This design comes from an exercise in tuning for small area on the open sky130 flow, not from production work.
Function was checked by simulation only, so behaviour that the tests miss may differ from the original.
Some runs may be left out. An edit can pass the tests and still lose a function that they never use.
No activity file was given, so power comes from the tool's default toggle rates.

$ cat design/flow/config.mk
export PLATFORM = sky130hd
export DESIGN_NAME = censor_rtl
export DESIGN_NICKNAME = censor_rtl
export VERILOG_FILES = /design/flow/design.v
export SDC_FILE = /design/flow/constraint.sdc
export NUM_CORES = 4
export LEC_CHECK = 0
export CAP_MARGIN = 20
export CORE_MARGIN = 2
export CORE_UTILIZATION = 60
export CTS_BUF_LIST = sky130_fd_sc_hd__clkbuf_8
export CTS_CLUSTER_DIAMETER = 80
export CTS_CLUSTER_SIZE = 18
export PLACE_DENSITY = 0.75
export SLEW_MARGIN = 40
export SYNTH_HIERARCHICAL = 1
$ cat design/flow/constraint.sdc
create_clock -name core_clock -period 10.0 [get_ports {clock}]
set_input_delay 2.0000 -clock core_clock [delete_from_list [all_inputs] [get_ports {clock}]]
set_output_delay 2.0000 -clock core_clock [all_outputs]
set_load 0.01 [all_outputs]
$ cat design/flow/design.v
`timescale 1ns / 1ps
module crc8_rtl(
    input clock,
    input load,
    input hold,
    input [7:0] char_in,
    output [7:0] crc_out);
    reg  [7:0] crc_reg;
    wire [7:0] x, n, d;
    assign crc_out = crc_reg;
    genvar i;
    generate
        for (i = 0; i < 8; i = i + 1) begin : g_x
            c_xor2 u(crc_reg[i], char_in[i], x[i]);
        end
    endgenerate
    wire x01, x47, x13, x25, x36, x036;
    c_xor2 s0(x[0], x[1], x01);
    c_xor2 s1(x[4], x[7], x47);
    c_xor2 s2(x[1], x[3], x13);
    c_xor2 s3(x[2], x[5], x25);
    c_xor2 s4(x[3], x[6], x36);
    c_xor2 s5(x36, x[0], x036);
    c_xor2 o0(x25, x[4], n[0]);          
    c_xor2 o1(x036, x[5], n[1]);         
    c_xor2 o2(n[3], x[6], n[2]);         
    c_xor2 o3(x01, x47, n[3]);           
    c_xor2 o4(x01, x[4], n[4]);          
    c_xor2 o5(x25, x[1], n[5]);          
    c_xor2 o6(x036, x[2], n[6]);         
    c_xor2 o7(x13, x47, n[7]);           
    generate
        for (i = 0; i < 8; i = i + 1) begin : g_d
            c_a22o u(n[i], load, crc_reg[i], hold, d[i]);
        end
    endgenerate
    always @(posedge clock) crc_reg <= d;
endmodule
`timescale 1ns / 1ps
module pearson8_rtl(
    input clock,
    input load,              
    input hold,              
    input [7:0] char_in,
    output [7:0] hash_out
);
    reg  [7:0] hash_reg;
    wire [7:0] x, next_hash, d;
    assign hash_out = hash_reg;
    genvar i;
    generate
        for (i = 0; i < 8; i = i + 1) begin : g_x
            c_xor2 u(hash_reg[i], char_in[i], x[i]);
        end
    endgenerate
    pearson8_lut lut(.x(x), .y(next_hash));
    generate
        for (i = 0; i < 8; i = i + 1) begin : g_d
            c_a22o u(next_hash[i], load, hash_reg[i], hold, d[i]);
        end
    endgenerate
    always @(posedge clock) hash_reg <= d;
endmodule
module pearson8_lut(x, y);
  input [7:0] x;
  wire [7:0] x;
  output [7:0] y;
  wire [7:0] y;
  wire _000_;
  wire _001_;
  wire _002_;
  wire _003_;
  wire _004_;
  wire _005_;
  wire _006_;
  wire _007_;
  wire _008_;
  wire _009_;
  wire _010_;
  wire _011_;
  wire _012_;
  wire _013_;
  wire _014_;
  wire _015_;
  wire _016_;
  wire _017_;
  wire _018_;
  wire _019_;
  wire _020_;
  wire _021_;
  wire _022_;
  wire _023_;
  wire _024_;
  wire _025_;
  wire _026_;
  wire _027_;
  wire _028_;
  wire _029_;
  wire _030_;
  wire _031_;
  wire _032_;
  wire _033_;
  wire _034_;
  wire _035_;
  wire _036_;
  wire _037_;
  wire _038_;
  wire _039_;
  wire _040_;
  wire _041_;
  wire _042_;
  wire _043_;
  wire _044_;
  wire _045_;
  wire _046_;
  wire _047_;
  wire _048_;
  wire _049_;
  wire _050_;
  wire _051_;
  wire _052_;
  wire _053_;
  wire _054_;
  wire _055_;
  wire _056_;
  wire _057_;
  wire _058_;
  wire _059_;
  wire _060_;
  wire _061_;
  wire _062_;
  wire _063_;
  wire _064_;
  wire _065_;
  wire _066_;
  wire _067_;
  wire _068_;
  wire _069_;
  wire _070_;
  wire _071_;
  wire _072_;
  wire _073_;
  wire _074_;
  wire _075_;
  wire _076_;
  wire _077_;
  wire _078_;
  wire _079_;
  wire _080_;
  wire _081_;
  wire _082_;
  wire _083_;
  wire _084_;
  wire _085_;
  wire _086_;
  wire _087_;
  wire _088_;
  wire _089_;
  wire _090_;
  wire _091_;
  wire _092_;
  wire _093_;
  wire _094_;
  wire _095_;
  wire _096_;
  wire _097_;
  wire _098_;
  wire _099_;
  wire _100_;
  wire _101_;
  wire _102_;
  wire _103_;
  wire _104_;
  wire _105_;
  wire _106_;
  wire _107_;
  wire _108_;
  wire _109_;
  wire _110_;
  wire _111_;
  wire _112_;
  wire _113_;
  wire _114_;
  wire _115_;
  wire _116_;
  wire _117_;
  wire _118_;
  wire _119_;
  wire _120_;
  wire _121_;
  wire _122_;
  wire _123_;
  wire _124_;
  wire _125_;
  wire _126_;
  wire _127_;
  wire _128_;
  wire _129_;
  wire _130_;
  wire _131_;
  wire _132_;
  wire _133_;
  wire _134_;
  wire _135_;
  wire _136_;
  wire _137_;
  wire _138_;
  wire _139_;
  wire _140_;
  wire _141_;
  wire _142_;
  wire _143_;
  wire _144_;
  wire _145_;
  wire _146_;
  wire _147_;
  wire _148_;
  wire _149_;
  wire _150_;
  wire _151_;
  wire _152_;
  wire _153_;
  wire _154_;
  wire _155_;
  wire _156_;
  wire _157_;
  wire _158_;
  wire _159_;
  wire _160_;
  wire _161_;
  wire _162_;
  wire _163_;
  wire _164_;
  wire _165_;
  wire _166_;
  wire _167_;
  wire _168_;
  wire _169_;
  wire _170_;
  wire _171_;
  wire _172_;
  wire _173_;
  wire _174_;
  wire _175_;
  wire _176_;
  wire _177_;
  wire _178_;
  wire _179_;
  wire _180_;
  wire _181_;
  wire _182_;
  wire _183_;
  wire _184_;
  wire _185_;
  wire _186_;
  wire _187_;
  wire _188_;
  wire _189_;
  wire _190_;
  wire _191_;
  wire _192_;
  wire _193_;
  wire _194_;
  wire _195_;
  wire _196_;
  wire _197_;
  wire _198_;
  wire _199_;
  wire _200_;
  wire _201_;
  wire _202_;
  wire _203_;
  wire _204_;
  wire _205_;
  wire _206_;
  wire _207_;
  wire _208_;
  wire _209_;
  wire _210_;
  wire _211_;
  wire _212_;
  wire _213_;
  wire _214_;
  wire _215_;
  wire _216_;
  wire _217_;
  wire _218_;
  wire _219_;
  wire _220_;
  wire _221_;
  wire _222_;
  wire _223_;
  wire _224_;
  wire _225_;
  wire _226_;
  wire _227_;
  wire _228_;
  wire _229_;
  wire _230_;
  wire _231_;
  wire _232_;
  wire _233_;
  wire _234_;
  wire _235_;
  wire _236_;
  wire _237_;
  wire _238_;
  wire _239_;
  wire _240_;
  wire _241_;
  wire _242_;
  wire _243_;
  wire _244_;
  wire _245_;
  wire _246_;
  wire _247_;
  wire _248_;
  wire _249_;
  wire _250_;
  wire _251_;
  wire _252_;
  wire _253_;
  wire _254_;
  wire _255_;
  wire _256_;
  wire _257_;
  wire _258_;
  wire _259_;
  wire _260_;
  wire _261_;
  wire _262_;
  wire _263_;
  wire _264_;
  wire _265_;
  wire _266_;
  wire _267_;
  wire _268_;
  wire _269_;
  wire _270_;
  wire _271_;
  wire _272_;
  wire _273_;
  wire _274_;
  wire _275_;
  wire _276_;
  wire _277_;
  wire _278_;
  wire _279_;
  wire _280_;
  wire _281_;
  wire _282_;
  wire _283_;
  wire _284_;
  wire _285_;
  wire _286_;
  wire _287_;
  wire _288_;
  wire _289_;
  wire _290_;
  wire _291_;
  wire _292_;
  wire _293_;
  wire _294_;
  wire _295_;
  wire _296_;
  wire _297_;
  wire _298_;
  wire _299_;
  wire _300_;
  wire _301_;
  wire _302_;
  wire _303_;
  wire _304_;
  wire _305_;
  wire _306_;
  wire _307_;
  wire _308_;
  wire _309_;
  wire _310_;
  wire _311_;
  wire _312_;
  wire _313_;
  wire _314_;
  wire _315_;
  wire _316_;
  wire _317_;
  wire _318_;
  wire _319_;
  wire _320_;
  wire _321_;
  wire _322_;
  wire _323_;
  wire _324_;
  wire _325_;
  wire _326_;
  wire _327_;
  wire _328_;
  wire _329_;
  wire _330_;
  wire _331_;
  wire _332_;
  wire _333_;
  wire _334_;
  wire _335_;
  wire _336_;
  wire _337_;
  wire _338_;
  wire _339_;
  wire _340_;
  wire _341_;
  wire _342_;
  wire _343_;
  wire _344_;
  wire _345_;
  wire _346_;
  wire _347_;
  wire _348_;
  wire _349_;
  wire _350_;
  wire _351_;
  wire _352_;
  wire _353_;
  wire _354_;
  wire _355_;
  wire _356_;
  wire _357_;
  wire _358_;
  wire _359_;
  wire _360_;
  wire _361_;
  wire _362_;
  wire _363_;
  wire _364_;
  wire _365_;
  wire _366_;
  wire _367_;
  wire _368_;
  wire _369_;
  wire _370_;
  wire _371_;
  wire _372_;
  wire _373_;
  wire _374_;
  wire _375_;
  wire _376_;
  wire _377_;
  wire _378_;
  wire _379_;
  wire _380_;
  wire _381_;
  wire _382_;
  wire _383_;
  wire _384_;
  wire _385_;
  wire _386_;
  wire _387_;
  wire _388_;
  wire _389_;
  wire _390_;
  wire _391_;
  wire _392_;
  wire _393_;
  wire _394_;
  wire _395_;
  wire _396_;
  wire _397_;
  wire _398_;
  wire _399_;
  wire _400_;
  wire _401_;
  wire _402_;
  wire _403_;
  wire _404_;
  wire _405_;
  wire _406_;
  wire _407_;
  wire _408_;
  wire _409_;
  wire _410_;
  wire _411_;
  wire _412_;
  wire _413_;
  wire _414_;
  wire _415_;
  wire _416_;
  wire _417_;
  wire _418_;
  wire _419_;
  wire _420_;
  wire _421_;
  wire _422_;
  wire _423_;
  wire _424_;
  wire _425_;
  wire _426_;
  wire _427_;
  wire _428_;
  wire _429_;
  wire _430_;
  wire _431_;
  wire _432_;
  c_inv _433_ (
    .A(x[6]),
    .Y(_069_)
  );
  c_inv _434_ (
    .A(x[5]),
    .Y(_080_)
  );
  c_inv _435_ (
    .A(x[4]),
    .Y(_091_)
  );
  c_inv _436_ (
    .A(x[2]),
    .Y(_101_)
  );
  c_inv _437_ (
    .A(x[0]),
    .Y(_112_)
  );
  c_nor2 _438_ (
    .A(_101_),
    .B(_112_),
    .Y(_123_)
  );
  c_inv _439_ (
    .A(_123_),
    .Y(_134_)
  );
  c_inv _440_ (
    .A(x[1]),
    .Y(_145_)
  );
  c_nor2 _441_ (
    .A(x[2]),
    .B(_145_),
    .Y(_156_)
  );
  c_nor2 _442_ (
    .A(x[3]),
    .B(_156_),
    .Y(_166_)
  );
  c_nand2 _443_ (
    .A(_166_),
    .B(_134_),
    .Y(_177_)
  );
  c_nor2 _444_ (
    .A(_145_),
    .B(_112_),
    .Y(_188_)
  );
  c_nor2 _445_ (
    .A(x[1]),
    .B(x[0]),
    .Y(_199_)
  );
  c_nor2 _446_ (
    .A(_199_),
    .B(_188_),
    .Y(_209_)
  );
  c_nor2 _447_ (
    .A(_101_),
    .B(_209_),
    .Y(_220_)
  );
  c_inv _448_ (
    .A(_220_),
    .Y(_231_)
  );
  c_nor2 _449_ (
    .A(x[1]),
    .B(x[2]),
    .Y(_242_)
  );
  c_nor2 _450_ (
    .A(x[3]),
    .B(_242_),
    .Y(_252_)
  );
  c_and2 _451_ (
    .A(_231_),
    .B(_252_),
    .X(_263_)
  );
  c_nand2 _452_ (
    .A(_263_),
    .B(_177_),
    .Y(_274_)
  );
  c_nor2 _453_ (
    .A(x[1]),
    .B(_101_),
    .Y(_285_)
  );
  c_nor2 _454_ (
    .A(_156_),
    .B(_285_),
    .Y(_295_)
  );
  c_inv _455_ (
    .A(_295_),
    .Y(_306_)
  );
  c_a31oi _456_ (
    .A1(_306_),
    .A2(x[3]),
    .A3(_134_),
    .B1(_091_),
    .Y(_317_)
  );
  c_inv _457_ (
    .A(_188_),
    .Y(_328_)
  );
  c_inv _458_ (
    .A(x[3]),
    .Y(_339_)
  );
  c_nor2 _459_ (
    .A(_339_),
    .B(_285_),
    .Y(_349_)
  );
  c_nand2 _460_ (
    .A(_349_),
    .B(_328_),
    .Y(_360_)
  );
  c_a32o _461_ (
    .A1(_091_),
    .A2(_177_),
    .A3(_360_),
    .B1(_274_),
    .B2(_317_),
    .X(_371_)
  );
  c_nand2 _462_ (
    .A(_371_),
    .B(_080_),
    .Y(_379_)
  );
  c_nor2 _463_ (
    .A(x[2]),
    .B(x[0]),
    .Y(_380_)
  );
  c_nor2 _464_ (
    .A(_242_),
    .B(_380_),
    .Y(_381_)
  );
  c_nor2 _465_ (
    .A(_199_),
    .B(_381_),
    .Y(_382_)
  );
  c_inv _466_ (
    .A(_199_),
    .Y(_383_)
  );
  c_nor2 _467_ (
    .A(_101_),
    .B(_383_),
    .Y(_384_)
  );
  c_nor2 _468_ (
    .A(_339_),
    .B(_384_),
    .Y(_385_)
  );
  c_inv _469_ (
    .A(_385_),
    .Y(_386_)
  );
  c_nor2 _470_ (
    .A(_382_),
    .B(_386_),
    .Y(_387_)
  );
  c_nor2 _471_ (
    .A(x[2]),
    .B(_112_),
    .Y(_388_)
  );
  c_nor2 _472_ (
    .A(x[3]),
    .B(_388_),
    .Y(_389_)
  );
  c_inv _473_ (
    .A(_389_),
    .Y(_390_)
  );
  c_nor2 _474_ (
    .A(_156_),
    .B(_390_),
    .Y(_391_)
  );
  c_nor2 _475_ (
    .A(_339_),
    .B(_188_),
    .Y(_392_)
  );
  c_nand2 _476_ (
    .A(_295_),
    .B(_392_),
    .Y(_393_)
  );
  c_nor2 _477_ (
    .A(x[3]),
    .B(_285_),
    .Y(_394_)
  );
  c_inv _478_ (
    .A(_394_),
    .Y(_395_)
  );
  c_inv _479_ (
    .A(_156_),
    .Y(_396_)
  );
  c_nor2 _480_ (
    .A(_112_),
    .B(_396_),
    .Y(_397_)
  );
  c_o21ai _481_ (
    .A1(_395_),
    .A2(_397_),
    .B1(_393_),
    .Y(_398_)
  );
  c_nand2 _482_ (
    .A(_398_),
    .B(_091_),
    .Y(_399_)
  );
  c_o311ai _483_ (
    .A1(_091_),
    .A2(_391_),
    .A3(_387_),
    .B1(x[5]),
    .C1(_399_),
    .Y(_400_)
  );
  c_nand3 _484_ (
    .A(_379_),
    .B(_069_),
    .C(_400_),
    .Y(_401_)
  );
  c_nor2 _485_ (
    .A(x[0]),
    .B(_145_),
    .Y(_402_)
  );
  c_nor2 _486_ (
    .A(_339_),
    .B(_402_),
    .Y(_403_)
  );
  c_nor2 _487_ (
    .A(x[1]),
    .B(_112_),
    .Y(_404_)
  );
  c_nor2 _488_ (
    .A(_404_),
    .B(_395_),
    .Y(_405_)
  );
  c_nor2 _489_ (
    .A(x[3]),
    .B(_123_),
    .Y(_406_)
  );
  c_inv _490_ (
    .A(_406_),
    .Y(_407_)
  );
  c_nor2 _491_ (
    .A(x[1]),
    .B(_407_),
    .Y(_408_)
  );
  c_nor2 _492_ (
    .A(_145_),
    .B(_101_),
    .Y(_409_)
  );
  c_inv _493_ (
    .A(_242_),
    .Y(_410_)
  );
  c_nand2 _494_ (
    .A(_410_),
    .B(_112_),
    .Y(_411_)
  );
  c_inv _495_ (
    .A(_411_),
    .Y(_412_)
  );
  c_nor2 _496_ (
    .A(_409_),
    .B(_412_),
    .Y(_413_)
  );
  c_nor2 _497_ (
    .A(_339_),
    .B(_413_),
    .Y(_414_)
  );
  c_o21ai _498_ (
    .A1(_408_),
    .A2(_414_),
    .B1(_091_),
    .Y(_415_)
  );
  c_o311ai _499_ (
    .A1(_091_),
    .A2(_403_),
    .A3(_405_),
    .B1(x[5]),
    .C1(_415_),
    .Y(_416_)
  );
  c_nor2 _500_ (
    .A(x[2]),
    .B(_383_),
    .Y(_417_)
  );
  c_inv _501_ (
    .A(_417_),
    .Y(_418_)
  );
  c_nor2 _502_ (
    .A(_339_),
    .B(_123_),
    .Y(_419_)
  );
  c_inv _503_ (
    .A(_419_),
    .Y(_420_)
  );
  c_nor2 _504_ (
    .A(_188_),
    .B(_420_),
    .Y(_421_)
  );
  c_nand2 _505_ (
    .A(_421_),
    .B(_418_),
    .Y(_422_)
  );
  c_inv _506_ (
    .A(_404_),
    .Y(_423_)
  );
  c_a31oi _507_ (
    .A1(_423_),
    .A2(_101_),
    .A3(_339_),
    .B1(x[4]),
    .Y(_424_)
  );
  c_nand2 _508_ (
    .A(_422_),
    .B(_424_),
    .Y(_425_)
  );
  c_inv _509_ (
    .A(_402_),
    .Y(_426_)
  );
  c_nor2 _510_ (
    .A(_101_),
    .B(_426_),
    .Y(_427_)
  );
  c_inv _511_ (
    .A(_427_),
    .Y(_428_)
  );
  c_a31oi _512_ (
    .A1(_426_),
    .A2(_101_),
    .A3(_339_),
    .B1(_091_),
    .Y(_429_)
  );
  c_nand2 _513_ (
    .A(_428_),
    .B(_429_),
    .Y(_430_)
  );
  c_nand3 _514_ (
    .A(_425_),
    .B(_080_),
    .C(_430_),
    .Y(_431_)
  );
  c_a31oi _515_ (
    .A1(_416_),
    .A2(x[6]),
    .A3(_431_),
    .B1(x[7]),
    .Y(_432_)
  );
  c_nor2 _516_ (
    .A(_382_),
    .B(_395_),
    .Y(_000_)
  );
  c_nor2 _517_ (
    .A(_339_),
    .B(_411_),
    .Y(_001_)
  );
  c_o21ai _518_ (
    .A1(_001_),
    .A2(_405_),
    .B1(_091_),
    .Y(_002_)
  );
  c_o311ai _519_ (
    .A1(_091_),
    .A2(_001_),
    .A3(_000_),
    .B1(x[5]),
    .C1(_002_),
    .Y(_003_)
  );
  c_nand2 _520_ (
    .A(_418_),
    .B(_406_),
    .Y(_004_)
  );
  c_inv _521_ (
    .A(_004_),
    .Y(_005_)
  );
  c_nand2 _522_ (
    .A(_005_),
    .B(_328_),
    .Y(_006_)
  );
  c_inv _523_ (
    .A(_285_),
    .Y(_007_)
  );
  c_nor2 _524_ (
    .A(_112_),
    .B(_007_),
    .Y(_008_)
  );
  c_inv _525_ (
    .A(_008_),
    .Y(_009_)
  );
  c_nor2 _526_ (
    .A(_339_),
    .B(_388_),
    .Y(_010_)
  );
  c_a31oi _527_ (
    .A1(_428_),
    .A2(_010_),
    .A3(_009_),
    .B1(_091_),
    .Y(_011_)
  );
  c_inv _528_ (
    .A(_382_),
    .Y(_012_)
  );
  c_nor2 _529_ (
    .A(x[3]),
    .B(_409_),
    .Y(_013_)
  );
  c_nand2 _530_ (
    .A(_012_),
    .B(_013_),
    .Y(_014_)
  );
  c_inv _531_ (
    .A(_209_),
    .Y(_015_)
  );
  c_o21ai _532_ (
    .A1(_409_),
    .A2(_015_),
    .B1(x[3]),
    .Y(_016_)
  );
  c_a32o _533_ (
    .A1(_091_),
    .A2(_014_),
    .A3(_016_),
    .B1(_011_),
    .B2(_006_),
    .X(_017_)
  );
  c_nand2 _534_ (
    .A(_017_),
    .B(_080_),
    .Y(_018_)
  );
  c_nand3 _535_ (
    .A(_018_),
    .B(x[6]),
    .C(_003_),
    .Y(_019_)
  );
  c_inv _536_ (
    .A(_166_),
    .Y(_020_)
  );
  c_nor2 _537_ (
    .A(x[0]),
    .B(_101_),
    .Y(_021_)
  );
  c_nor2 _538_ (
    .A(_021_),
    .B(_020_),
    .Y(_022_)
  );
  c_inv _539_ (
    .A(_380_),
    .Y(_023_)
  );
  c_a31oi _540_ (
    .A1(_396_),
    .A2(_023_),
    .A3(_007_),
    .B1(_339_),
    .Y(_024_)
  );
  c_o21ai _541_ (
    .A1(_024_),
    .A2(_022_),
    .B1(x[4]),
    .Y(_025_)
  );
  c_nand2 _542_ (
    .A(_421_),
    .B(_306_),
    .Y(_026_)
  );
  c_a31oi _543_ (
    .A1(_426_),
    .A2(_339_),
    .A3(_023_),
    .B1(x[4]),
    .Y(_027_)
  );
  c_nand2 _544_ (
    .A(_026_),
    .B(_027_),
    .Y(_028_)
  );
  c_nand3 _545_ (
    .A(_028_),
    .B(x[5]),
    .C(_025_),
    .Y(_029_)
  );
  c_nor2 _546_ (
    .A(_339_),
    .B(_242_),
    .Y(_030_)
  );
  c_inv _547_ (
    .A(_030_),
    .Y(_031_)
  );
  c_nor2 _548_ (
    .A(_031_),
    .B(_427_),
    .Y(_032_)
  );
  c_nand2 _549_ (
    .A(_032_),
    .B(_009_),
    .Y(_033_)
  );
  c_nand3 _550_ (
    .A(_006_),
    .B(_091_),
    .C(_033_),
    .Y(_034_)
  );
  c_and2 _551_ (
    .A(_231_),
    .B(_391_),
    .X(_035_)
  );
  c_o311ai _552_ (
    .A1(_091_),
    .A2(_032_),
    .A3(_035_),
    .B1(_080_),
    .C1(_034_),
    .Y(_036_)
  );
  c_nand3 _553_ (
    .A(_036_),
    .B(_069_),
    .C(_029_),
    .Y(_037_)
  );
  c_a32oi _554_ (
    .A1(_019_),
    .A2(x[7]),
    .A3(_037_),
    .B1(_401_),
    .B2(_432_),
    .Y(y[6])
  );
  c_a31oi _555_ (
    .A1(_406_),
    .A2(_328_),
    .A3(_023_),
    .B1(_091_),
    .Y(_038_)
  );
  c_o21ai _556_ (
    .A1(_397_),
    .A2(_386_),
    .B1(_038_),
    .Y(_039_)
  );
  c_nor2 _557_ (
    .A(x[3]),
    .B(_380_),
    .Y(_040_)
  );
  c_inv _558_ (
    .A(_040_),
    .Y(_041_)
  );
  c_nor2 _559_ (
    .A(_339_),
    .B(_380_),
    .Y(_042_)
  );
  c_inv _560_ (
    .A(_042_),
    .Y(_043_)
  );
  c_nand2 _561_ (
    .A(_383_),
    .B(_410_),
    .Y(_044_)
  );
  c_o22ai _562_ (
    .A1(_188_),
    .A2(_043_),
    .B1(_041_),
    .B2(_044_),
    .Y(_045_)
  );
  c_nand2 _563_ (
    .A(_045_),
    .B(_091_),
    .Y(_046_)
  );
  c_nand3 _564_ (
    .A(_039_),
    .B(_080_),
    .C(_046_),
    .Y(_047_)
  );
  c_nand2 _565_ (
    .A(_418_),
    .B(x[3]),
    .Y(_048_)
  );
  c_o21ai _566_ (
    .A1(_008_),
    .A2(_048_),
    .B1(_014_),
    .Y(_049_)
  );
  c_nor2 _567_ (
    .A(_091_),
    .B(_049_),
    .Y(_050_)
  );
  c_a311oi _568_ (
    .A1(_396_),
    .A2(_423_),
    .A3(x[3]),
    .B1(x[4]),
    .C1(_406_),
    .Y(_051_)
  );
  c_o311ai _569_ (
    .A1(_080_),
    .A2(_051_),
    .A3(_050_),
    .B1(_069_),
    .C1(_047_),
    .Y(_052_)
  );
  c_inv _570_ (
    .A(_388_),
    .Y(_053_)
  );
  c_nor2 _571_ (
    .A(x[1]),
    .B(_053_),
    .Y(_054_)
  );
  c_nor2 _572_ (
    .A(_054_),
    .B(_407_),
    .Y(_055_)
  );
  c_inv _573_ (
    .A(_021_),
    .Y(_056_)
  );
  c_nand2 _574_ (
    .A(_056_),
    .B(x[3]),
    .Y(_057_)
  );
  c_nor2 _575_ (
    .A(_285_),
    .B(_057_),
    .Y(_058_)
  );
  c_o21ai _576_ (
    .A1(_058_),
    .A2(_055_),
    .B1(_091_),
    .Y(_059_)
  );
  c_a31oi _577_ (
    .A1(_423_),
    .A2(x[2]),
    .A3(_339_),
    .B1(_091_),
    .Y(_060_)
  );
  c_nand2 _578_ (
    .A(_056_),
    .B(_030_),
    .Y(_061_)
  );
  c_nand2 _579_ (
    .A(_060_),
    .B(_061_),
    .Y(_062_)
  );
  c_nand3 _580_ (
    .A(_059_),
    .B(x[5]),
    .C(_062_),
    .Y(_063_)
  );
  c_nor2 _581_ (
    .A(_388_),
    .B(_021_),
    .Y(_064_)
  );
  c_o21ai _582_ (
    .A1(x[3]),
    .A2(_064_),
    .B1(_091_),
    .Y(_065_)
  );
  c_nor2 _583_ (
    .A(_285_),
    .B(_123_),
    .Y(_066_)
  );
  c_nor2 _584_ (
    .A(_339_),
    .B(_066_),
    .Y(_067_)
  );
  c_nor2 _585_ (
    .A(_067_),
    .B(_065_),
    .Y(_068_)
  );
  c_nand2 _586_ (
    .A(_009_),
    .B(_339_),
    .Y(_070_)
  );
  c_and2 _587_ (
    .A(_070_),
    .B(_048_),
    .X(_071_)
  );
  c_o311ai _588_ (
    .A1(x[5]),
    .A2(_068_),
    .A3(_071_),
    .B1(x[6]),
    .C1(_063_),
    .Y(_072_)
  );
  c_nand2 _589_ (
    .A(_041_),
    .B(x[4]),
    .Y(_073_)
  );
  c_nor2 _590_ (
    .A(x[3]),
    .B(_209_),
    .Y(_074_)
  );
  c_nor2 _591_ (
    .A(_074_),
    .B(_032_),
    .Y(_075_)
  );
  c_o22ai _592_ (
    .A1(_044_),
    .A2(_073_),
    .B1(x[4]),
    .B2(_075_),
    .Y(_076_)
  );
  c_nand2 _593_ (
    .A(_076_),
    .B(x[6]),
    .Y(_077_)
  );
  c_o21ai _594_ (
    .A1(_156_),
    .A2(_402_),
    .B1(_040_),
    .Y(_078_)
  );
  c_o21ai _595_ (
    .A1(x[1]),
    .A2(_043_),
    .B1(_078_),
    .Y(_079_)
  );
  c_nor2 _596_ (
    .A(_091_),
    .B(_079_),
    .Y(_081_)
  );
  c_nor2 _597_ (
    .A(_101_),
    .B(_015_),
    .Y(_082_)
  );
  c_inv _598_ (
    .A(_082_),
    .Y(_083_)
  );
  c_nor2 _599_ (
    .A(_339_),
    .B(_083_),
    .Y(_084_)
  );
  c_nor2 _600_ (
    .A(_065_),
    .B(_084_),
    .Y(_085_)
  );
  c_o311ai _601_ (
    .A1(x[6]),
    .A2(_081_),
    .A3(_085_),
    .B1(x[5]),
    .C1(_077_),
    .Y(_086_)
  );
  c_o21ai _602_ (
    .A1(x[3]),
    .A2(_412_),
    .B1(_011_),
    .Y(_087_)
  );
  c_inv _603_ (
    .A(_403_),
    .Y(_088_)
  );
  c_nor2 _604_ (
    .A(_156_),
    .B(_088_),
    .Y(_089_)
  );
  c_o21ai _605_ (
    .A1(_394_),
    .A2(_089_),
    .B1(_091_),
    .Y(_090_)
  );
  c_nand3 _606_ (
    .A(_087_),
    .B(_069_),
    .C(_090_),
    .Y(_092_)
  );
  c_inv _607_ (
    .A(_022_),
    .Y(_093_)
  );
  c_nor2 _608_ (
    .A(x[4]),
    .B(_419_),
    .Y(_094_)
  );
  c_nand2 _609_ (
    .A(_093_),
    .B(_094_),
    .Y(_095_)
  );
  c_o21ai _610_ (
    .A1(_404_),
    .A2(_043_),
    .B1(_429_),
    .Y(_096_)
  );
  c_nand3 _611_ (
    .A(_095_),
    .B(_096_),
    .C(x[6]),
    .Y(_097_)
  );
  c_a31oi _612_ (
    .A1(_092_),
    .A2(_080_),
    .A3(_097_),
    .B1(x[7]),
    .Y(_098_)
  );
  c_a32o _613_ (
    .A1(_052_),
    .A2(x[7]),
    .A3(_072_),
    .B1(_086_),
    .B2(_098_),
    .X(y[5])
  );
  c_inv _614_ (
    .A(x[7]),
    .Y(_099_)
  );
  c_inv _615_ (
    .A(_392_),
    .Y(_100_)
  );
  c_inv _616_ (
    .A(_397_),
    .Y(_102_)
  );
  c_a31oi _617_ (
    .A1(_083_),
    .A2(_339_),
    .A3(_102_),
    .B1(_091_),
    .Y(_103_)
  );
  c_o21a _618_ (
    .A1(_100_),
    .A2(_409_),
    .B1(_103_),
    .X(_104_)
  );
  c_nor2 _619_ (
    .A(_339_),
    .B(_199_),
    .Y(_105_)
  );
  c_nand2 _620_ (
    .A(_056_),
    .B(_105_),
    .Y(_106_)
  );
  c_a31oi _621_ (
    .A1(_012_),
    .A2(_134_),
    .A3(_106_),
    .B1(x[4]),
    .Y(_107_)
  );
  c_nor2 _622_ (
    .A(x[2]),
    .B(x[3]),
    .Y(_108_)
  );
  c_nor2 _623_ (
    .A(x[3]),
    .B(_188_),
    .Y(_109_)
  );
  c_nor2 _624_ (
    .A(_042_),
    .B(_109_),
    .Y(_110_)
  );
  c_o21ai _625_ (
    .A1(_285_),
    .A2(_110_),
    .B1(_091_),
    .Y(_111_)
  );
  c_nor2 _626_ (
    .A(_043_),
    .B(_209_),
    .Y(_113_)
  );
  c_o311ai _627_ (
    .A1(_091_),
    .A2(_108_),
    .A3(_113_),
    .B1(x[6]),
    .C1(_111_),
    .Y(_114_)
  );
  c_o311ai _628_ (
    .A1(x[6]),
    .A2(_107_),
    .A3(_104_),
    .B1(x[5]),
    .C1(_114_),
    .Y(_115_)
  );
  c_nor2 _629_ (
    .A(x[3]),
    .B(_404_),
    .Y(_116_)
  );
  c_nand2 _630_ (
    .A(_428_),
    .B(_116_),
    .Y(_117_)
  );
  c_o21ai _631_ (
    .A1(_339_),
    .A2(_012_),
    .B1(_117_),
    .Y(_118_)
  );
  c_nand2 _632_ (
    .A(_118_),
    .B(_091_),
    .Y(_119_)
  );
  c_o21ai _633_ (
    .A1(_031_),
    .A2(_220_),
    .B1(_429_),
    .Y(_120_)
  );
  c_nand3 _634_ (
    .A(_119_),
    .B(_120_),
    .C(x[6]),
    .Y(_121_)
  );
  c_nand2 _635_ (
    .A(_102_),
    .B(_105_),
    .Y(_122_)
  );
  c_inv _636_ (
    .A(_064_),
    .Y(_124_)
  );
  c_inv _637_ (
    .A(_109_),
    .Y(_125_)
  );
  c_nor2 _638_ (
    .A(_125_),
    .B(_124_),
    .Y(_126_)
  );
  c_nor2 _639_ (
    .A(_091_),
    .B(_126_),
    .Y(_127_)
  );
  c_nand2 _640_ (
    .A(_127_),
    .B(_122_),
    .Y(_128_)
  );
  c_nor2 _641_ (
    .A(_088_),
    .B(_124_),
    .Y(_129_)
  );
  c_o311ai _642_ (
    .A1(x[4]),
    .A2(_166_),
    .A3(_129_),
    .B1(_069_),
    .C1(_128_),
    .Y(_130_)
  );
  c_nand3 _643_ (
    .A(_130_),
    .B(_121_),
    .C(_080_),
    .Y(_131_)
  );
  c_nand3 _644_ (
    .A(_115_),
    .B(_099_),
    .C(_131_),
    .Y(_132_)
  );
  c_inv _645_ (
    .A(_013_),
    .Y(_133_)
  );
  c_o22ai _646_ (
    .A1(_088_),
    .A2(_124_),
    .B1(_133_),
    .B2(_054_),
    .Y(_135_)
  );
  c_nor2 _647_ (
    .A(_209_),
    .B(_390_),
    .Y(_136_)
  );
  c_o21ai _648_ (
    .A1(_001_),
    .A2(_136_),
    .B1(_091_),
    .Y(_137_)
  );
  c_o21ai _649_ (
    .A1(_091_),
    .A2(_135_),
    .B1(_137_),
    .Y(_138_)
  );
  c_nor2 _650_ (
    .A(x[6]),
    .B(_138_),
    .Y(_139_)
  );
  c_inv _651_ (
    .A(_409_),
    .Y(_140_)
  );
  c_a31oi _652_ (
    .A1(_140_),
    .A2(x[3]),
    .A3(_410_),
    .B1(x[4]),
    .Y(_141_)
  );
  c_o21ai _653_ (
    .A1(_042_),
    .A2(_126_),
    .B1(_141_),
    .Y(_142_)
  );
  c_o21ai _654_ (
    .A1(_199_),
    .A2(_380_),
    .B1(x[3]),
    .Y(_143_)
  );
  c_o21ai _655_ (
    .A1(_384_),
    .A2(_020_),
    .B1(_143_),
    .Y(_144_)
  );
  c_nand2 _656_ (
    .A(_144_),
    .B(x[4]),
    .Y(_146_)
  );
  c_a31oi _657_ (
    .A1(x[6]),
    .A2(_142_),
    .A3(_146_),
    .B1(_139_),
    .Y(_147_)
  );
  c_inv _658_ (
    .A(_089_),
    .Y(_148_)
  );
  c_nor2 _659_ (
    .A(_064_),
    .B(_395_),
    .Y(_149_)
  );
  c_nor2 _660_ (
    .A(x[4]),
    .B(_149_),
    .Y(_150_)
  );
  c_nand2 _661_ (
    .A(_150_),
    .B(_148_),
    .Y(_151_)
  );
  c_nor2 _662_ (
    .A(_145_),
    .B(_023_),
    .Y(_152_)
  );
  c_o21ai _663_ (
    .A1(_395_),
    .A2(_152_),
    .B1(_317_),
    .Y(_153_)
  );
  c_nand3 _664_ (
    .A(_151_),
    .B(x[6]),
    .C(_153_),
    .Y(_154_)
  );
  c_and2 _665_ (
    .A(_016_),
    .B(x[4]),
    .X(_155_)
  );
  c_nand2 _666_ (
    .A(_155_),
    .B(_177_),
    .Y(_157_)
  );
  c_nand3 _667_ (
    .A(_125_),
    .B(_091_),
    .C(_061_),
    .Y(_158_)
  );
  c_nand3 _668_ (
    .A(_157_),
    .B(_069_),
    .C(_158_),
    .Y(_159_)
  );
  c_a31oi _669_ (
    .A1(_159_),
    .A2(x[5]),
    .A3(_154_),
    .B1(_099_),
    .Y(_160_)
  );
  c_o21ai _670_ (
    .A1(x[5]),
    .A2(_147_),
    .B1(_160_),
    .Y(_161_)
  );
  c_nand2 _671_ (
    .A(_132_),
    .B(_161_),
    .Y(y[4])
  );
  c_o21ai _672_ (
    .A1(_152_),
    .A2(_070_),
    .B1(_026_),
    .Y(_162_)
  );
  c_nand2 _673_ (
    .A(_162_),
    .B(x[4]),
    .Y(_163_)
  );
  c_nand2 _674_ (
    .A(_166_),
    .B(_426_),
    .Y(_164_)
  );
  c_nand2 _675_ (
    .A(_102_),
    .B(_418_),
    .Y(_165_)
  );
  c_o21ai _676_ (
    .A1(_008_),
    .A2(_165_),
    .B1(x[3]),
    .Y(_167_)
  );
  c_nand3 _677_ (
    .A(_167_),
    .B(_091_),
    .C(_164_),
    .Y(_168_)
  );
  c_nand3 _678_ (
    .A(_168_),
    .B(_163_),
    .C(_080_),
    .Y(_169_)
  );
  c_o21ai _679_ (
    .A1(_082_),
    .A2(_048_),
    .B1(_150_),
    .Y(_170_)
  );
  c_nor2 _680_ (
    .A(x[3]),
    .B(_295_),
    .Y(_171_)
  );
  c_o311ai _681_ (
    .A1(_091_),
    .A2(_419_),
    .A3(_171_),
    .B1(x[5]),
    .C1(_170_),
    .Y(_172_)
  );
  c_inv _682_ (
    .A(_349_),
    .Y(_173_)
  );
  c_nor2 _683_ (
    .A(_112_),
    .B(_173_),
    .Y(_174_)
  );
  c_nand2 _684_ (
    .A(_174_),
    .B(_396_),
    .Y(_175_)
  );
  c_nand2 _685_ (
    .A(_175_),
    .B(_143_),
    .Y(_176_)
  );
  c_o21ai _686_ (
    .A1(_149_),
    .A2(_176_),
    .B1(_091_),
    .Y(_178_)
  );
  c_o311ai _687_ (
    .A1(_091_),
    .A2(_349_),
    .A3(_021_),
    .B1(x[5]),
    .C1(_178_),
    .Y(_179_)
  );
  c_nor2 _688_ (
    .A(x[3]),
    .B(_101_),
    .Y(_180_)
  );
  c_nor2 _689_ (
    .A(x[4]),
    .B(_180_),
    .Y(_181_)
  );
  c_o21ai _690_ (
    .A1(_043_),
    .A2(_008_),
    .B1(_181_),
    .Y(_182_)
  );
  c_o21ai _691_ (
    .A1(_057_),
    .A2(_209_),
    .B1(_060_),
    .Y(_183_)
  );
  c_a31oi _692_ (
    .A1(_183_),
    .A2(_080_),
    .A3(_182_),
    .B1(_069_),
    .Y(_184_)
  );
  c_a32oi _693_ (
    .A1(_169_),
    .A2(_069_),
    .A3(_172_),
    .B1(_179_),
    .B2(_184_),
    .Y(_185_)
  );
  c_o21ai _694_ (
    .A1(_199_),
    .A2(_041_),
    .B1(_011_),
    .Y(_186_)
  );
  c_o21ai _695_ (
    .A1(_108_),
    .A2(_209_),
    .B1(_091_),
    .Y(_187_)
  );
  c_nor2 _696_ (
    .A(x[1]),
    .B(_339_),
    .Y(_189_)
  );
  c_a31oi _697_ (
    .A1(_134_),
    .A2(_339_),
    .A3(_328_),
    .B1(x[4]),
    .Y(_190_)
  );
  c_o21ai _698_ (
    .A1(_173_),
    .A2(_388_),
    .B1(_190_),
    .Y(_191_)
  );
  c_nand2 _699_ (
    .A(_007_),
    .B(x[4]),
    .Y(_192_)
  );
  c_o311ai _700_ (
    .A1(_189_),
    .A2(_152_),
    .A3(_192_),
    .B1(_080_),
    .C1(_191_),
    .Y(_193_)
  );
  c_nand2 _701_ (
    .A(_193_),
    .B(x[6]),
    .Y(_194_)
  );
  c_a31oi _702_ (
    .A1(_186_),
    .A2(x[5]),
    .A3(_187_),
    .B1(_194_),
    .Y(_195_)
  );
  c_nor2 _703_ (
    .A(_064_),
    .B(_173_),
    .Y(_196_)
  );
  c_o21ai _704_ (
    .A1(_196_),
    .A2(_263_),
    .B1(x[4]),
    .Y(_197_)
  );
  c_nor2 _705_ (
    .A(x[5]),
    .B(_141_),
    .Y(_198_)
  );
  c_nand2 _706_ (
    .A(_388_),
    .B(x[3]),
    .Y(_200_)
  );
  c_nand3 _707_ (
    .A(_200_),
    .B(_328_),
    .C(_091_),
    .Y(_201_)
  );
  c_a32oi _708_ (
    .A1(x[5]),
    .A2(_007_),
    .A3(_201_),
    .B1(_197_),
    .B2(_198_),
    .Y(_202_)
  );
  c_o21ai _709_ (
    .A1(x[6]),
    .A2(_202_),
    .B1(x[7]),
    .Y(_203_)
  );
  c_o22ai _710_ (
    .A1(x[7]),
    .A2(_185_),
    .B1(_195_),
    .B2(_203_),
    .Y(y[3])
  );
  c_o311ai _711_ (
    .A1(_145_),
    .A2(x[3]),
    .A3(_021_),
    .B1(x[4]),
    .C1(_148_),
    .Y(_204_)
  );
  c_o311ai _712_ (
    .A1(x[4]),
    .A2(_285_),
    .A3(_417_),
    .B1(_080_),
    .C1(_204_),
    .Y(_205_)
  );
  c_nand3 _713_ (
    .A(_167_),
    .B(_091_),
    .C(_004_),
    .Y(_206_)
  );
  c_nand2 _714_ (
    .A(_116_),
    .B(_056_),
    .Y(_207_)
  );
  c_nand3 _715_ (
    .A(_393_),
    .B(x[4]),
    .C(_207_),
    .Y(_208_)
  );
  c_nand3 _716_ (
    .A(_206_),
    .B(x[5]),
    .C(_208_),
    .Y(_210_)
  );
  c_nand3 _717_ (
    .A(_210_),
    .B(x[6]),
    .C(_205_),
    .Y(_211_)
  );
  c_nor2 _718_ (
    .A(_285_),
    .B(_124_),
    .Y(_212_)
  );
  c_o21ai _719_ (
    .A1(_339_),
    .A2(_212_),
    .B1(_027_),
    .Y(_213_)
  );
  c_o311ai _720_ (
    .A1(x[3]),
    .A2(_409_),
    .A3(_015_),
    .B1(x[4]),
    .C1(_173_),
    .Y(_214_)
  );
  c_nand3 _721_ (
    .A(_213_),
    .B(_214_),
    .C(x[5]),
    .Y(_215_)
  );
  c_nand2 _722_ (
    .A(_402_),
    .B(_339_),
    .Y(_216_)
  );
  c_nand3 _723_ (
    .A(_057_),
    .B(x[4]),
    .C(_216_),
    .Y(_217_)
  );
  c_nor2 _724_ (
    .A(x[2]),
    .B(_404_),
    .Y(_218_)
  );
  c_nor2 _725_ (
    .A(_218_),
    .B(_088_),
    .Y(_219_)
  );
  c_o21ai _726_ (
    .A1(x[3]),
    .A2(_053_),
    .B1(_091_),
    .Y(_221_)
  );
  c_o21ai _727_ (
    .A1(_221_),
    .A2(_219_),
    .B1(_217_),
    .Y(_222_)
  );
  c_nand2 _728_ (
    .A(_222_),
    .B(_080_),
    .Y(_223_)
  );
  c_nand3 _729_ (
    .A(_215_),
    .B(_069_),
    .C(_223_),
    .Y(_224_)
  );
  c_a31oi _730_ (
    .A1(_231_),
    .A2(_339_),
    .A3(_053_),
    .B1(x[4]),
    .Y(_225_)
  );
  c_o21ai _731_ (
    .A1(_339_),
    .A2(_383_),
    .B1(_225_),
    .Y(_226_)
  );
  c_nand2 _732_ (
    .A(_403_),
    .B(_218_),
    .Y(_227_)
  );
  c_nand3 _733_ (
    .A(_227_),
    .B(_164_),
    .C(x[4]),
    .Y(_228_)
  );
  c_nand3 _734_ (
    .A(_226_),
    .B(x[5]),
    .C(_228_),
    .Y(_229_)
  );
  c_a31oi _735_ (
    .A1(_009_),
    .A2(x[3]),
    .A3(_053_),
    .B1(_091_),
    .Y(_230_)
  );
  c_nor2 _736_ (
    .A(_152_),
    .B(_220_),
    .Y(_232_)
  );
  c_nand2 _737_ (
    .A(_230_),
    .B(_232_),
    .Y(_233_)
  );
  c_o21ai _738_ (
    .A1(_392_),
    .A2(_074_),
    .B1(_091_),
    .Y(_234_)
  );
  c_nand3 _739_ (
    .A(_233_),
    .B(_080_),
    .C(_234_),
    .Y(_235_)
  );
  c_nand3 _740_ (
    .A(_229_),
    .B(x[6]),
    .C(_235_),
    .Y(_236_)
  );
  c_nand2 _741_ (
    .A(_392_),
    .B(_101_),
    .Y(_237_)
  );
  c_nand3 _742_ (
    .A(_424_),
    .B(_237_),
    .C(_216_),
    .Y(_238_)
  );
  c_nand2 _743_ (
    .A(_140_),
    .B(_040_),
    .Y(_239_)
  );
  c_o311ai _744_ (
    .A1(_339_),
    .A2(_404_),
    .A3(_427_),
    .B1(x[4]),
    .C1(_239_),
    .Y(_240_)
  );
  c_nand3 _745_ (
    .A(_240_),
    .B(_080_),
    .C(_238_),
    .Y(_241_)
  );
  c_nor2 _746_ (
    .A(x[3]),
    .B(_402_),
    .Y(_243_)
  );
  c_nor2 _747_ (
    .A(x[4]),
    .B(_243_),
    .Y(_244_)
  );
  c_nand2 _748_ (
    .A(_244_),
    .B(_106_),
    .Y(_245_)
  );
  c_o311ai _749_ (
    .A1(_091_),
    .A2(_196_),
    .A3(_005_),
    .B1(x[5]),
    .C1(_245_),
    .Y(_246_)
  );
  c_a31oi _750_ (
    .A1(_246_),
    .A2(_069_),
    .A3(_241_),
    .B1(_099_),
    .Y(_247_)
  );
  c_a32o _751_ (
    .A1(_211_),
    .A2(_099_),
    .A3(_224_),
    .B1(_236_),
    .B2(_247_),
    .X(y[2])
  );
  c_nor2 _752_ (
    .A(x[4]),
    .B(_055_),
    .Y(_248_)
  );
  c_o21ai _753_ (
    .A1(_145_),
    .A2(_021_),
    .B1(x[3]),
    .Y(_249_)
  );
  c_o21ai _754_ (
    .A1(_427_),
    .A2(_165_),
    .B1(x[3]),
    .Y(_250_)
  );
  c_a32oi _755_ (
    .A1(_250_),
    .A2(x[4]),
    .A3(_117_),
    .B1(_248_),
    .B2(_249_),
    .Y(_251_)
  );
  c_nand2 _756_ (
    .A(_428_),
    .B(_010_),
    .Y(_253_)
  );
  c_o21ai _757_ (
    .A1(x[3]),
    .A2(_295_),
    .B1(_253_),
    .Y(_254_)
  );
  c_nand2 _758_ (
    .A(_254_),
    .B(_091_),
    .Y(_255_)
  );
  c_nand2 _759_ (
    .A(_413_),
    .B(x[3]),
    .Y(_256_)
  );
  c_nand3 _760_ (
    .A(_256_),
    .B(x[4]),
    .C(_041_),
    .Y(_257_)
  );
  c_a31oi _761_ (
    .A1(_255_),
    .A2(x[6]),
    .A3(_257_),
    .B1(_080_),
    .Y(_258_)
  );
  c_o21ai _762_ (
    .A1(x[6]),
    .A2(_251_),
    .B1(_258_),
    .Y(_259_)
  );
  c_o21ai _763_ (
    .A1(_384_),
    .A2(_382_),
    .B1(_339_),
    .Y(_260_)
  );
  c_nand2 _764_ (
    .A(_056_),
    .B(_252_),
    .Y(_261_)
  );
  c_a32oi _765_ (
    .A1(_383_),
    .A2(_094_),
    .A3(_261_),
    .B1(_155_),
    .B2(_260_),
    .Y(_262_)
  );
  c_nor2 _766_ (
    .A(_180_),
    .B(_109_),
    .Y(_264_)
  );
  c_nand2 _767_ (
    .A(_007_),
    .B(_105_),
    .Y(_265_)
  );
  c_nand3 _768_ (
    .A(_264_),
    .B(x[4]),
    .C(_265_),
    .Y(_266_)
  );
  c_o311ai _769_ (
    .A1(x[4]),
    .A2(_108_),
    .A3(_105_),
    .B1(x[6]),
    .C1(_266_),
    .Y(_267_)
  );
  c_o21ai _770_ (
    .A1(x[6]),
    .A2(_262_),
    .B1(_267_),
    .Y(_268_)
  );
  c_o21ai _771_ (
    .A1(x[5]),
    .A2(_268_),
    .B1(_259_),
    .Y(_269_)
  );
  c_nor2 _772_ (
    .A(x[4]),
    .B(_079_),
    .Y(_270_)
  );
  c_o21ai _773_ (
    .A1(_112_),
    .A2(_306_),
    .B1(_339_),
    .Y(_271_)
  );
  c_o21ai _774_ (
    .A1(_145_),
    .A2(_064_),
    .B1(_349_),
    .Y(_272_)
  );
  c_o21a _775_ (
    .A1(_152_),
    .A2(_271_),
    .B1(_272_),
    .X(_273_)
  );
  c_o21ai _776_ (
    .A1(_145_),
    .A2(_064_),
    .B1(x[3]),
    .Y(_275_)
  );
  c_nand2 _777_ (
    .A(_248_),
    .B(_275_),
    .Y(_276_)
  );
  c_o311ai _778_ (
    .A1(_091_),
    .A2(_421_),
    .A3(_005_),
    .B1(_080_),
    .C1(_276_),
    .Y(_277_)
  );
  c_o311ai _779_ (
    .A1(_080_),
    .A2(_270_),
    .A3(_273_),
    .B1(_069_),
    .C1(_277_),
    .Y(_278_)
  );
  c_o21ai _780_ (
    .A1(_199_),
    .A2(_133_),
    .B1(_275_),
    .Y(_279_)
  );
  c_nand2 _781_ (
    .A(_279_),
    .B(_091_),
    .Y(_280_)
  );
  c_o21ai _782_ (
    .A1(_402_),
    .A2(_218_),
    .B1(_339_),
    .Y(_281_)
  );
  c_nand3 _783_ (
    .A(_122_),
    .B(x[4]),
    .C(_281_),
    .Y(_282_)
  );
  c_nand3 _784_ (
    .A(_280_),
    .B(_282_),
    .C(_080_),
    .Y(_283_)
  );
  c_nand2 _785_ (
    .A(_103_),
    .B(_057_),
    .Y(_284_)
  );
  c_nor2 _786_ (
    .A(x[4]),
    .B(_391_),
    .Y(_286_)
  );
  c_o21ai _787_ (
    .A1(_339_),
    .A2(_102_),
    .B1(_286_),
    .Y(_287_)
  );
  c_nand3 _788_ (
    .A(_284_),
    .B(x[5]),
    .C(_287_),
    .Y(_288_)
  );
  c_a31oi _789_ (
    .A1(_288_),
    .A2(x[6]),
    .A3(_283_),
    .B1(x[7]),
    .Y(_289_)
  );
  c_a22o _790_ (
    .A1(_278_),
    .A2(_289_),
    .B1(_269_),
    .B2(x[7]),
    .X(y[1])
  );
  c_nand2 _791_ (
    .A(_124_),
    .B(_189_),
    .Y(_290_)
  );
  c_nand2 _792_ (
    .A(_290_),
    .B(_091_),
    .Y(_291_)
  );
  c_nand2 _793_ (
    .A(_083_),
    .B(_166_),
    .Y(_292_)
  );
  c_nand2 _794_ (
    .A(_349_),
    .B(_112_),
    .Y(_293_)
  );
  c_nand3 _795_ (
    .A(_292_),
    .B(_291_),
    .C(_293_),
    .Y(_294_)
  );
  c_o21ai _796_ (
    .A1(_291_),
    .A2(_292_),
    .B1(_294_),
    .Y(_296_)
  );
  c_nand2 _797_ (
    .A(_296_),
    .B(_080_),
    .Y(_297_)
  );
  c_nor2 _798_ (
    .A(_152_),
    .B(_271_),
    .Y(_298_)
  );
  c_o21ai _799_ (
    .A1(_174_),
    .A2(_298_),
    .B1(_091_),
    .Y(_299_)
  );
  c_nand2 _800_ (
    .A(_299_),
    .B(x[5]),
    .Y(_300_)
  );
  c_o21ai _801_ (
    .A1(_230_),
    .A2(_300_),
    .B1(_297_),
    .Y(_301_)
  );
  c_nand2 _802_ (
    .A(_301_),
    .B(_069_),
    .Y(_302_)
  );
  c_o21ai _803_ (
    .A1(_145_),
    .A2(_023_),
    .B1(_116_),
    .Y(_303_)
  );
  c_nand2 _804_ (
    .A(_167_),
    .B(_303_),
    .Y(_304_)
  );
  c_nand2 _805_ (
    .A(_304_),
    .B(_091_),
    .Y(_305_)
  );
  c_a31oi _806_ (
    .A1(_328_),
    .A2(_339_),
    .A3(_007_),
    .B1(_091_),
    .Y(_307_)
  );
  c_o21ai _807_ (
    .A1(_339_),
    .A2(_232_),
    .B1(_307_),
    .Y(_308_)
  );
  c_nand3 _808_ (
    .A(_305_),
    .B(x[5]),
    .C(_308_),
    .Y(_309_)
  );
  c_nand3 _809_ (
    .A(_175_),
    .B(x[4]),
    .C(_239_),
    .Y(_310_)
  );
  c_inv _810_ (
    .A(_212_),
    .Y(_311_)
  );
  c_nand2 _811_ (
    .A(_311_),
    .B(_339_),
    .Y(_312_)
  );
  c_nand2 _812_ (
    .A(_312_),
    .B(_272_),
    .Y(_313_)
  );
  c_nand3 _813_ (
    .A(_313_),
    .B(_080_),
    .C(_310_),
    .Y(_314_)
  );
  c_a31oi _814_ (
    .A1(_309_),
    .A2(x[6]),
    .A3(_314_),
    .B1(x[7]),
    .Y(_315_)
  );
  c_inv _815_ (
    .A(_084_),
    .Y(_316_)
  );
  c_nand2 _816_ (
    .A(_389_),
    .B(_145_),
    .Y(_318_)
  );
  c_nand2 _817_ (
    .A(_403_),
    .B(_101_),
    .Y(_319_)
  );
  c_a31oi _818_ (
    .A1(_316_),
    .A2(_318_),
    .A3(_319_),
    .B1(x[4]),
    .Y(_320_)
  );
  c_nand2 _819_ (
    .A(_218_),
    .B(_426_),
    .Y(_321_)
  );
  c_o21ai _820_ (
    .A1(_008_),
    .A2(_264_),
    .B1(x[4]),
    .Y(_322_)
  );
  c_a31oi _821_ (
    .A1(x[3]),
    .A2(_140_),
    .A3(_321_),
    .B1(_322_),
    .Y(_323_)
  );
  c_o21ai _822_ (
    .A1(_323_),
    .A2(_320_),
    .B1(_080_),
    .Y(_324_)
  );
  c_nand2 _823_ (
    .A(_100_),
    .B(_066_),
    .Y(_325_)
  );
  c_nand3 _824_ (
    .A(_316_),
    .B(x[4]),
    .C(_325_),
    .Y(_326_)
  );
  c_nor2 _825_ (
    .A(_380_),
    .B(_285_),
    .Y(_327_)
  );
  c_o21ai _826_ (
    .A1(_252_),
    .A2(_327_),
    .B1(_091_),
    .Y(_329_)
  );
  c_nand3 _827_ (
    .A(_326_),
    .B(x[5]),
    .C(_329_),
    .Y(_330_)
  );
  c_nand3 _828_ (
    .A(_324_),
    .B(_069_),
    .C(_330_),
    .Y(_331_)
  );
  c_nand3 _829_ (
    .A(_256_),
    .B(_091_),
    .C(_264_),
    .Y(_332_)
  );
  c_nor2 _830_ (
    .A(_339_),
    .B(_383_),
    .Y(_333_)
  );
  c_nor2 _831_ (
    .A(_091_),
    .B(_409_),
    .Y(_334_)
  );
  c_o21ai _832_ (
    .A1(_381_),
    .A2(_333_),
    .B1(_334_),
    .Y(_335_)
  );
  c_nand2 _833_ (
    .A(_332_),
    .B(_335_),
    .Y(_336_)
  );
  c_o22ai _834_ (
    .A1(_402_),
    .A2(_407_),
    .B1(_031_),
    .B2(_220_),
    .Y(_337_)
  );
  c_nand2 _835_ (
    .A(_337_),
    .B(_091_),
    .Y(_338_)
  );
  c_nand2 _836_ (
    .A(_390_),
    .B(_061_),
    .Y(_340_)
  );
  c_a31oi _837_ (
    .A1(_340_),
    .A2(x[4]),
    .A3(_140_),
    .B1(_080_),
    .Y(_341_)
  );
  c_a22o _838_ (
    .A1(_338_),
    .A2(_341_),
    .B1(_336_),
    .B2(_080_),
    .X(_342_)
  );
  c_nand2 _839_ (
    .A(_342_),
    .B(x[6]),
    .Y(_343_)
  );
  c_a32o _840_ (
    .A1(_331_),
    .A2(x[7]),
    .A3(_343_),
    .B1(_302_),
    .B2(_315_),
    .X(y[0])
  );
  c_nand2 _841_ (
    .A(_311_),
    .B(_252_),
    .Y(_344_)
  );
  c_a32oi _842_ (
    .A1(_344_),
    .A2(x[4]),
    .A3(_106_),
    .B1(_253_),
    .B2(_225_),
    .Y(_345_)
  );
  c_nand4 _843_ (
    .A(_093_),
    .B(_091_),
    .C(_134_),
    .D(_012_),
    .Y(_346_)
  );
  c_o21ai _844_ (
    .A1(_152_),
    .A2(_406_),
    .B1(_216_),
    .Y(_347_)
  );
  c_nor2 _845_ (
    .A(_091_),
    .B(_067_),
    .Y(_348_)
  );
  c_nand2 _846_ (
    .A(_348_),
    .B(_347_),
    .Y(_350_)
  );
  c_a31oi _847_ (
    .A1(_346_),
    .A2(x[5]),
    .A3(_350_),
    .B1(x[6]),
    .Y(_351_)
  );
  c_o21ai _848_ (
    .A1(x[5]),
    .A2(_345_),
    .B1(_351_),
    .Y(_352_)
  );
  c_o21ai _849_ (
    .A1(_339_),
    .A2(_311_),
    .B1(_318_),
    .Y(_353_)
  );
  c_o21ai _850_ (
    .A1(x[2]),
    .A2(_402_),
    .B1(_116_),
    .Y(_354_)
  );
  c_a22o _851_ (
    .A1(_348_),
    .A2(_354_),
    .B1(_353_),
    .B2(_091_),
    .X(_355_)
  );
  c_nand2 _852_ (
    .A(_355_),
    .B(_080_),
    .Y(_356_)
  );
  c_nor2 _853_ (
    .A(_384_),
    .B(_397_),
    .Y(_357_)
  );
  c_nand2 _854_ (
    .A(_286_),
    .B(_357_),
    .Y(_358_)
  );
  c_o21ai _855_ (
    .A1(_417_),
    .A2(_110_),
    .B1(x[4]),
    .Y(_359_)
  );
  c_nand3 _856_ (
    .A(_358_),
    .B(x[5]),
    .C(_359_),
    .Y(_361_)
  );
  c_nand3 _857_ (
    .A(_356_),
    .B(x[6]),
    .C(_361_),
    .Y(_362_)
  );
  c_nor2 _858_ (
    .A(_390_),
    .B(_082_),
    .Y(_363_)
  );
  c_nand3 _859_ (
    .A(_271_),
    .B(_091_),
    .C(_386_),
    .Y(_364_)
  );
  c_o311ai _860_ (
    .A1(_091_),
    .A2(_042_),
    .A3(_363_),
    .B1(x[5]),
    .C1(_364_),
    .Y(_365_)
  );
  c_a21o _861_ (
    .A1(_166_),
    .A2(_212_),
    .B1(_291_),
    .X(_366_)
  );
  c_o311ai _862_ (
    .A1(_091_),
    .A2(_408_),
    .A3(_333_),
    .B1(_080_),
    .C1(_366_),
    .Y(_367_)
  );
  c_nand3 _863_ (
    .A(_365_),
    .B(_367_),
    .C(x[6]),
    .Y(_368_)
  );
  c_a31oi _864_ (
    .A1(_339_),
    .A2(_053_),
    .A3(_411_),
    .B1(_414_),
    .Y(_369_)
  );
  c_nand2 _865_ (
    .A(_369_),
    .B(_091_),
    .Y(_370_)
  );
  c_o21ai _866_ (
    .A1(_188_),
    .A2(_043_),
    .B1(_103_),
    .Y(_372_)
  );
  c_nand3 _867_ (
    .A(_372_),
    .B(_080_),
    .C(_370_),
    .Y(_373_)
  );
  c_nand3 _868_ (
    .A(_312_),
    .B(x[4]),
    .C(_290_),
    .Y(_374_)
  );
  c_nand2 _869_ (
    .A(_349_),
    .B(_426_),
    .Y(_375_)
  );
  c_nand3 _870_ (
    .A(_375_),
    .B(_091_),
    .C(_261_),
    .Y(_376_)
  );
  c_nand3 _871_ (
    .A(_374_),
    .B(x[5]),
    .C(_376_),
    .Y(_377_)
  );
  c_a31oi _872_ (
    .A1(_373_),
    .A2(_069_),
    .A3(_377_),
    .B1(x[7]),
    .Y(_378_)
  );
  c_a32o _873_ (
    .A1(_362_),
    .A2(x[7]),
    .A3(_352_),
    .B1(_368_),
    .B2(_378_),
    .X(y[7])
  );
endmodule
`timescale 1ns / 1ps
module bloom_filter_rtl(
    input clock,
    input reset,
    input write,             
    input [7:0] hash1,       
    input [7:0] hash2,       
    output hit               
);
    reg  [254:0] fa_n;       
    reg  [255:1] fb_n;       
    reg          fs_n;       
    wire [15:0] a_lo_n, a_hi_n, b_lo_n, b_hi_n;
    wire [15:0] wa_lo_n, wb_lo_n;
    bf_dec8n da(hash1, write, a_lo_n, wa_lo_n, a_hi_n);
    bf_dec8n db(hash2, write, b_lo_n, wb_lo_n, b_hi_n);
    genvar i;
    wire [254:0] fa_d;
    wire [255:1] fb_d;
    generate
        for (i = 0; i < 255; i = i + 1) begin : g_a
            c_o22a u(fa_n[i], reset, wa_lo_n[i % 16], a_hi_n[i / 16], fa_d[i]);
        end
        for (i = 1; i < 256; i = i + 1) begin : g_b
            c_o22a u(fb_n[i], reset, wb_lo_n[i % 16], b_hi_n[i / 16], fb_d[i]);
        end
    endgenerate
    wire fs_a, fs_d;
    c_o22a us0(fs_n, reset, wa_lo_n[15], a_hi_n[15], fs_a);
    c_o21a us1(wb_lo_n[0], b_hi_n[0], fs_a, fs_d);
    always @(posedge clock) begin
        fa_n <= fa_d;
        fb_n <= fb_d;
        fs_n <= fs_d;
    end
    wire ha_n, hb_n;
    bf_rd256 ra({fs_n, fa_n}, a_lo_n, a_hi_n, ha_n);
    bf_rd256 rb({fb_n, fs_n}, b_lo_n, b_hi_n, hb_n);
    c_nor2 uh(ha_n, hb_n, hit);
endmodule
module bf_dec8n(input [7:0] x, input w, output [15:0] lo_n, output [15:0] wlo_n, output [15:0] hi_n);
    wire [7:0] xn;
    wire [3:0] p, q, wq, r, s;       
    genvar i;
    generate
        for (i = 0; i < 8; i = i + 1) begin : g_n
            c_inv u(x[i], xn[i]);
        end
        for (i = 0; i < 4; i = i + 1) begin : g_p
            c_nor2 up(i & 1 ? xn[0] : x[0], i & 2 ? xn[1] : x[1], p[i]);
            c_nor2 uq(i & 1 ? xn[2] : x[2], i & 2 ? xn[3] : x[3], q[i]);
            c_and3 uw(w, i & 1 ? x[2] : xn[2], i & 2 ? x[3] : xn[3], wq[i]);
            c_nor2 ur(i & 1 ? xn[4] : x[4], i & 2 ? xn[5] : x[5], r[i]);
            c_nor2 us(i & 1 ? xn[6] : x[6], i & 2 ? xn[7] : x[7], s[i]);
        end
        for (i = 0; i < 16; i = i + 1) begin : g_o
            c_nand2 ul(p[i % 4], q[i / 4], lo_n[i]);
            c_nand2 uw(p[i % 4], wq[i / 4], wlo_n[i]);
            c_nand2 uh(r[i % 4], s[i / 4], hi_n[i]);
        end
    endgenerate
endmodule
module bf_ao16n(input [15:0] v_n, input [15:0] sel_n, output y_n);
    wire [7:0] p;        
    wire [1:0] q;
    genvar i;
    generate
        for (i = 0; i < 8; i = i + 1) begin : g_p
            c_o22ai u(v_n[2*i], sel_n[2*i], v_n[2*i+1], sel_n[2*i+1], p[i]);
        end
    endgenerate
    c_or4 u0(p[0], p[1], p[2], p[3], q[0]);
    c_or4 u1(p[4], p[5], p[6], p[7], q[1]);
    c_nor2 un(q[0], q[1], y_n);
endmodule
module bf_rd256(input [255:0] v_n, input [15:0] lo_n, input [15:0] hi_n, output y_n);
    wire [15:0] g_n;
    genvar k;
    generate
        for (k = 0; k < 16; k = k + 1) begin : g_grp
            bf_ao16n u(v_n[16*k +: 16], lo_n, g_n[k]);
        end
    endgenerate
    bf_ao16n top(g_n, hi_n, y_n);
endmodule
module c_inv(input A, output Y); assign Y = ~A; endmodule
module c_and2(input A, input B, output X); assign X = A & B; endmodule
module c_or2(input A, input B, output X); assign X = A | B; endmodule
module c_nand2(input A, input B, output Y); assign Y = ~(A & B); endmodule
module c_nor2(input A, input B, output Y); assign Y = ~(A | B); endmodule
module c_or4(input A, input B, input C, input D, output X); assign X = A | B | C | D; endmodule
module c_and3(input A, input B, input C, output X); assign X = A & B & C; endmodule
module c_nand3(input A, input B, input C, output Y); assign Y = ~(A & B & C); endmodule
module c_nand4(input A, input B, input C, input D, output Y); assign Y = ~(A & B & C & D); endmodule
module c_and4(input A, input B, input C, input D, output X); assign X = A & B & C & D; endmodule
module c_xor2(input A, input B, output X); assign X = A ^ B; endmodule
module c_a21o(input A1, input A2, input B1, output X); assign X = (A1 & A2) | B1; endmodule
module c_a22o(input A1, input A2, input B1, input B2, output X); assign X = (A1 & A2) | (B1 & B2); endmodule
module c_a31oi(input A1, input A2, input A3, input B1, output Y); assign Y = ~((A1 & A2 & A3) | B1); endmodule
module c_a32o(input A1, input A2, input A3, input B1, input B2, output X); assign X = (A1 & A2 & A3) | (B1 & B2); endmodule
module c_a32oi(input A1, input A2, input A3, input B1, input B2, output Y); assign Y = ~((A1 & A2 & A3) | (B1 & B2)); endmodule
module c_a311oi(input A1, input A2, input A3, input B1, input C1, output Y); assign Y = ~((A1 & A2 & A3) | B1 | C1); endmodule
module c_o21a(input A1, input A2, input B1, output X); assign X = (A1 | A2) & B1; endmodule
module c_o21ai(input A1, input A2, input B1, output Y); assign Y = ~((A1 | A2) & B1); endmodule
module c_o22a(input A1, input A2, input B1, input B2, output X); assign X = (A1 | A2) & (B1 | B2); endmodule
module c_o22ai(input A1, input A2, input B1, input B2, output Y); assign Y = ~((A1 | A2) & (B1 | B2)); endmodule
module c_o311ai(input A1, input A2, input A3, input B1, input C1, output Y); assign Y = ~((A1 | A2 | A3) & B1 & C1); endmodule
`timescale 1ns / 1ps
module fifo_rtl #(parameter DEPTH = 44) (
    input clock,
    input shift,
    input [7:0] data_in,
    output [7:0] q,
    output [7:0] q_next
);
    reg [8*DEPTH-1:0] line;
    always @(posedge clock)
        if (shift) line <= {line[8*DEPTH-9:0], data_in};
    assign q = line[8*DEPTH-1 -: 8];
    assign q_next = line[8*DEPTH-9 -: 8];
endmodule
`timescale 1ns / 1ps
module censor_rtl(
    input clock,
    input reset,
    input enable,
    input bloom_write,
    input [7:0] char_in,
    output [7:0] char_out,
    output data_ready
    );
    localparam NFLAG = 22;       
    wire space_in = (char_in == 8'h20);
    wire take_text = enable & ~bloom_write;
    wire [7:0] crc, hash;
    wire hit;
    wire [7:0] oldest, next_oldest;
    wire hash_load = enable & ~reset & ~space_in;
    wire hash_hold = ~enable & ~reset;
    crc8_rtl crc8(clock, hash_load, hash_hold, char_in, crc);
    pearson8_rtl pearson8(clock, hash_load, hash_hold, char_in, hash);
    bloom_filter_rtl bloom_filter(clock, reset, ~reset & enable & bloom_write & space_in, crc, hash, hit);
    fifo_rtl #(.DEPTH(44)) line(clock, take_text, char_in, oldest, next_oldest);
    reg [5:0] count;
    assign data_ready = count[5] & count[3] & count[2];
    always @(posedge clock)
        if (reset) count <= 6'd0;
        else if (take_text & ~data_ready) count <= count + 6'd1;
    reg in_word;
    always @(posedge clock)
        if (reset) in_word <= 1'b0;
        else if (enable) in_word <= space_in ? 1'b0 : (in_word | ~bloom_write);
    wire push = take_text & space_in & in_word;
    wire out_space = (oldest == 8'h20);
    wire next_space = (next_oldest == 8'h20);
    wire pop = take_text & data_ready & ~out_space & next_space;
    reg [NFLAG-1:0] flags;
    reg [4:0] nflags;
    always @(posedge clock)
        if (push) flags <= {flags[NFLAG-2:0], hit};
    always @(posedge clock)
        if (reset) nflags <= 5'd0;
        else if (push & ~pop) nflags <= nflags + 5'd1;
        else if (pop & ~push) nflags <= nflags - 5'd1;
    wire [4:0] head_idx = nflags - 5'd1;
    wire head = flags[head_idx];
    wire censor = head & ~out_space;
    assign char_out = censor ? 8'h2A : oldest;
endmodule
$ cat design/flow/flow/run.sh
#!/bin/bash
# The standard layout (standard.sh: ORFS synthesis through finish), with
# two changes passed to ORFS through its own variables:
#  - clock tree synthesis with clkbuf_8 buffers, clusters of at most 18 sinks
#    within 80 um, and no dummy loads;
#  - input and output ports are buffered with buf_1 cells (repair may still
#    resize them).
# make's full output goes to standard.log here; ORFS writes each step's log
# under orfs/logs/.
set -euo pipefail
export CTS_ARGS="-sink_clustering_enable -repair_clock_nets -sink_clustering_size 18 -sink_clustering_max_diameter 80 -buf_list sky130_fd_sc_hd__clkbuf_8 -dont_use_dummy_load"
export BUFFER_PORTS_ARGS="-buffer_cell sky130_fd_sc_hd__buf_1"
bash standard.sh > standard.log 2>&1
$ cat design/flow/standard.sh
#!/bin/bash
# synth_recipe.tcl (not shown) runs the flow's synth.tcl, then flattens the netlist and writes it again
# the make line also repeats each setting of config.mk as NAME=value (left out here)
make -C /OpenROAD-flow-scripts/flow DESIGN_CONFIG=/design/flow/config.mk WORK_HOME=/design/flow/orfs CLKGATE_MAP_FILE= SYNTH_SCRIPT=/design/flow/synth_recipe.tcl "${@:-finish}"
Figure 1. Floorplan with the power grid (run 1).
Pins as bars on the die edge.
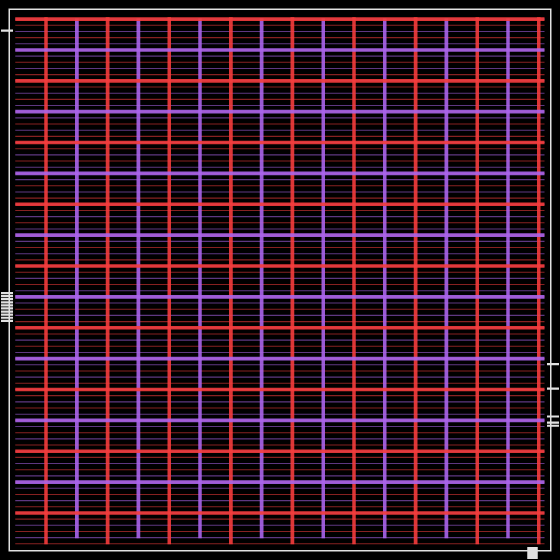
| color | net |
|---|---|
| red | VSS |
| purple | VDD |
met5 straps: 17
met1 rails: 86

Figure 2. Cell classes on the final placement (run 1).
The bar under the picture is 50 um long. Fill, decap, tap and diode cells in gray.
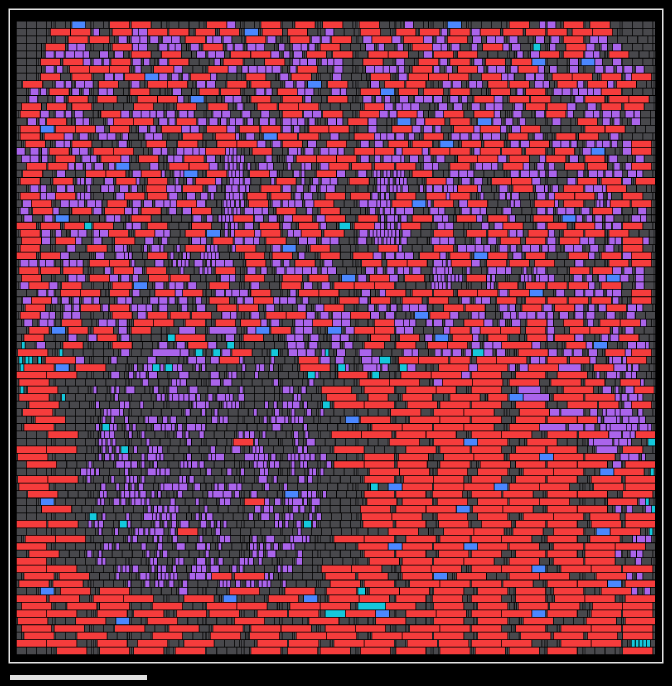
| color | class | cells |
|---|---|---|
| blue | clock drivers | 56 |
| cyan | remaining buffers and delay cells | 46 |
| red | sequential cells | 913 |
| purple | combinational and other logic | 1615 |

Figure 3. Clock network drawn from the DEF (run 1).
The bar under the picture is 50 um long.
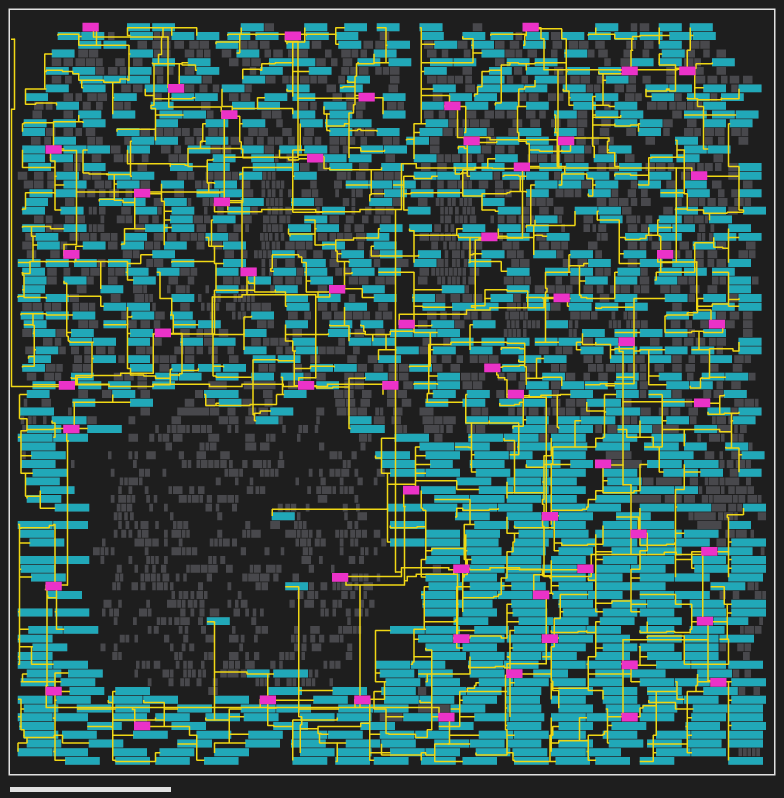
[magenta] clock drivers | count: 56
[yellow] clock wires | length: 8730 um
[cyan] flip-flops | count: 913
routed clock nets: 57

==> impl_metrics.json, run 1 <==
{
  "status": "finished clean",
  "grt_usage_pct": 28.10,
  "power_frac_seq_pct": 53.3,
  "hpwl_um": 50190,
  "ys_ff_latch": 913,
  "crit_top_cell": "inv_1",
  "yosysTopAreaCell": "edfxtp_1",
  "netlist_instances": 2549,
  "slowest_stage": "nor2_1",
  "power.density_mw_per_mm2": 218.2,
  "setup_ws_ns": 4.470,
  "syn_area_mm2": 0.03283,
  "grt_util_met1_pct": 39.66,
  "min_period_ns": 5.530,
  "cts.sinks": 913,
  "critical_path_buf_inv_count": 4,
  "die_w_um": 237.9,
  "synth_nets": 2565,
  "initial_utilization_pct": 60.89,
  "nets": 2648,
  "required_ns": 10.55,
  "routed_wl_um": 80740,
  "cts_root_buf": "clkbuf_8",
  "overflow": 0,
  "skew_ns": 0.09625,
  "max-slew-margin-rel_pct": 40.16,
  "tightest_slew_ns": 0.8942,
  "yosysTopAreaCellShare_pct": 34.21,
  "routedWlPerCell_um": 24.27,
  "final_common_cell": "dfxtp_1",
  "die_h_um": 237.9,
  "clockPowerShare_pct": 20.4,
  "synth_area_leaders": "edfxtp_1, dfxtp_1, o22a_1, o22ai_1, nand2_1",
  "grt_pass1_wl_um": 124200,
  "swShare_pct": 34.73,
  "cts_buffers": 56,
  "grtUsageMet3_pct": 4.477,
  "path_clk_slew_ns": 0.11,
  "drt_pre_antenna_iters": 6,
  "drive_above_1_share_pct": 3.764,
  "end_kind": "register",
  "critical_path_class": "primary input to register",
  "timing.final.max_slew_violations": 0,
  "place_ws_ns": 3.996,
  "powerClk_mw": 1.54,
  "critical_path.max_fanout": 13,
  "cts_max_level": 2,
  "vdd_ir_drop_max_mv": 0.1295,
  "hold_viol": 0,
  "synthToLayoutAreaGrowth_pct": 5.716,
  "ant_nets": 0,
  "grt_max_degree": 110,
  "drt_iter0_drc": 2656,
  "regMostFlops": "line.line",
  "ios": 21,
  "p_seq_mw": 4.03,
  "coreArea_mm2": 0.05392,
  "fmaxAchievable_ghz": 0.1808,
  "cts_resized": 0,
  "avgSynthCellArea_um2": 12.88,
  "synth-edff-count": 374,
  "finalCritPeriodShare_pct": 55.30,
  "final_cell_mix": "dfxtp_1, o22a_1, edfxtp_1, o22ai_1, nor2_1",
  "cp_cell_sequence": "buf_1, xor2_1, inv_1, nor2_1, inv_1, nor2_1, inv_1, a31oi_1, nand2_1, nand3_1, nand3_1, a32o_1, a22o_1",
  "yosysSeqAreaShare_pct": 67.07,
  "cp_slowest_stage_delay_ns": 0.70,
  "synthTopCellsByCount": "dfxtp_1, o22a_1, edfxtp_1, o22ai_1",
  "antenna_found_initial": 2,
  "synth_warnings": 11,
  "rsz0062_at_grt": "no",
  "cts_hold_buf": 0,
  "setup_viol": 0,
  "largest_register_ffs": 352,
  "grt_pass1_vias": 22090,
  "row_count": 85,
  "synthFlopType": "dfxtp_1",
  "postCtsSetupBuffers": 0,
  "clockBufferDepth": 3,
  "yosysMostFrequentCell": "dfxtp_1",
  "crit_arrival_ns": 6.08,
  "vias": 22930,
  "hold_path.class": "register to register",
  "tns_ns": 0,
  "cts_tree": "built",
  "leakage_nw": 11.07,
  "gp_congestion": 0.9536,
  "vias_per_cell": 6.893,
  "p_sw_mw": 2.630,
  "grt_util_met2_pct": 43.34,
  "combPwrFrac_pct": 26.4,
  "design.die.area_mm2": 0.05661,
  "port_buffers": 20,
  "maxCapViolCount": 0,
  "async_flop_share_pct": 0,
  "cellInternalPower_mw": 4.943,
  "crit_family": "simple AND/OR/NAND/NOR gates",
  "total_power_mw": 7.574,
  "critPathLaunchType": "primary input",
  "p_comb_mw": 2.00,
  "grt.busiest_layer": "met2",
  "reg.largest.list": "line.line x352, bloom_filter.fa_n x255, bloom_filter.fb_n x255",
  "drc": 0,
  "synth.distinct_cells": 49,
  "power_leader": "sequential cells",
  "insertion_delay_ns": 0.72
}
run 1: per-module statistics from Yosys, one instance, submodules excluded, a selection:
module	cells inside	cell area [um2]
c_o22a	1	8.758
c_o21a	1	7.507
c_nor2	1	3.754
c_nand2	1	3.754
c_a31oi	1	6.256
c_a32oi	1	8.758
crc8_rtl	8	160.2
censor_rtl	128	1649
c_and3	1	6.256
c_o311ai	1	8.758
c_nand3	1	5.005
bloom_filter_rtl	511	10230
c_o21ai	1	5.005
c_xor2	1	8.758
c_nand4	1	6.256
c_and2	1	6.256
run 1: layout make-up:
type | instances | area [um2]
multi-input combinational | 1546 | 10470
fill | 4118 | 19210
tap | 696 | 870.8
timing repair buffer | 46 | 317.8
antenna | 1 | 2.502
clock buffer | 56 | 770.7
sequential | 913 | 22020
inverter | 69 | 259.0
run 1: metal layers:
metal / share of wire [%] / wire, um
met1: 43 / 34560
met2: 45 / 36500
met3: 7.7 / 6215
met4: 4.3 / 3456
met5: 0.016 / 13
run 1: worst register-to-register path, stage by stage (launching register included):
cell and delay [ns]:
dfxtp_1 0.64, xor2_1 0.64, inv_1 0.47, nor2_1 0.70, inv_1 0.29, nor2_1 0.42, inv_1 0.15, a31oi_1 0.42
nand2_1 0.11, nand3_1 0.09, nand3_1 0.08, a32o_1 0.23, a22o_1 0.22
run 1: cells by family (layout without fill, tap and decap cells):
logic type	Yosys count	after routing	synth area share, %
xor+xnor	41	41	1.117
compound gates	955	955	22.28
simple gates	536	536	7.606
mux	10	10	0.5335
buf+inv	90	171	1.239
flops	913	913	67.07
other cells	0	1	0
fa+ha+maj	4	4	0.1524
run 1: final timing paths:
| path | end | slack, ns | startpoint | depth (start not counted) |
|---|---|---|---|---|
| max reg2reg | pearson8.hash_reg[2] | 5.46 | pearson8.hash_reg[2] | 12 |
| min reg2reg | line.line[140] | 0.36 | line.line[132] | 0 |
| min | line.line[140] | 0.36 | line.line[132] | 0 |
| max | pearson8.hash_reg[2] | 4.47 | char_in[2] | 13 |
run 1: through the flow:
step / cells / utilization (%) / cell area (um2) / hold WS (ns)
3_3_place_gp: 3269 / 62.85 / 33890 / 0.4005
2_1_floorplan: 2549 / - / 32840 / 0.4003
5_1_grt: 3327 / 64.37 / 34710 / 0.3824
4_1_cts: 3326 / 64.34 / 34690 / 0.3672
3_5_place_dp: 3270 / 62.91 / 33920 / 0.4045
6_report: 3327 / 64.37 / 34710 / 0.3613
Figure 4. The routed nets (run 1).
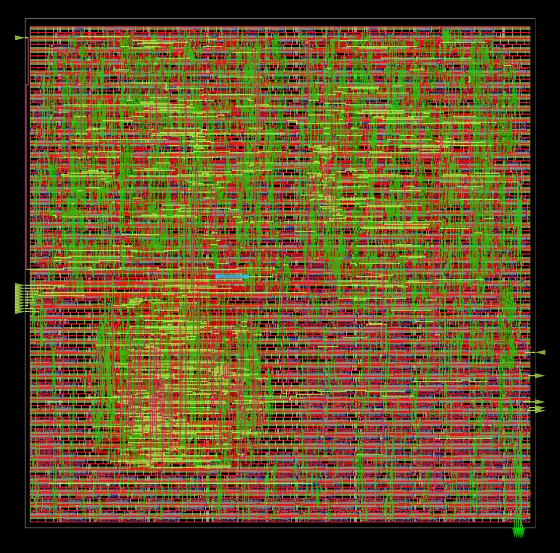

==> run 1 -> run 2 <==
==> design/flow/run.sh (new file) <==
#!/bin/bash
# synth_recipe.tcl (not shown) runs the flow's synth.tcl, then flattens the netlist and writes it again
# the make line also repeats each setting of config.mk as NAME=value (left out here)
make -C /OpenROAD-flow-scripts/flow DESIGN_CONFIG=/design/flow/config.mk WORK_HOME=/design/flow/orfs CLKGATE_MAP_FILE= SYNTH_SCRIPT=/design/flow/synth_recipe.tcl finish
--- a/design/flow/config.mk
+++ b/design/flow/config.mk
@@ -8,9 +8,9 @@
 export CAP_MARGIN = 20
 export CORE_MARGIN = 2
-export CORE_UTILIZATION = 60
+export CORE_UTILIZATION = 55
 export CTS_BUF_LIST = sky130_fd_sc_hd__clkbuf_8
 export CTS_CLUSTER_DIAMETER = 80
-export CTS_CLUSTER_SIZE = 18
-export PLACE_DENSITY = 0.75
-export SLEW_MARGIN = 40
+export CTS_CLUSTER_SIZE = 16
+export PLACE_DENSITY = 0.7
+export SLEW_MARGIN = 20
 export SYNTH_HIERARCHICAL = 1
removed: design/flow/flow/run.sh
removed: design/flow/standard.sh
Figure 5. The routed nets (run 2).
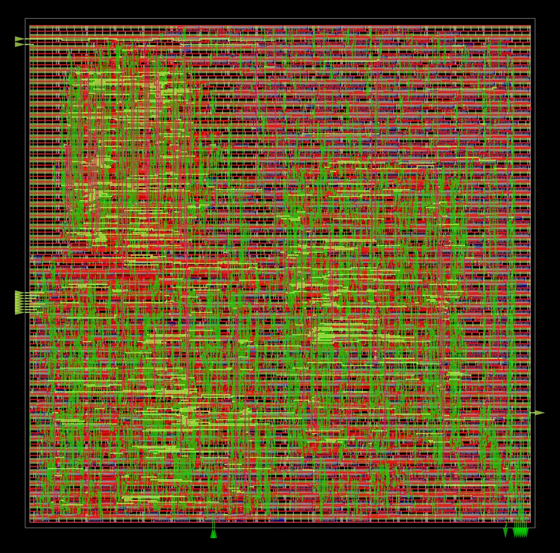
met3 routed WL: 5370 um
wl on met1: 36420 um
Routed WL per cell: 24.76 um
met2 routed WL: 39600 um

Figure 6. Cell classes on the final placement (run 2).
The bar under the picture is 50 um long. Fill, decap, tap and diode cells in gray.
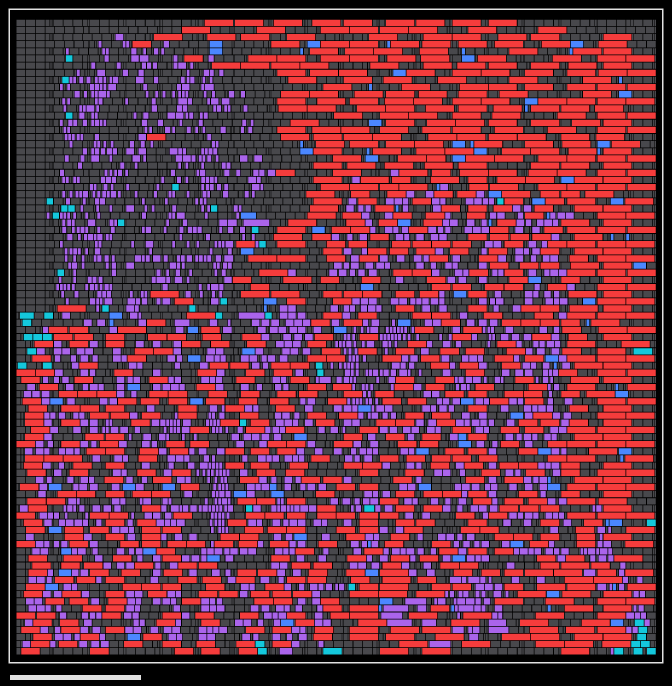
| color | class | cells |
|---|---|---|
| cyan | remaining buffers and delay cells | 47 |
| blue | clock drivers and dummy loads | 103 |
| red | sequential cells | 913 |
| purple | combinational and other logic | 1615 |

Figure 7. Clock network drawn from the DEF (run 2).
The bar under the picture is 50 um long.
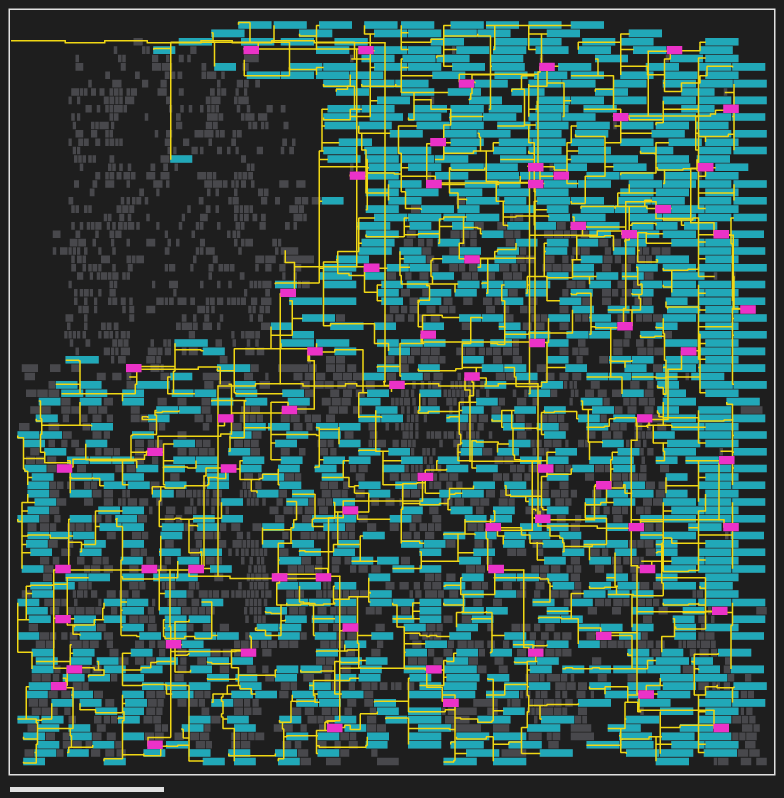
[magenta] clock drivers | count: 67
[yellow] clock wires | length: 9180 um
[cyan] flip-flops | count: 913
flops lie: all over the die
routed clock nets: 68

==> run 2 against run 1 <==
Effect of this change: flip-flop and latch count unchanged; worst setup slack worse by 0.14 ns; critical endpoint is now char_out[7]; critical path depth down 5; via count down 0.24%; cell count up 3.8%; area after synthesis unchanged; clock-buffer cell count up 12; clock skew down 0.064 ns.
==> impl_metrics.json, run 2 <==
{
  "setup_viol": 0,
  "netlist_instances": 2549,
  "cts_root_buf": "clkbuf_8",
  "max-slew-margin-rel_pct": 26.71,
  "critPathLaunchType": "register",
  "gp_congestion": 0.9715,
  "vdd_ir_drop_max_mv": 0.1538,
  "drt_iter0_drc": 2396,
  "required_ns": 8.00,
  "hpwl_um": 52500,
  "initial_utilization_pct": 55.63,
  "place_ws_ns": 3.939,
  "largest_register_ffs": 352,
  "fmaxAchievable_ghz": 0.1765,
  "rsz0062_at_grt": "no",
  "reg2reg_depth": 12,
  "yosysTopAreaCellShare_pct": 34.21,
  "port_buffers": 20,
  "overflow": 0,
  "async_flop_share_pct": 0,
  "cp_cell_sequence": "inv_1, ha_1, xor2_2, mux4_2, a211oi_1, nor4_4, nor2b_1, clkdlybuf4s50_1",
  "r2r-end": "pearson8.hash_reg[5]",
  "critical_path_buf_inv_count": 2,
  "critical_path.max_fanout": 12,
  "final_cell_mix": "dfxtp_1, o22a_1, edfxtp_1, o22ai_1",
  "yosysSeqAreaShare_pct": 67.07,
  "grt_pass1_wl_um": 128200,
  "ios": 21,
  "die_h_um": 248.3,
  "synth_area_leaders": "edfxtp_1, dfxtp_1, o22a_1, o22ai_1, nand2_1",
  "maxCapViolCount": 0,
  "die_w_um": 248.3,
  "cp_slowest_stage_delay_ns": 0.70,
  "syn_area_mm2": 0.03283,
  "avgSynthCellArea_um2": 12.88,
  "grt_max_degree": 206,
  "min_period_ns": 5.666,
  "final_common_cell": "dfxtp_1",
  "synthTopCellsByCount": "dfxtp_1, o22a_1, edfxtp_1, o22ai_1",
  "clockBufferDepth": 3,
  "postCtsSetupBuffers": 0,
  "vias": 22880,
  "regMostFlops": "line.line",
  "reg2reg_slack_ns": 5.69,
  "yosysTopAreaCell": "edfxtp_1",
  "grt_usage_pct": 27.14,
  "coreArea_mm2": 0.05902,
  "slowest_stage": "dfxtp_1",
  "synth.distinct_cells": 49,
  "row_count": 89,
  "drt_pre_antenna_iters": 6,
  "cts_tree": "built",
  "cts.sinks": 913,
  "timing.final.max_slew_violations": 0,
  "synthFlopType": "dfxtp_1",
  "critical_path_class": "register to output pin",
  "reg.largest.list": "line.line x352, bloom_filter.fa_n x255, bloom_filter.fb_n x255",
  "synth-edff-count": 374,
  "crit_cells": 8,
  "endpoint": "char_out[7]",
  "power.density_mw_per_mm2": 222.4,
  "yosysMostFrequentCell": "dfxtp_1",
  "synth_warnings": 11,
  "end_kind": "output pin",
  "insertion_delay_ns": 0.68,
  "vias_per_cell": 6.627,
  "cts_max_level": 3,
  "nets": 2660,
  "path_clk_slew_ns": 0.10,
  "synth_nets": 2565,
  "ys_ff_latch": 913,
  "ant_nets": 0,
  "hold_start": "line.line[55]",
  "tns_ns": 0,
  "nFillCells": 4692,
  "skew_ns": 0.03202,
  "setup_ws_ns": 4.334,
  "antenna_found_initial": 1,
  "crit_path_start": "nflags[0]",
  "cts_resized": 0,
  "leakage_nw": 11.39,
  "cts_buffers": 67,
  "routed_wl_um": 85460,
  "design.die.area_mm2": 0.06167,
  "grt_pass1_vias": 22150,
  "cts_hold_buf": 0,
  "synthToLayoutAreaGrowth_pct": 7.374,
  "finalCritPeriodShare_pct": 56.66,
  "status": "finished clean",
  "crit_family": "flip-flops",
  "drc": 0,
  "hold_slack_ns": 0.4056,
  "drive_above_1_share_pct": 4.332,
  "hold_viol": 0,
  "hold_path.class": "register to register",
  "r2r-start": "pearson8.hash_reg[2]",
  "crit_arrival_ns": 3.67,
  "tightest_slew_ns": 1.099
}
==> run 2: cell counts after synthesis <==
No cell type changed its count.
==> run 2: worst min-delay path by stage <==
| stage | end | depth (start not counted) | slack (ns) |
|---|---|---|---|
| final | line.line[63] | 0 | 0.41 |
| after global routing | line.line[63] | 0 | 0.42 |
| after CTS | line.line[59] | 0 | 0.40 |
| after detailed placement | line.line[119] | 0 | 0.40 |
| after global placement | line.line[40] | 0 | 0.40 |
| after floorplan | line.line[100] | 0 | 0.40 |
==> run 2: cells by family after synthesis <==
kind of cell	Yosys count	synth area share (%)
AO/OA/AOI/OAI	955	22.28
XOR/XNOR	41	1.117
adder cells (fa/ha/maj)	4	0.1524
buffers and inverters	90	1.239
flip-flops	913	67.07
multiplexers	10	0.5335
AND/OR/NAND/NOR	536	7.606
==> run 2: layout make-up <==
type                    count  area, um2  area share (%)
clock buffers              68      935.9           2.655
well taps                 773      967.2           2.743
flip-flops and latches    913      22020           62.46
multi-input cells        1546      10460           29.68
diodes                      1      2.502        0.007098
inverters                  69      259.0          0.7347
clock inverters            35      168.9          0.4791
repair buffers             47      436.7           1.239
==> run 2: modules after synthesis (local to each module, per instance), excerpt <==
module / times used / cell area, um2 / flops+latches / cells
c_a21o: 1 / 7.507 / 0 / 1
c_a31oi: 31 / 6.256 / 0 / 1
crc8_rtl: 1 / 160.2 / 8 / 8
c_o311ai: 23 / 8.758 / 0 / 1
c_or4: 68 / 7.507 / 0 / 1
c_nand4: 1 / 6.256 / 0 / 1
==> run 2: per-stage QoR <==
stage | cell area (um2) | cells | total power, mW | utilization, %
final | 35250 | 3452 | 7.841 | 59.73
after global placement | 34140 | 3348 | 6.144 | 57.85
after detailed placement | 34140 | 3348 | 6.071 | 57.85
after floorplan | 32840 | 2549 | 5.284 | -
after global routing | 35250 | 3452 | 8.152 | 59.73
after CTS | 35250 | 3451 | 7.820 | 59.72
==> run 2: routing by layer <==
metal  global-route usage [%]  up-vias  wire [um]
met5                        0        -          0
met4                    14.04        0       4069
met3                    4.331      227       5370
met2                    42.88      911      39600
met1                    36.29    11370      36420
li1                         -    10370          -
==> run 2: power by group <==
group	switching, mW	internal [mW]	leakage, nW
combinational	1.53	0.503	2.85
clock	1.13	0.641	0.671
sequential	0.0864	3.95	7.87
total	2.74	5.10	11.4
Figure 8. Routed metal, one color a layer (run 2).
Only two layers are drawn.
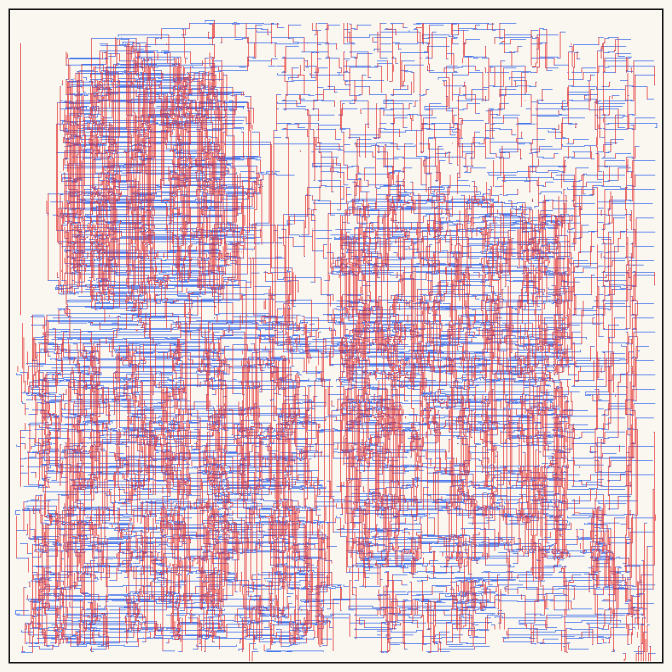

## Run 3: large edit since run 2, in outline
design/flow/design.v: 3138 -> 3172 lines; modules unchanged: 30
  pearson8_lut: edited, 2906 -> 3 lines
  pearson8_lut_p: new, 2935 lines
  c_or3: new, 1 lines
  c_nand2b: new, 1 lines
==> module pearson8_lut as of run 3 <==
module pearson8_lut(input [7:0] x, output [7:0] y);
    pearson8_lut_p u(.x({x[3], x[4], x[6], x[1], x[2], x[7], x[5], x[0]}), .y(y));
endmodule
==> module c_or3 as of run 3 <==
module c_or3(input A, input B, input C, output X); assign X = A | B | C; endmodule
==> module c_nand2b as of run 3 <==
module c_nand2b(input A_N, input B, output Y); assign Y = ~(~A_N & B); endmodule
==> design/flow/flow/run.sh (new file) <==
#!/bin/bash
# The standard layout (standard.sh: ORFS synthesis through finish), with
# two changes passed to ORFS through its own variables:
#  - clock tree synthesis with clkbuf_8 buffers, clusters of at most 18 sinks
#    within 80 um, and no dummy loads;
#  - input and output ports are buffered with buf_1 cells (repair may still
#    resize them).
# make's full output goes to standard.log here; ORFS writes each step's log
# under orfs/logs/.
set -euo pipefail
export CTS_ARGS="-sink_clustering_enable -repair_clock_nets -sink_clustering_size 18 -sink_clustering_max_diameter 80 -buf_list sky130_fd_sc_hd__clkbuf_8 -dont_use_dummy_load"
export BUFFER_PORTS_ARGS="-buffer_cell sky130_fd_sc_hd__buf_1"
bash standard.sh > standard.log 2>&1
==> design/flow/standard.sh (new file) <==
#!/bin/bash
# synth_recipe.tcl (not shown) runs the flow's synth.tcl, then flattens the netlist and writes it again
# the make line also repeats each setting of config.mk as NAME=value (left out here)
make -C /OpenROAD-flow-scripts/flow DESIGN_CONFIG=/design/flow/config.mk WORK_HOME=/design/flow/orfs CLKGATE_MAP_FILE= SYNTH_SCRIPT=/design/flow/synth_recipe.tcl "${@:-finish}"
--- a/design/flow/config.mk
+++ b/design/flow/config.mk
@@ -8,9 +8,9 @@
 export CAP_MARGIN = 20
 export CORE_MARGIN = 2
-export CORE_UTILIZATION = 55
+export CORE_UTILIZATION = 60
 export CTS_BUF_LIST = sky130_fd_sc_hd__clkbuf_8
 export CTS_CLUSTER_DIAMETER = 80
-export CTS_CLUSTER_SIZE = 16
-export PLACE_DENSITY = 0.7
-export SLEW_MARGIN = 20
+export CTS_CLUSTER_SIZE = 18
+export PLACE_DENSITY = 0.75
+export SLEW_MARGIN = 40
 export SYNTH_HIERARCHICAL = 1
removed: design/flow/run.sh
Figure 9. Routed metal, one color a layer (run 3).
Only two layers are drawn.
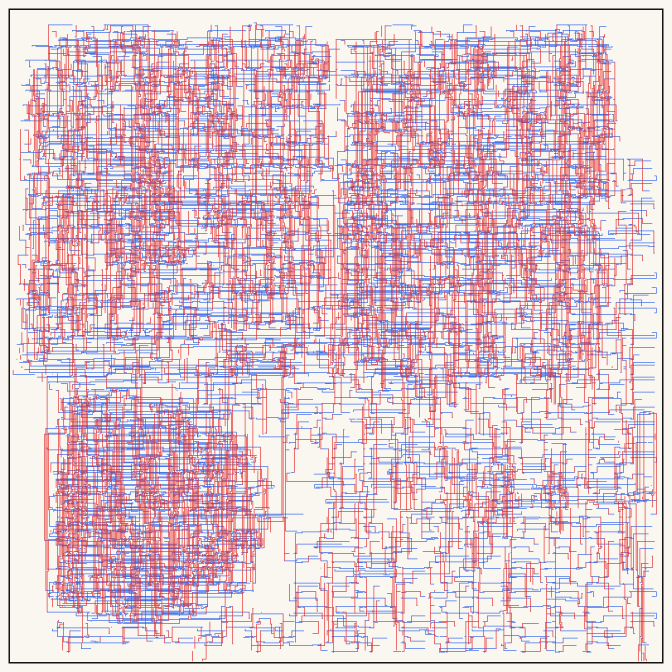
| color | layer | wire length |
|---|---|---|
| red | metal 2 | 37.1 mm |
| blue | metal 1 | 34.8 mm |

Figure 10. Clock network drawn from the DEF (run 3).
The bar under the picture is 50 um long.
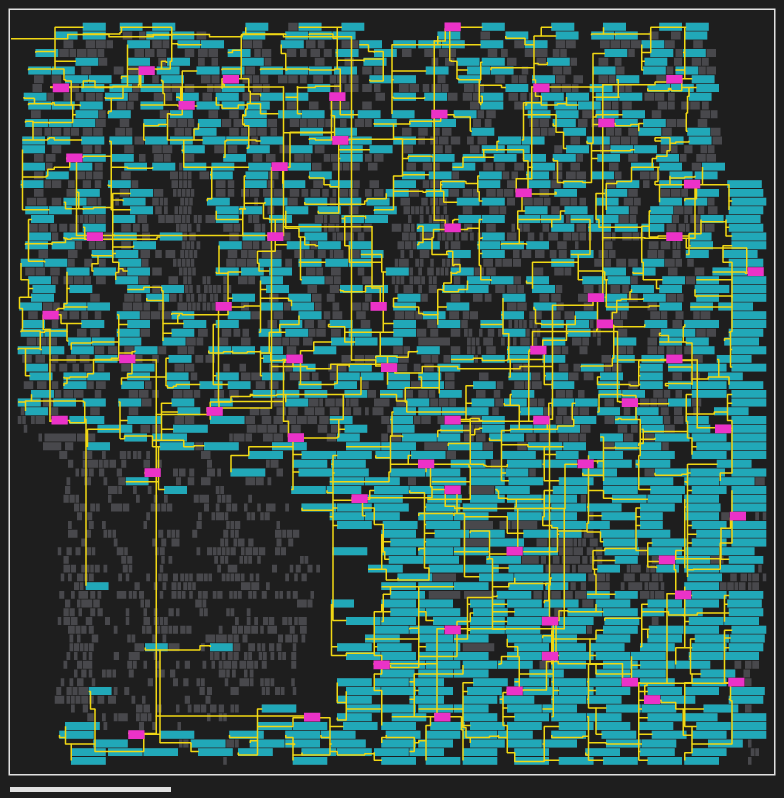
[magenta] clock drivers | count: 57
[cyan] flip-flops | count: 913
[yellow] clock wires | length: 8620 um
routed clock nets: 58

Figure 11. Floorplan with the power grid (run 3).
Pins as bars on the die edge.
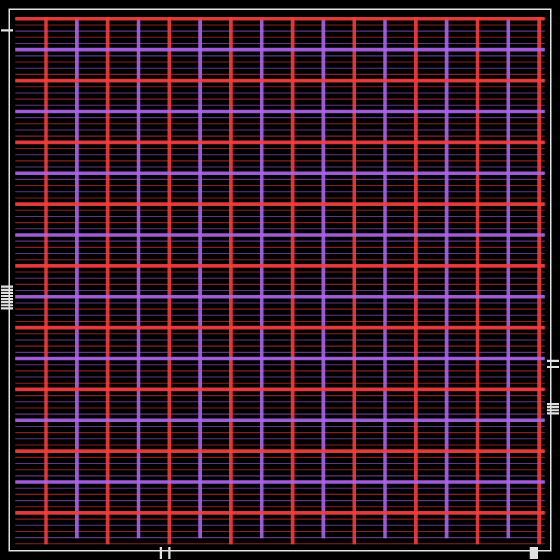
| color | net |
|---|---|
| red | VSS |
| purple | VDD |
signal pins: 21
met1 rails: 86

==> run 3 against run 2 <==
Effect of this change: maximum frequency is 4.9% higher; total power is 3.5% lower; sequential share of layout area is 0.95 points higher; synthesized cell count is 0.39% higher; die area is 8.3% lower; area after synthesis is 0.11% lower.
==> impl_metrics.json, run 3 <==
{
  "gp_congestion": 1.049,
  "die_h_um": 237.8,
  "cts_tree": "built",
  "cp_slowest_stage_delay_ns": 0.73,
  "drt_iter0_drc": 2767,
  "grt_pass1_vias": 22210,
  "swShare_pct": 34.73,
  "end_kind": "output pin",
  "max-slew-margin-rel_pct": 37.82,
  "routed_wl_um": 82530,
  "reg.largest.list": "line.line x352, bloom_filter.fa_n x255, bloom_filter.fb_n x255",
  "cts_max_level": 2,
  "cp_cell_sequence": "inv_1, ha_1, xor2_2, mux4_2, a211oi_1, nor4_4, or2_1, buf_1",
  "critical_path_class": "register to output pin",
  "coreArea_mm2": 0.05392,
  "endpoint": "char_out[1]",
  "drc": 0,
  "p_sw_mw": 2.628,
  "largest_register_ffs": 352,
  "avgSynthCellArea_um2": 12.82,
  "cellInternalPower_mw": 4.939,
  "cts.sinks": 913,
  "required_ns": 8.00,
  "yosysTopAreaCell": "edfxtp_1",
  "leakage_nw": 11.13,
  "hold_start": "line.line[85]",
  "die_w_um": 237.8,
  "hpwl_um": 50460,
  "critical_path.max_fanout": 12,
  "netlist_instances": 2559,
  "synth-edff-count": 374,
  "synthTopCellsByCount": "dfxtp_1, o22a_1, edfxtp_1, o22ai_1, nand2_1",
  "total_power_mw": 7.567,
  "synthToLayoutAreaGrowth_pct": 5.890,
  "skew_ns": 0.09160,
  "design.die.area_mm2": 0.05655,
  "setup_ws_ns": 4.600,
  "crit_arrival_ns": 3.40,
  "ant_nets": 0,
  "insertion_delay_ns": 0.72,
  "hold_path.class": "register to register",
  "nFillCells": 4078,
  "ios": 21,
  "drive_above_1_share_pct": 3.785,
  "initial_utilization_pct": 60.82,
  "min_period_ns": 5.400,
  "routedWlPerCell_um": 24.72,
  "grt_pass1_wl_um": 126200,
  "reg2reg_slack_ns": 5.98,
  "grt_usage_pct": 28.68,
  "cts_resized": 0,
  "syn_area_mm2": 0.03280,
  "setup_viol": 0,
  "maxCapViolCount": 0,
  "power.density_mw_per_mm2": 217.9,
  "path_clk_slew_ns": 0.10,
  "tightest_slew_ns": 0.9304,
  "nets": 2660,
  "synth.distinct_cells": 47,
  "hold_viol": 0,
  "drt_pre_antenna_iters": 6,
  "clockBufferDepth": 3,
  "cts_buffers": 57,
  "tns_ns": 0,
  "synthFlopType": "dfxtp_1",
  "final_cell_mix": "dfxtp_1, o22a_1, edfxtp_1, o22ai_1, nand2_1",
  "synth_warnings": 11,
  "crit_path_start": "nflags[0]",
  "slowest_stage": "dfxtp_1",
  "fmaxAchievable_ghz": 0.1852,
  "synth_nets": 2575,
  "reg2reg_depth": 15,
  "antenna_found_initial": 2,
  "final_common_cell": "dfxtp_1",
  "port_buffers": 20,
  "yosysMostFrequentCell": "dfxtp_1",
  "status": "finished clean",
  "postCtsSetupBuffers": 0,
  "clockPowerShare_pct": 20.5,
  "power_frac_seq_pct": 53.4,
  "critPathLaunchType": "register",
  "vias_per_cell": 6.908,
  "overflow": 0,
  "r2r-start": "pearson8.hash_reg[0]",
  "place_ws_ns": 4.463,
  "timing.final.max_slew_violations": 0,
  "async_flop_share_pct": 0,
  "yosysTopAreaCellShare_pct": 34.24,
  "rsz0062_at_grt": "no",
  "combPwrFrac_pct": 26.1,
  "cts_root_buf": "clkbuf_8",
  "vdd_ir_drop_max_mv": 0.1425,
  "regMostFlops": "line.line",
  "vias": 23070,
  "ys_ff_latch": 913,
  "grt_max_degree": 156,
  "synth_area_leaders": "edfxtp_1, dfxtp_1, o22a_1, o22ai_1, nand2_1",
  "cts_hold_buf": 0,
  "yosysSeqAreaShare_pct": 67.14,
  "row_count": 85,
  "finalCritPeriodShare_pct": 54.00,
  "r2r-end": "pearson8.hash_reg[2]"
}
-- run 3: kinds of logic (layout without fill, tap and decap cells) --
group,after synthesis,after routing,synth area share (%)
multiplexers,10,10,0.5341
flip-flops,913,913,67.14
XOR/XNOR,41,41,1.118
other,0,1,0
adder cells (fa/ha/maj),4,4,0.1526
buffers and inverters,91,174,1.251
AND/OR/NAND/NOR,567,567,8.096
AO/OA/AOI/OAI,933,933,21.70
-- run 3: worst min path at each step --
| stage | endpoint | slack [ns] | cells after the start |
|---|---|---|---|
| global placement | line.line[9] | 0.40 | 0 |
| floorplan | line.line[100] | 0.40 | 0 |
| CTS | line.line[93] | 0.34 | 0 |
| global route | line.line[154] | 0.37 | 0 |
| finish | line.line[93] | 0.38 | 0 |
| detailed placement | line.line[116] | 0.40 | 0 |
-- run 3: power groups by stage --
| stage | logic [mW] | clock network, mW | registers [mW] |
|---|---|---|---|
| 6_report | 1.97 | 1.55 | 4.04 |
| 3_5_place_dp | 1.86 | 0 | 4.12 |
| 5_1_grt | 2.07 | 1.72 | 4.05 |
| 4_1_cts | 1.87 | 1.60 | 4.04 |
| 2_1_floorplan | 1.18 | 0 | 4.08 |
| 3_3_place_gp | 1.91 | 0 | 4.12 |
-- run 3: stage by stage --
| stage | area (um2) | std cells | hold WS, ns | utilization (%) |
|---|---|---|---|---|
| floorplan | 32800 | 2559 | 0.4003 | - |
| global placement | 33840 | 3278 | 0.4005 | 62.75 |
| detailed placement | 33930 | 3281 | 0.4045 | 62.92 |
| CTS | 34710 | 3338 | 0.3388 | 64.38 |
| global route | 34730 | 3338 | 0.3668 | 64.40 |
| finish | 34730 | 3339 | 0.3817 | 64.41 |
-- run 3: area by class of cell --
type	count	area [um2]	area share (%)
antenna	1	2.502	0.007206
clock buffer	57	784.5	2.259
inverter	70	262.8	0.7566
multi-input combinational	1555	10410	29.97
sequential	913	22020	63.41
tap	696	870.8	2.508
timing repair buffer	47	377.9	1.088
-- run 3: worst max-delay path: cells and delay by family, from the launching register on --
kind	cells	cell delay, ns
mux	1	0.36
compound gates	1	0.40
fa+ha+maj	1	0.29
buf+inv	2	0.23
flops	1	0.73
xor+xnor	1	0.28
simple gates	2	0.40
-- run 3: layer usage --
metal	track usage (%)	share of wire [%]
met1	39.18	42
met2	44.19	45
met3	4.831	7.8
met4	15.28	4.9
met5	0	0

static timing again, ports no longer ideal:
Ports are ideal in the flow. The routed layouts listed here were re-timed in OpenROAD.
Step 1 sets driving cells, clkbuf_16 on the clock port and buf_2 on the other inputs (assumed; they add their load-dependent delay and slew).
Step 2 also shifts input and output timing later by t, the mid clock arrival at the registers, as if the neighbouring blocks saw the same clock.
a / b / c = no drivers / after step 1 / after step 2; a / b = the first two.
| run | shift t [ns] | setup WS [ns] | worst setup path after step 2 | clock arrival spread, ns | worst slew at a driven data input, ns |
|---|---|---|---|---|---|
| run 1 | 0.726 | 4.470 / 4.499 / 3.773 | input to register | 0.097 / 0.097 | 0.13 |
| run 2 | 0.720 | 4.334 / 4.278 / 3.688 | input to register | 0.041 / 0.041 | 0.09 |
| run 3 | 0.728 | 4.600 / 4.545 / 4.260 | input to register | 0.095 / 0.095 | 0.12 |
After both steps every run listed still meets setup and hold. The setup slack of run 1, which loses most, moves by +0.029 ns with the drivers and by -0.697 ns with both steps.
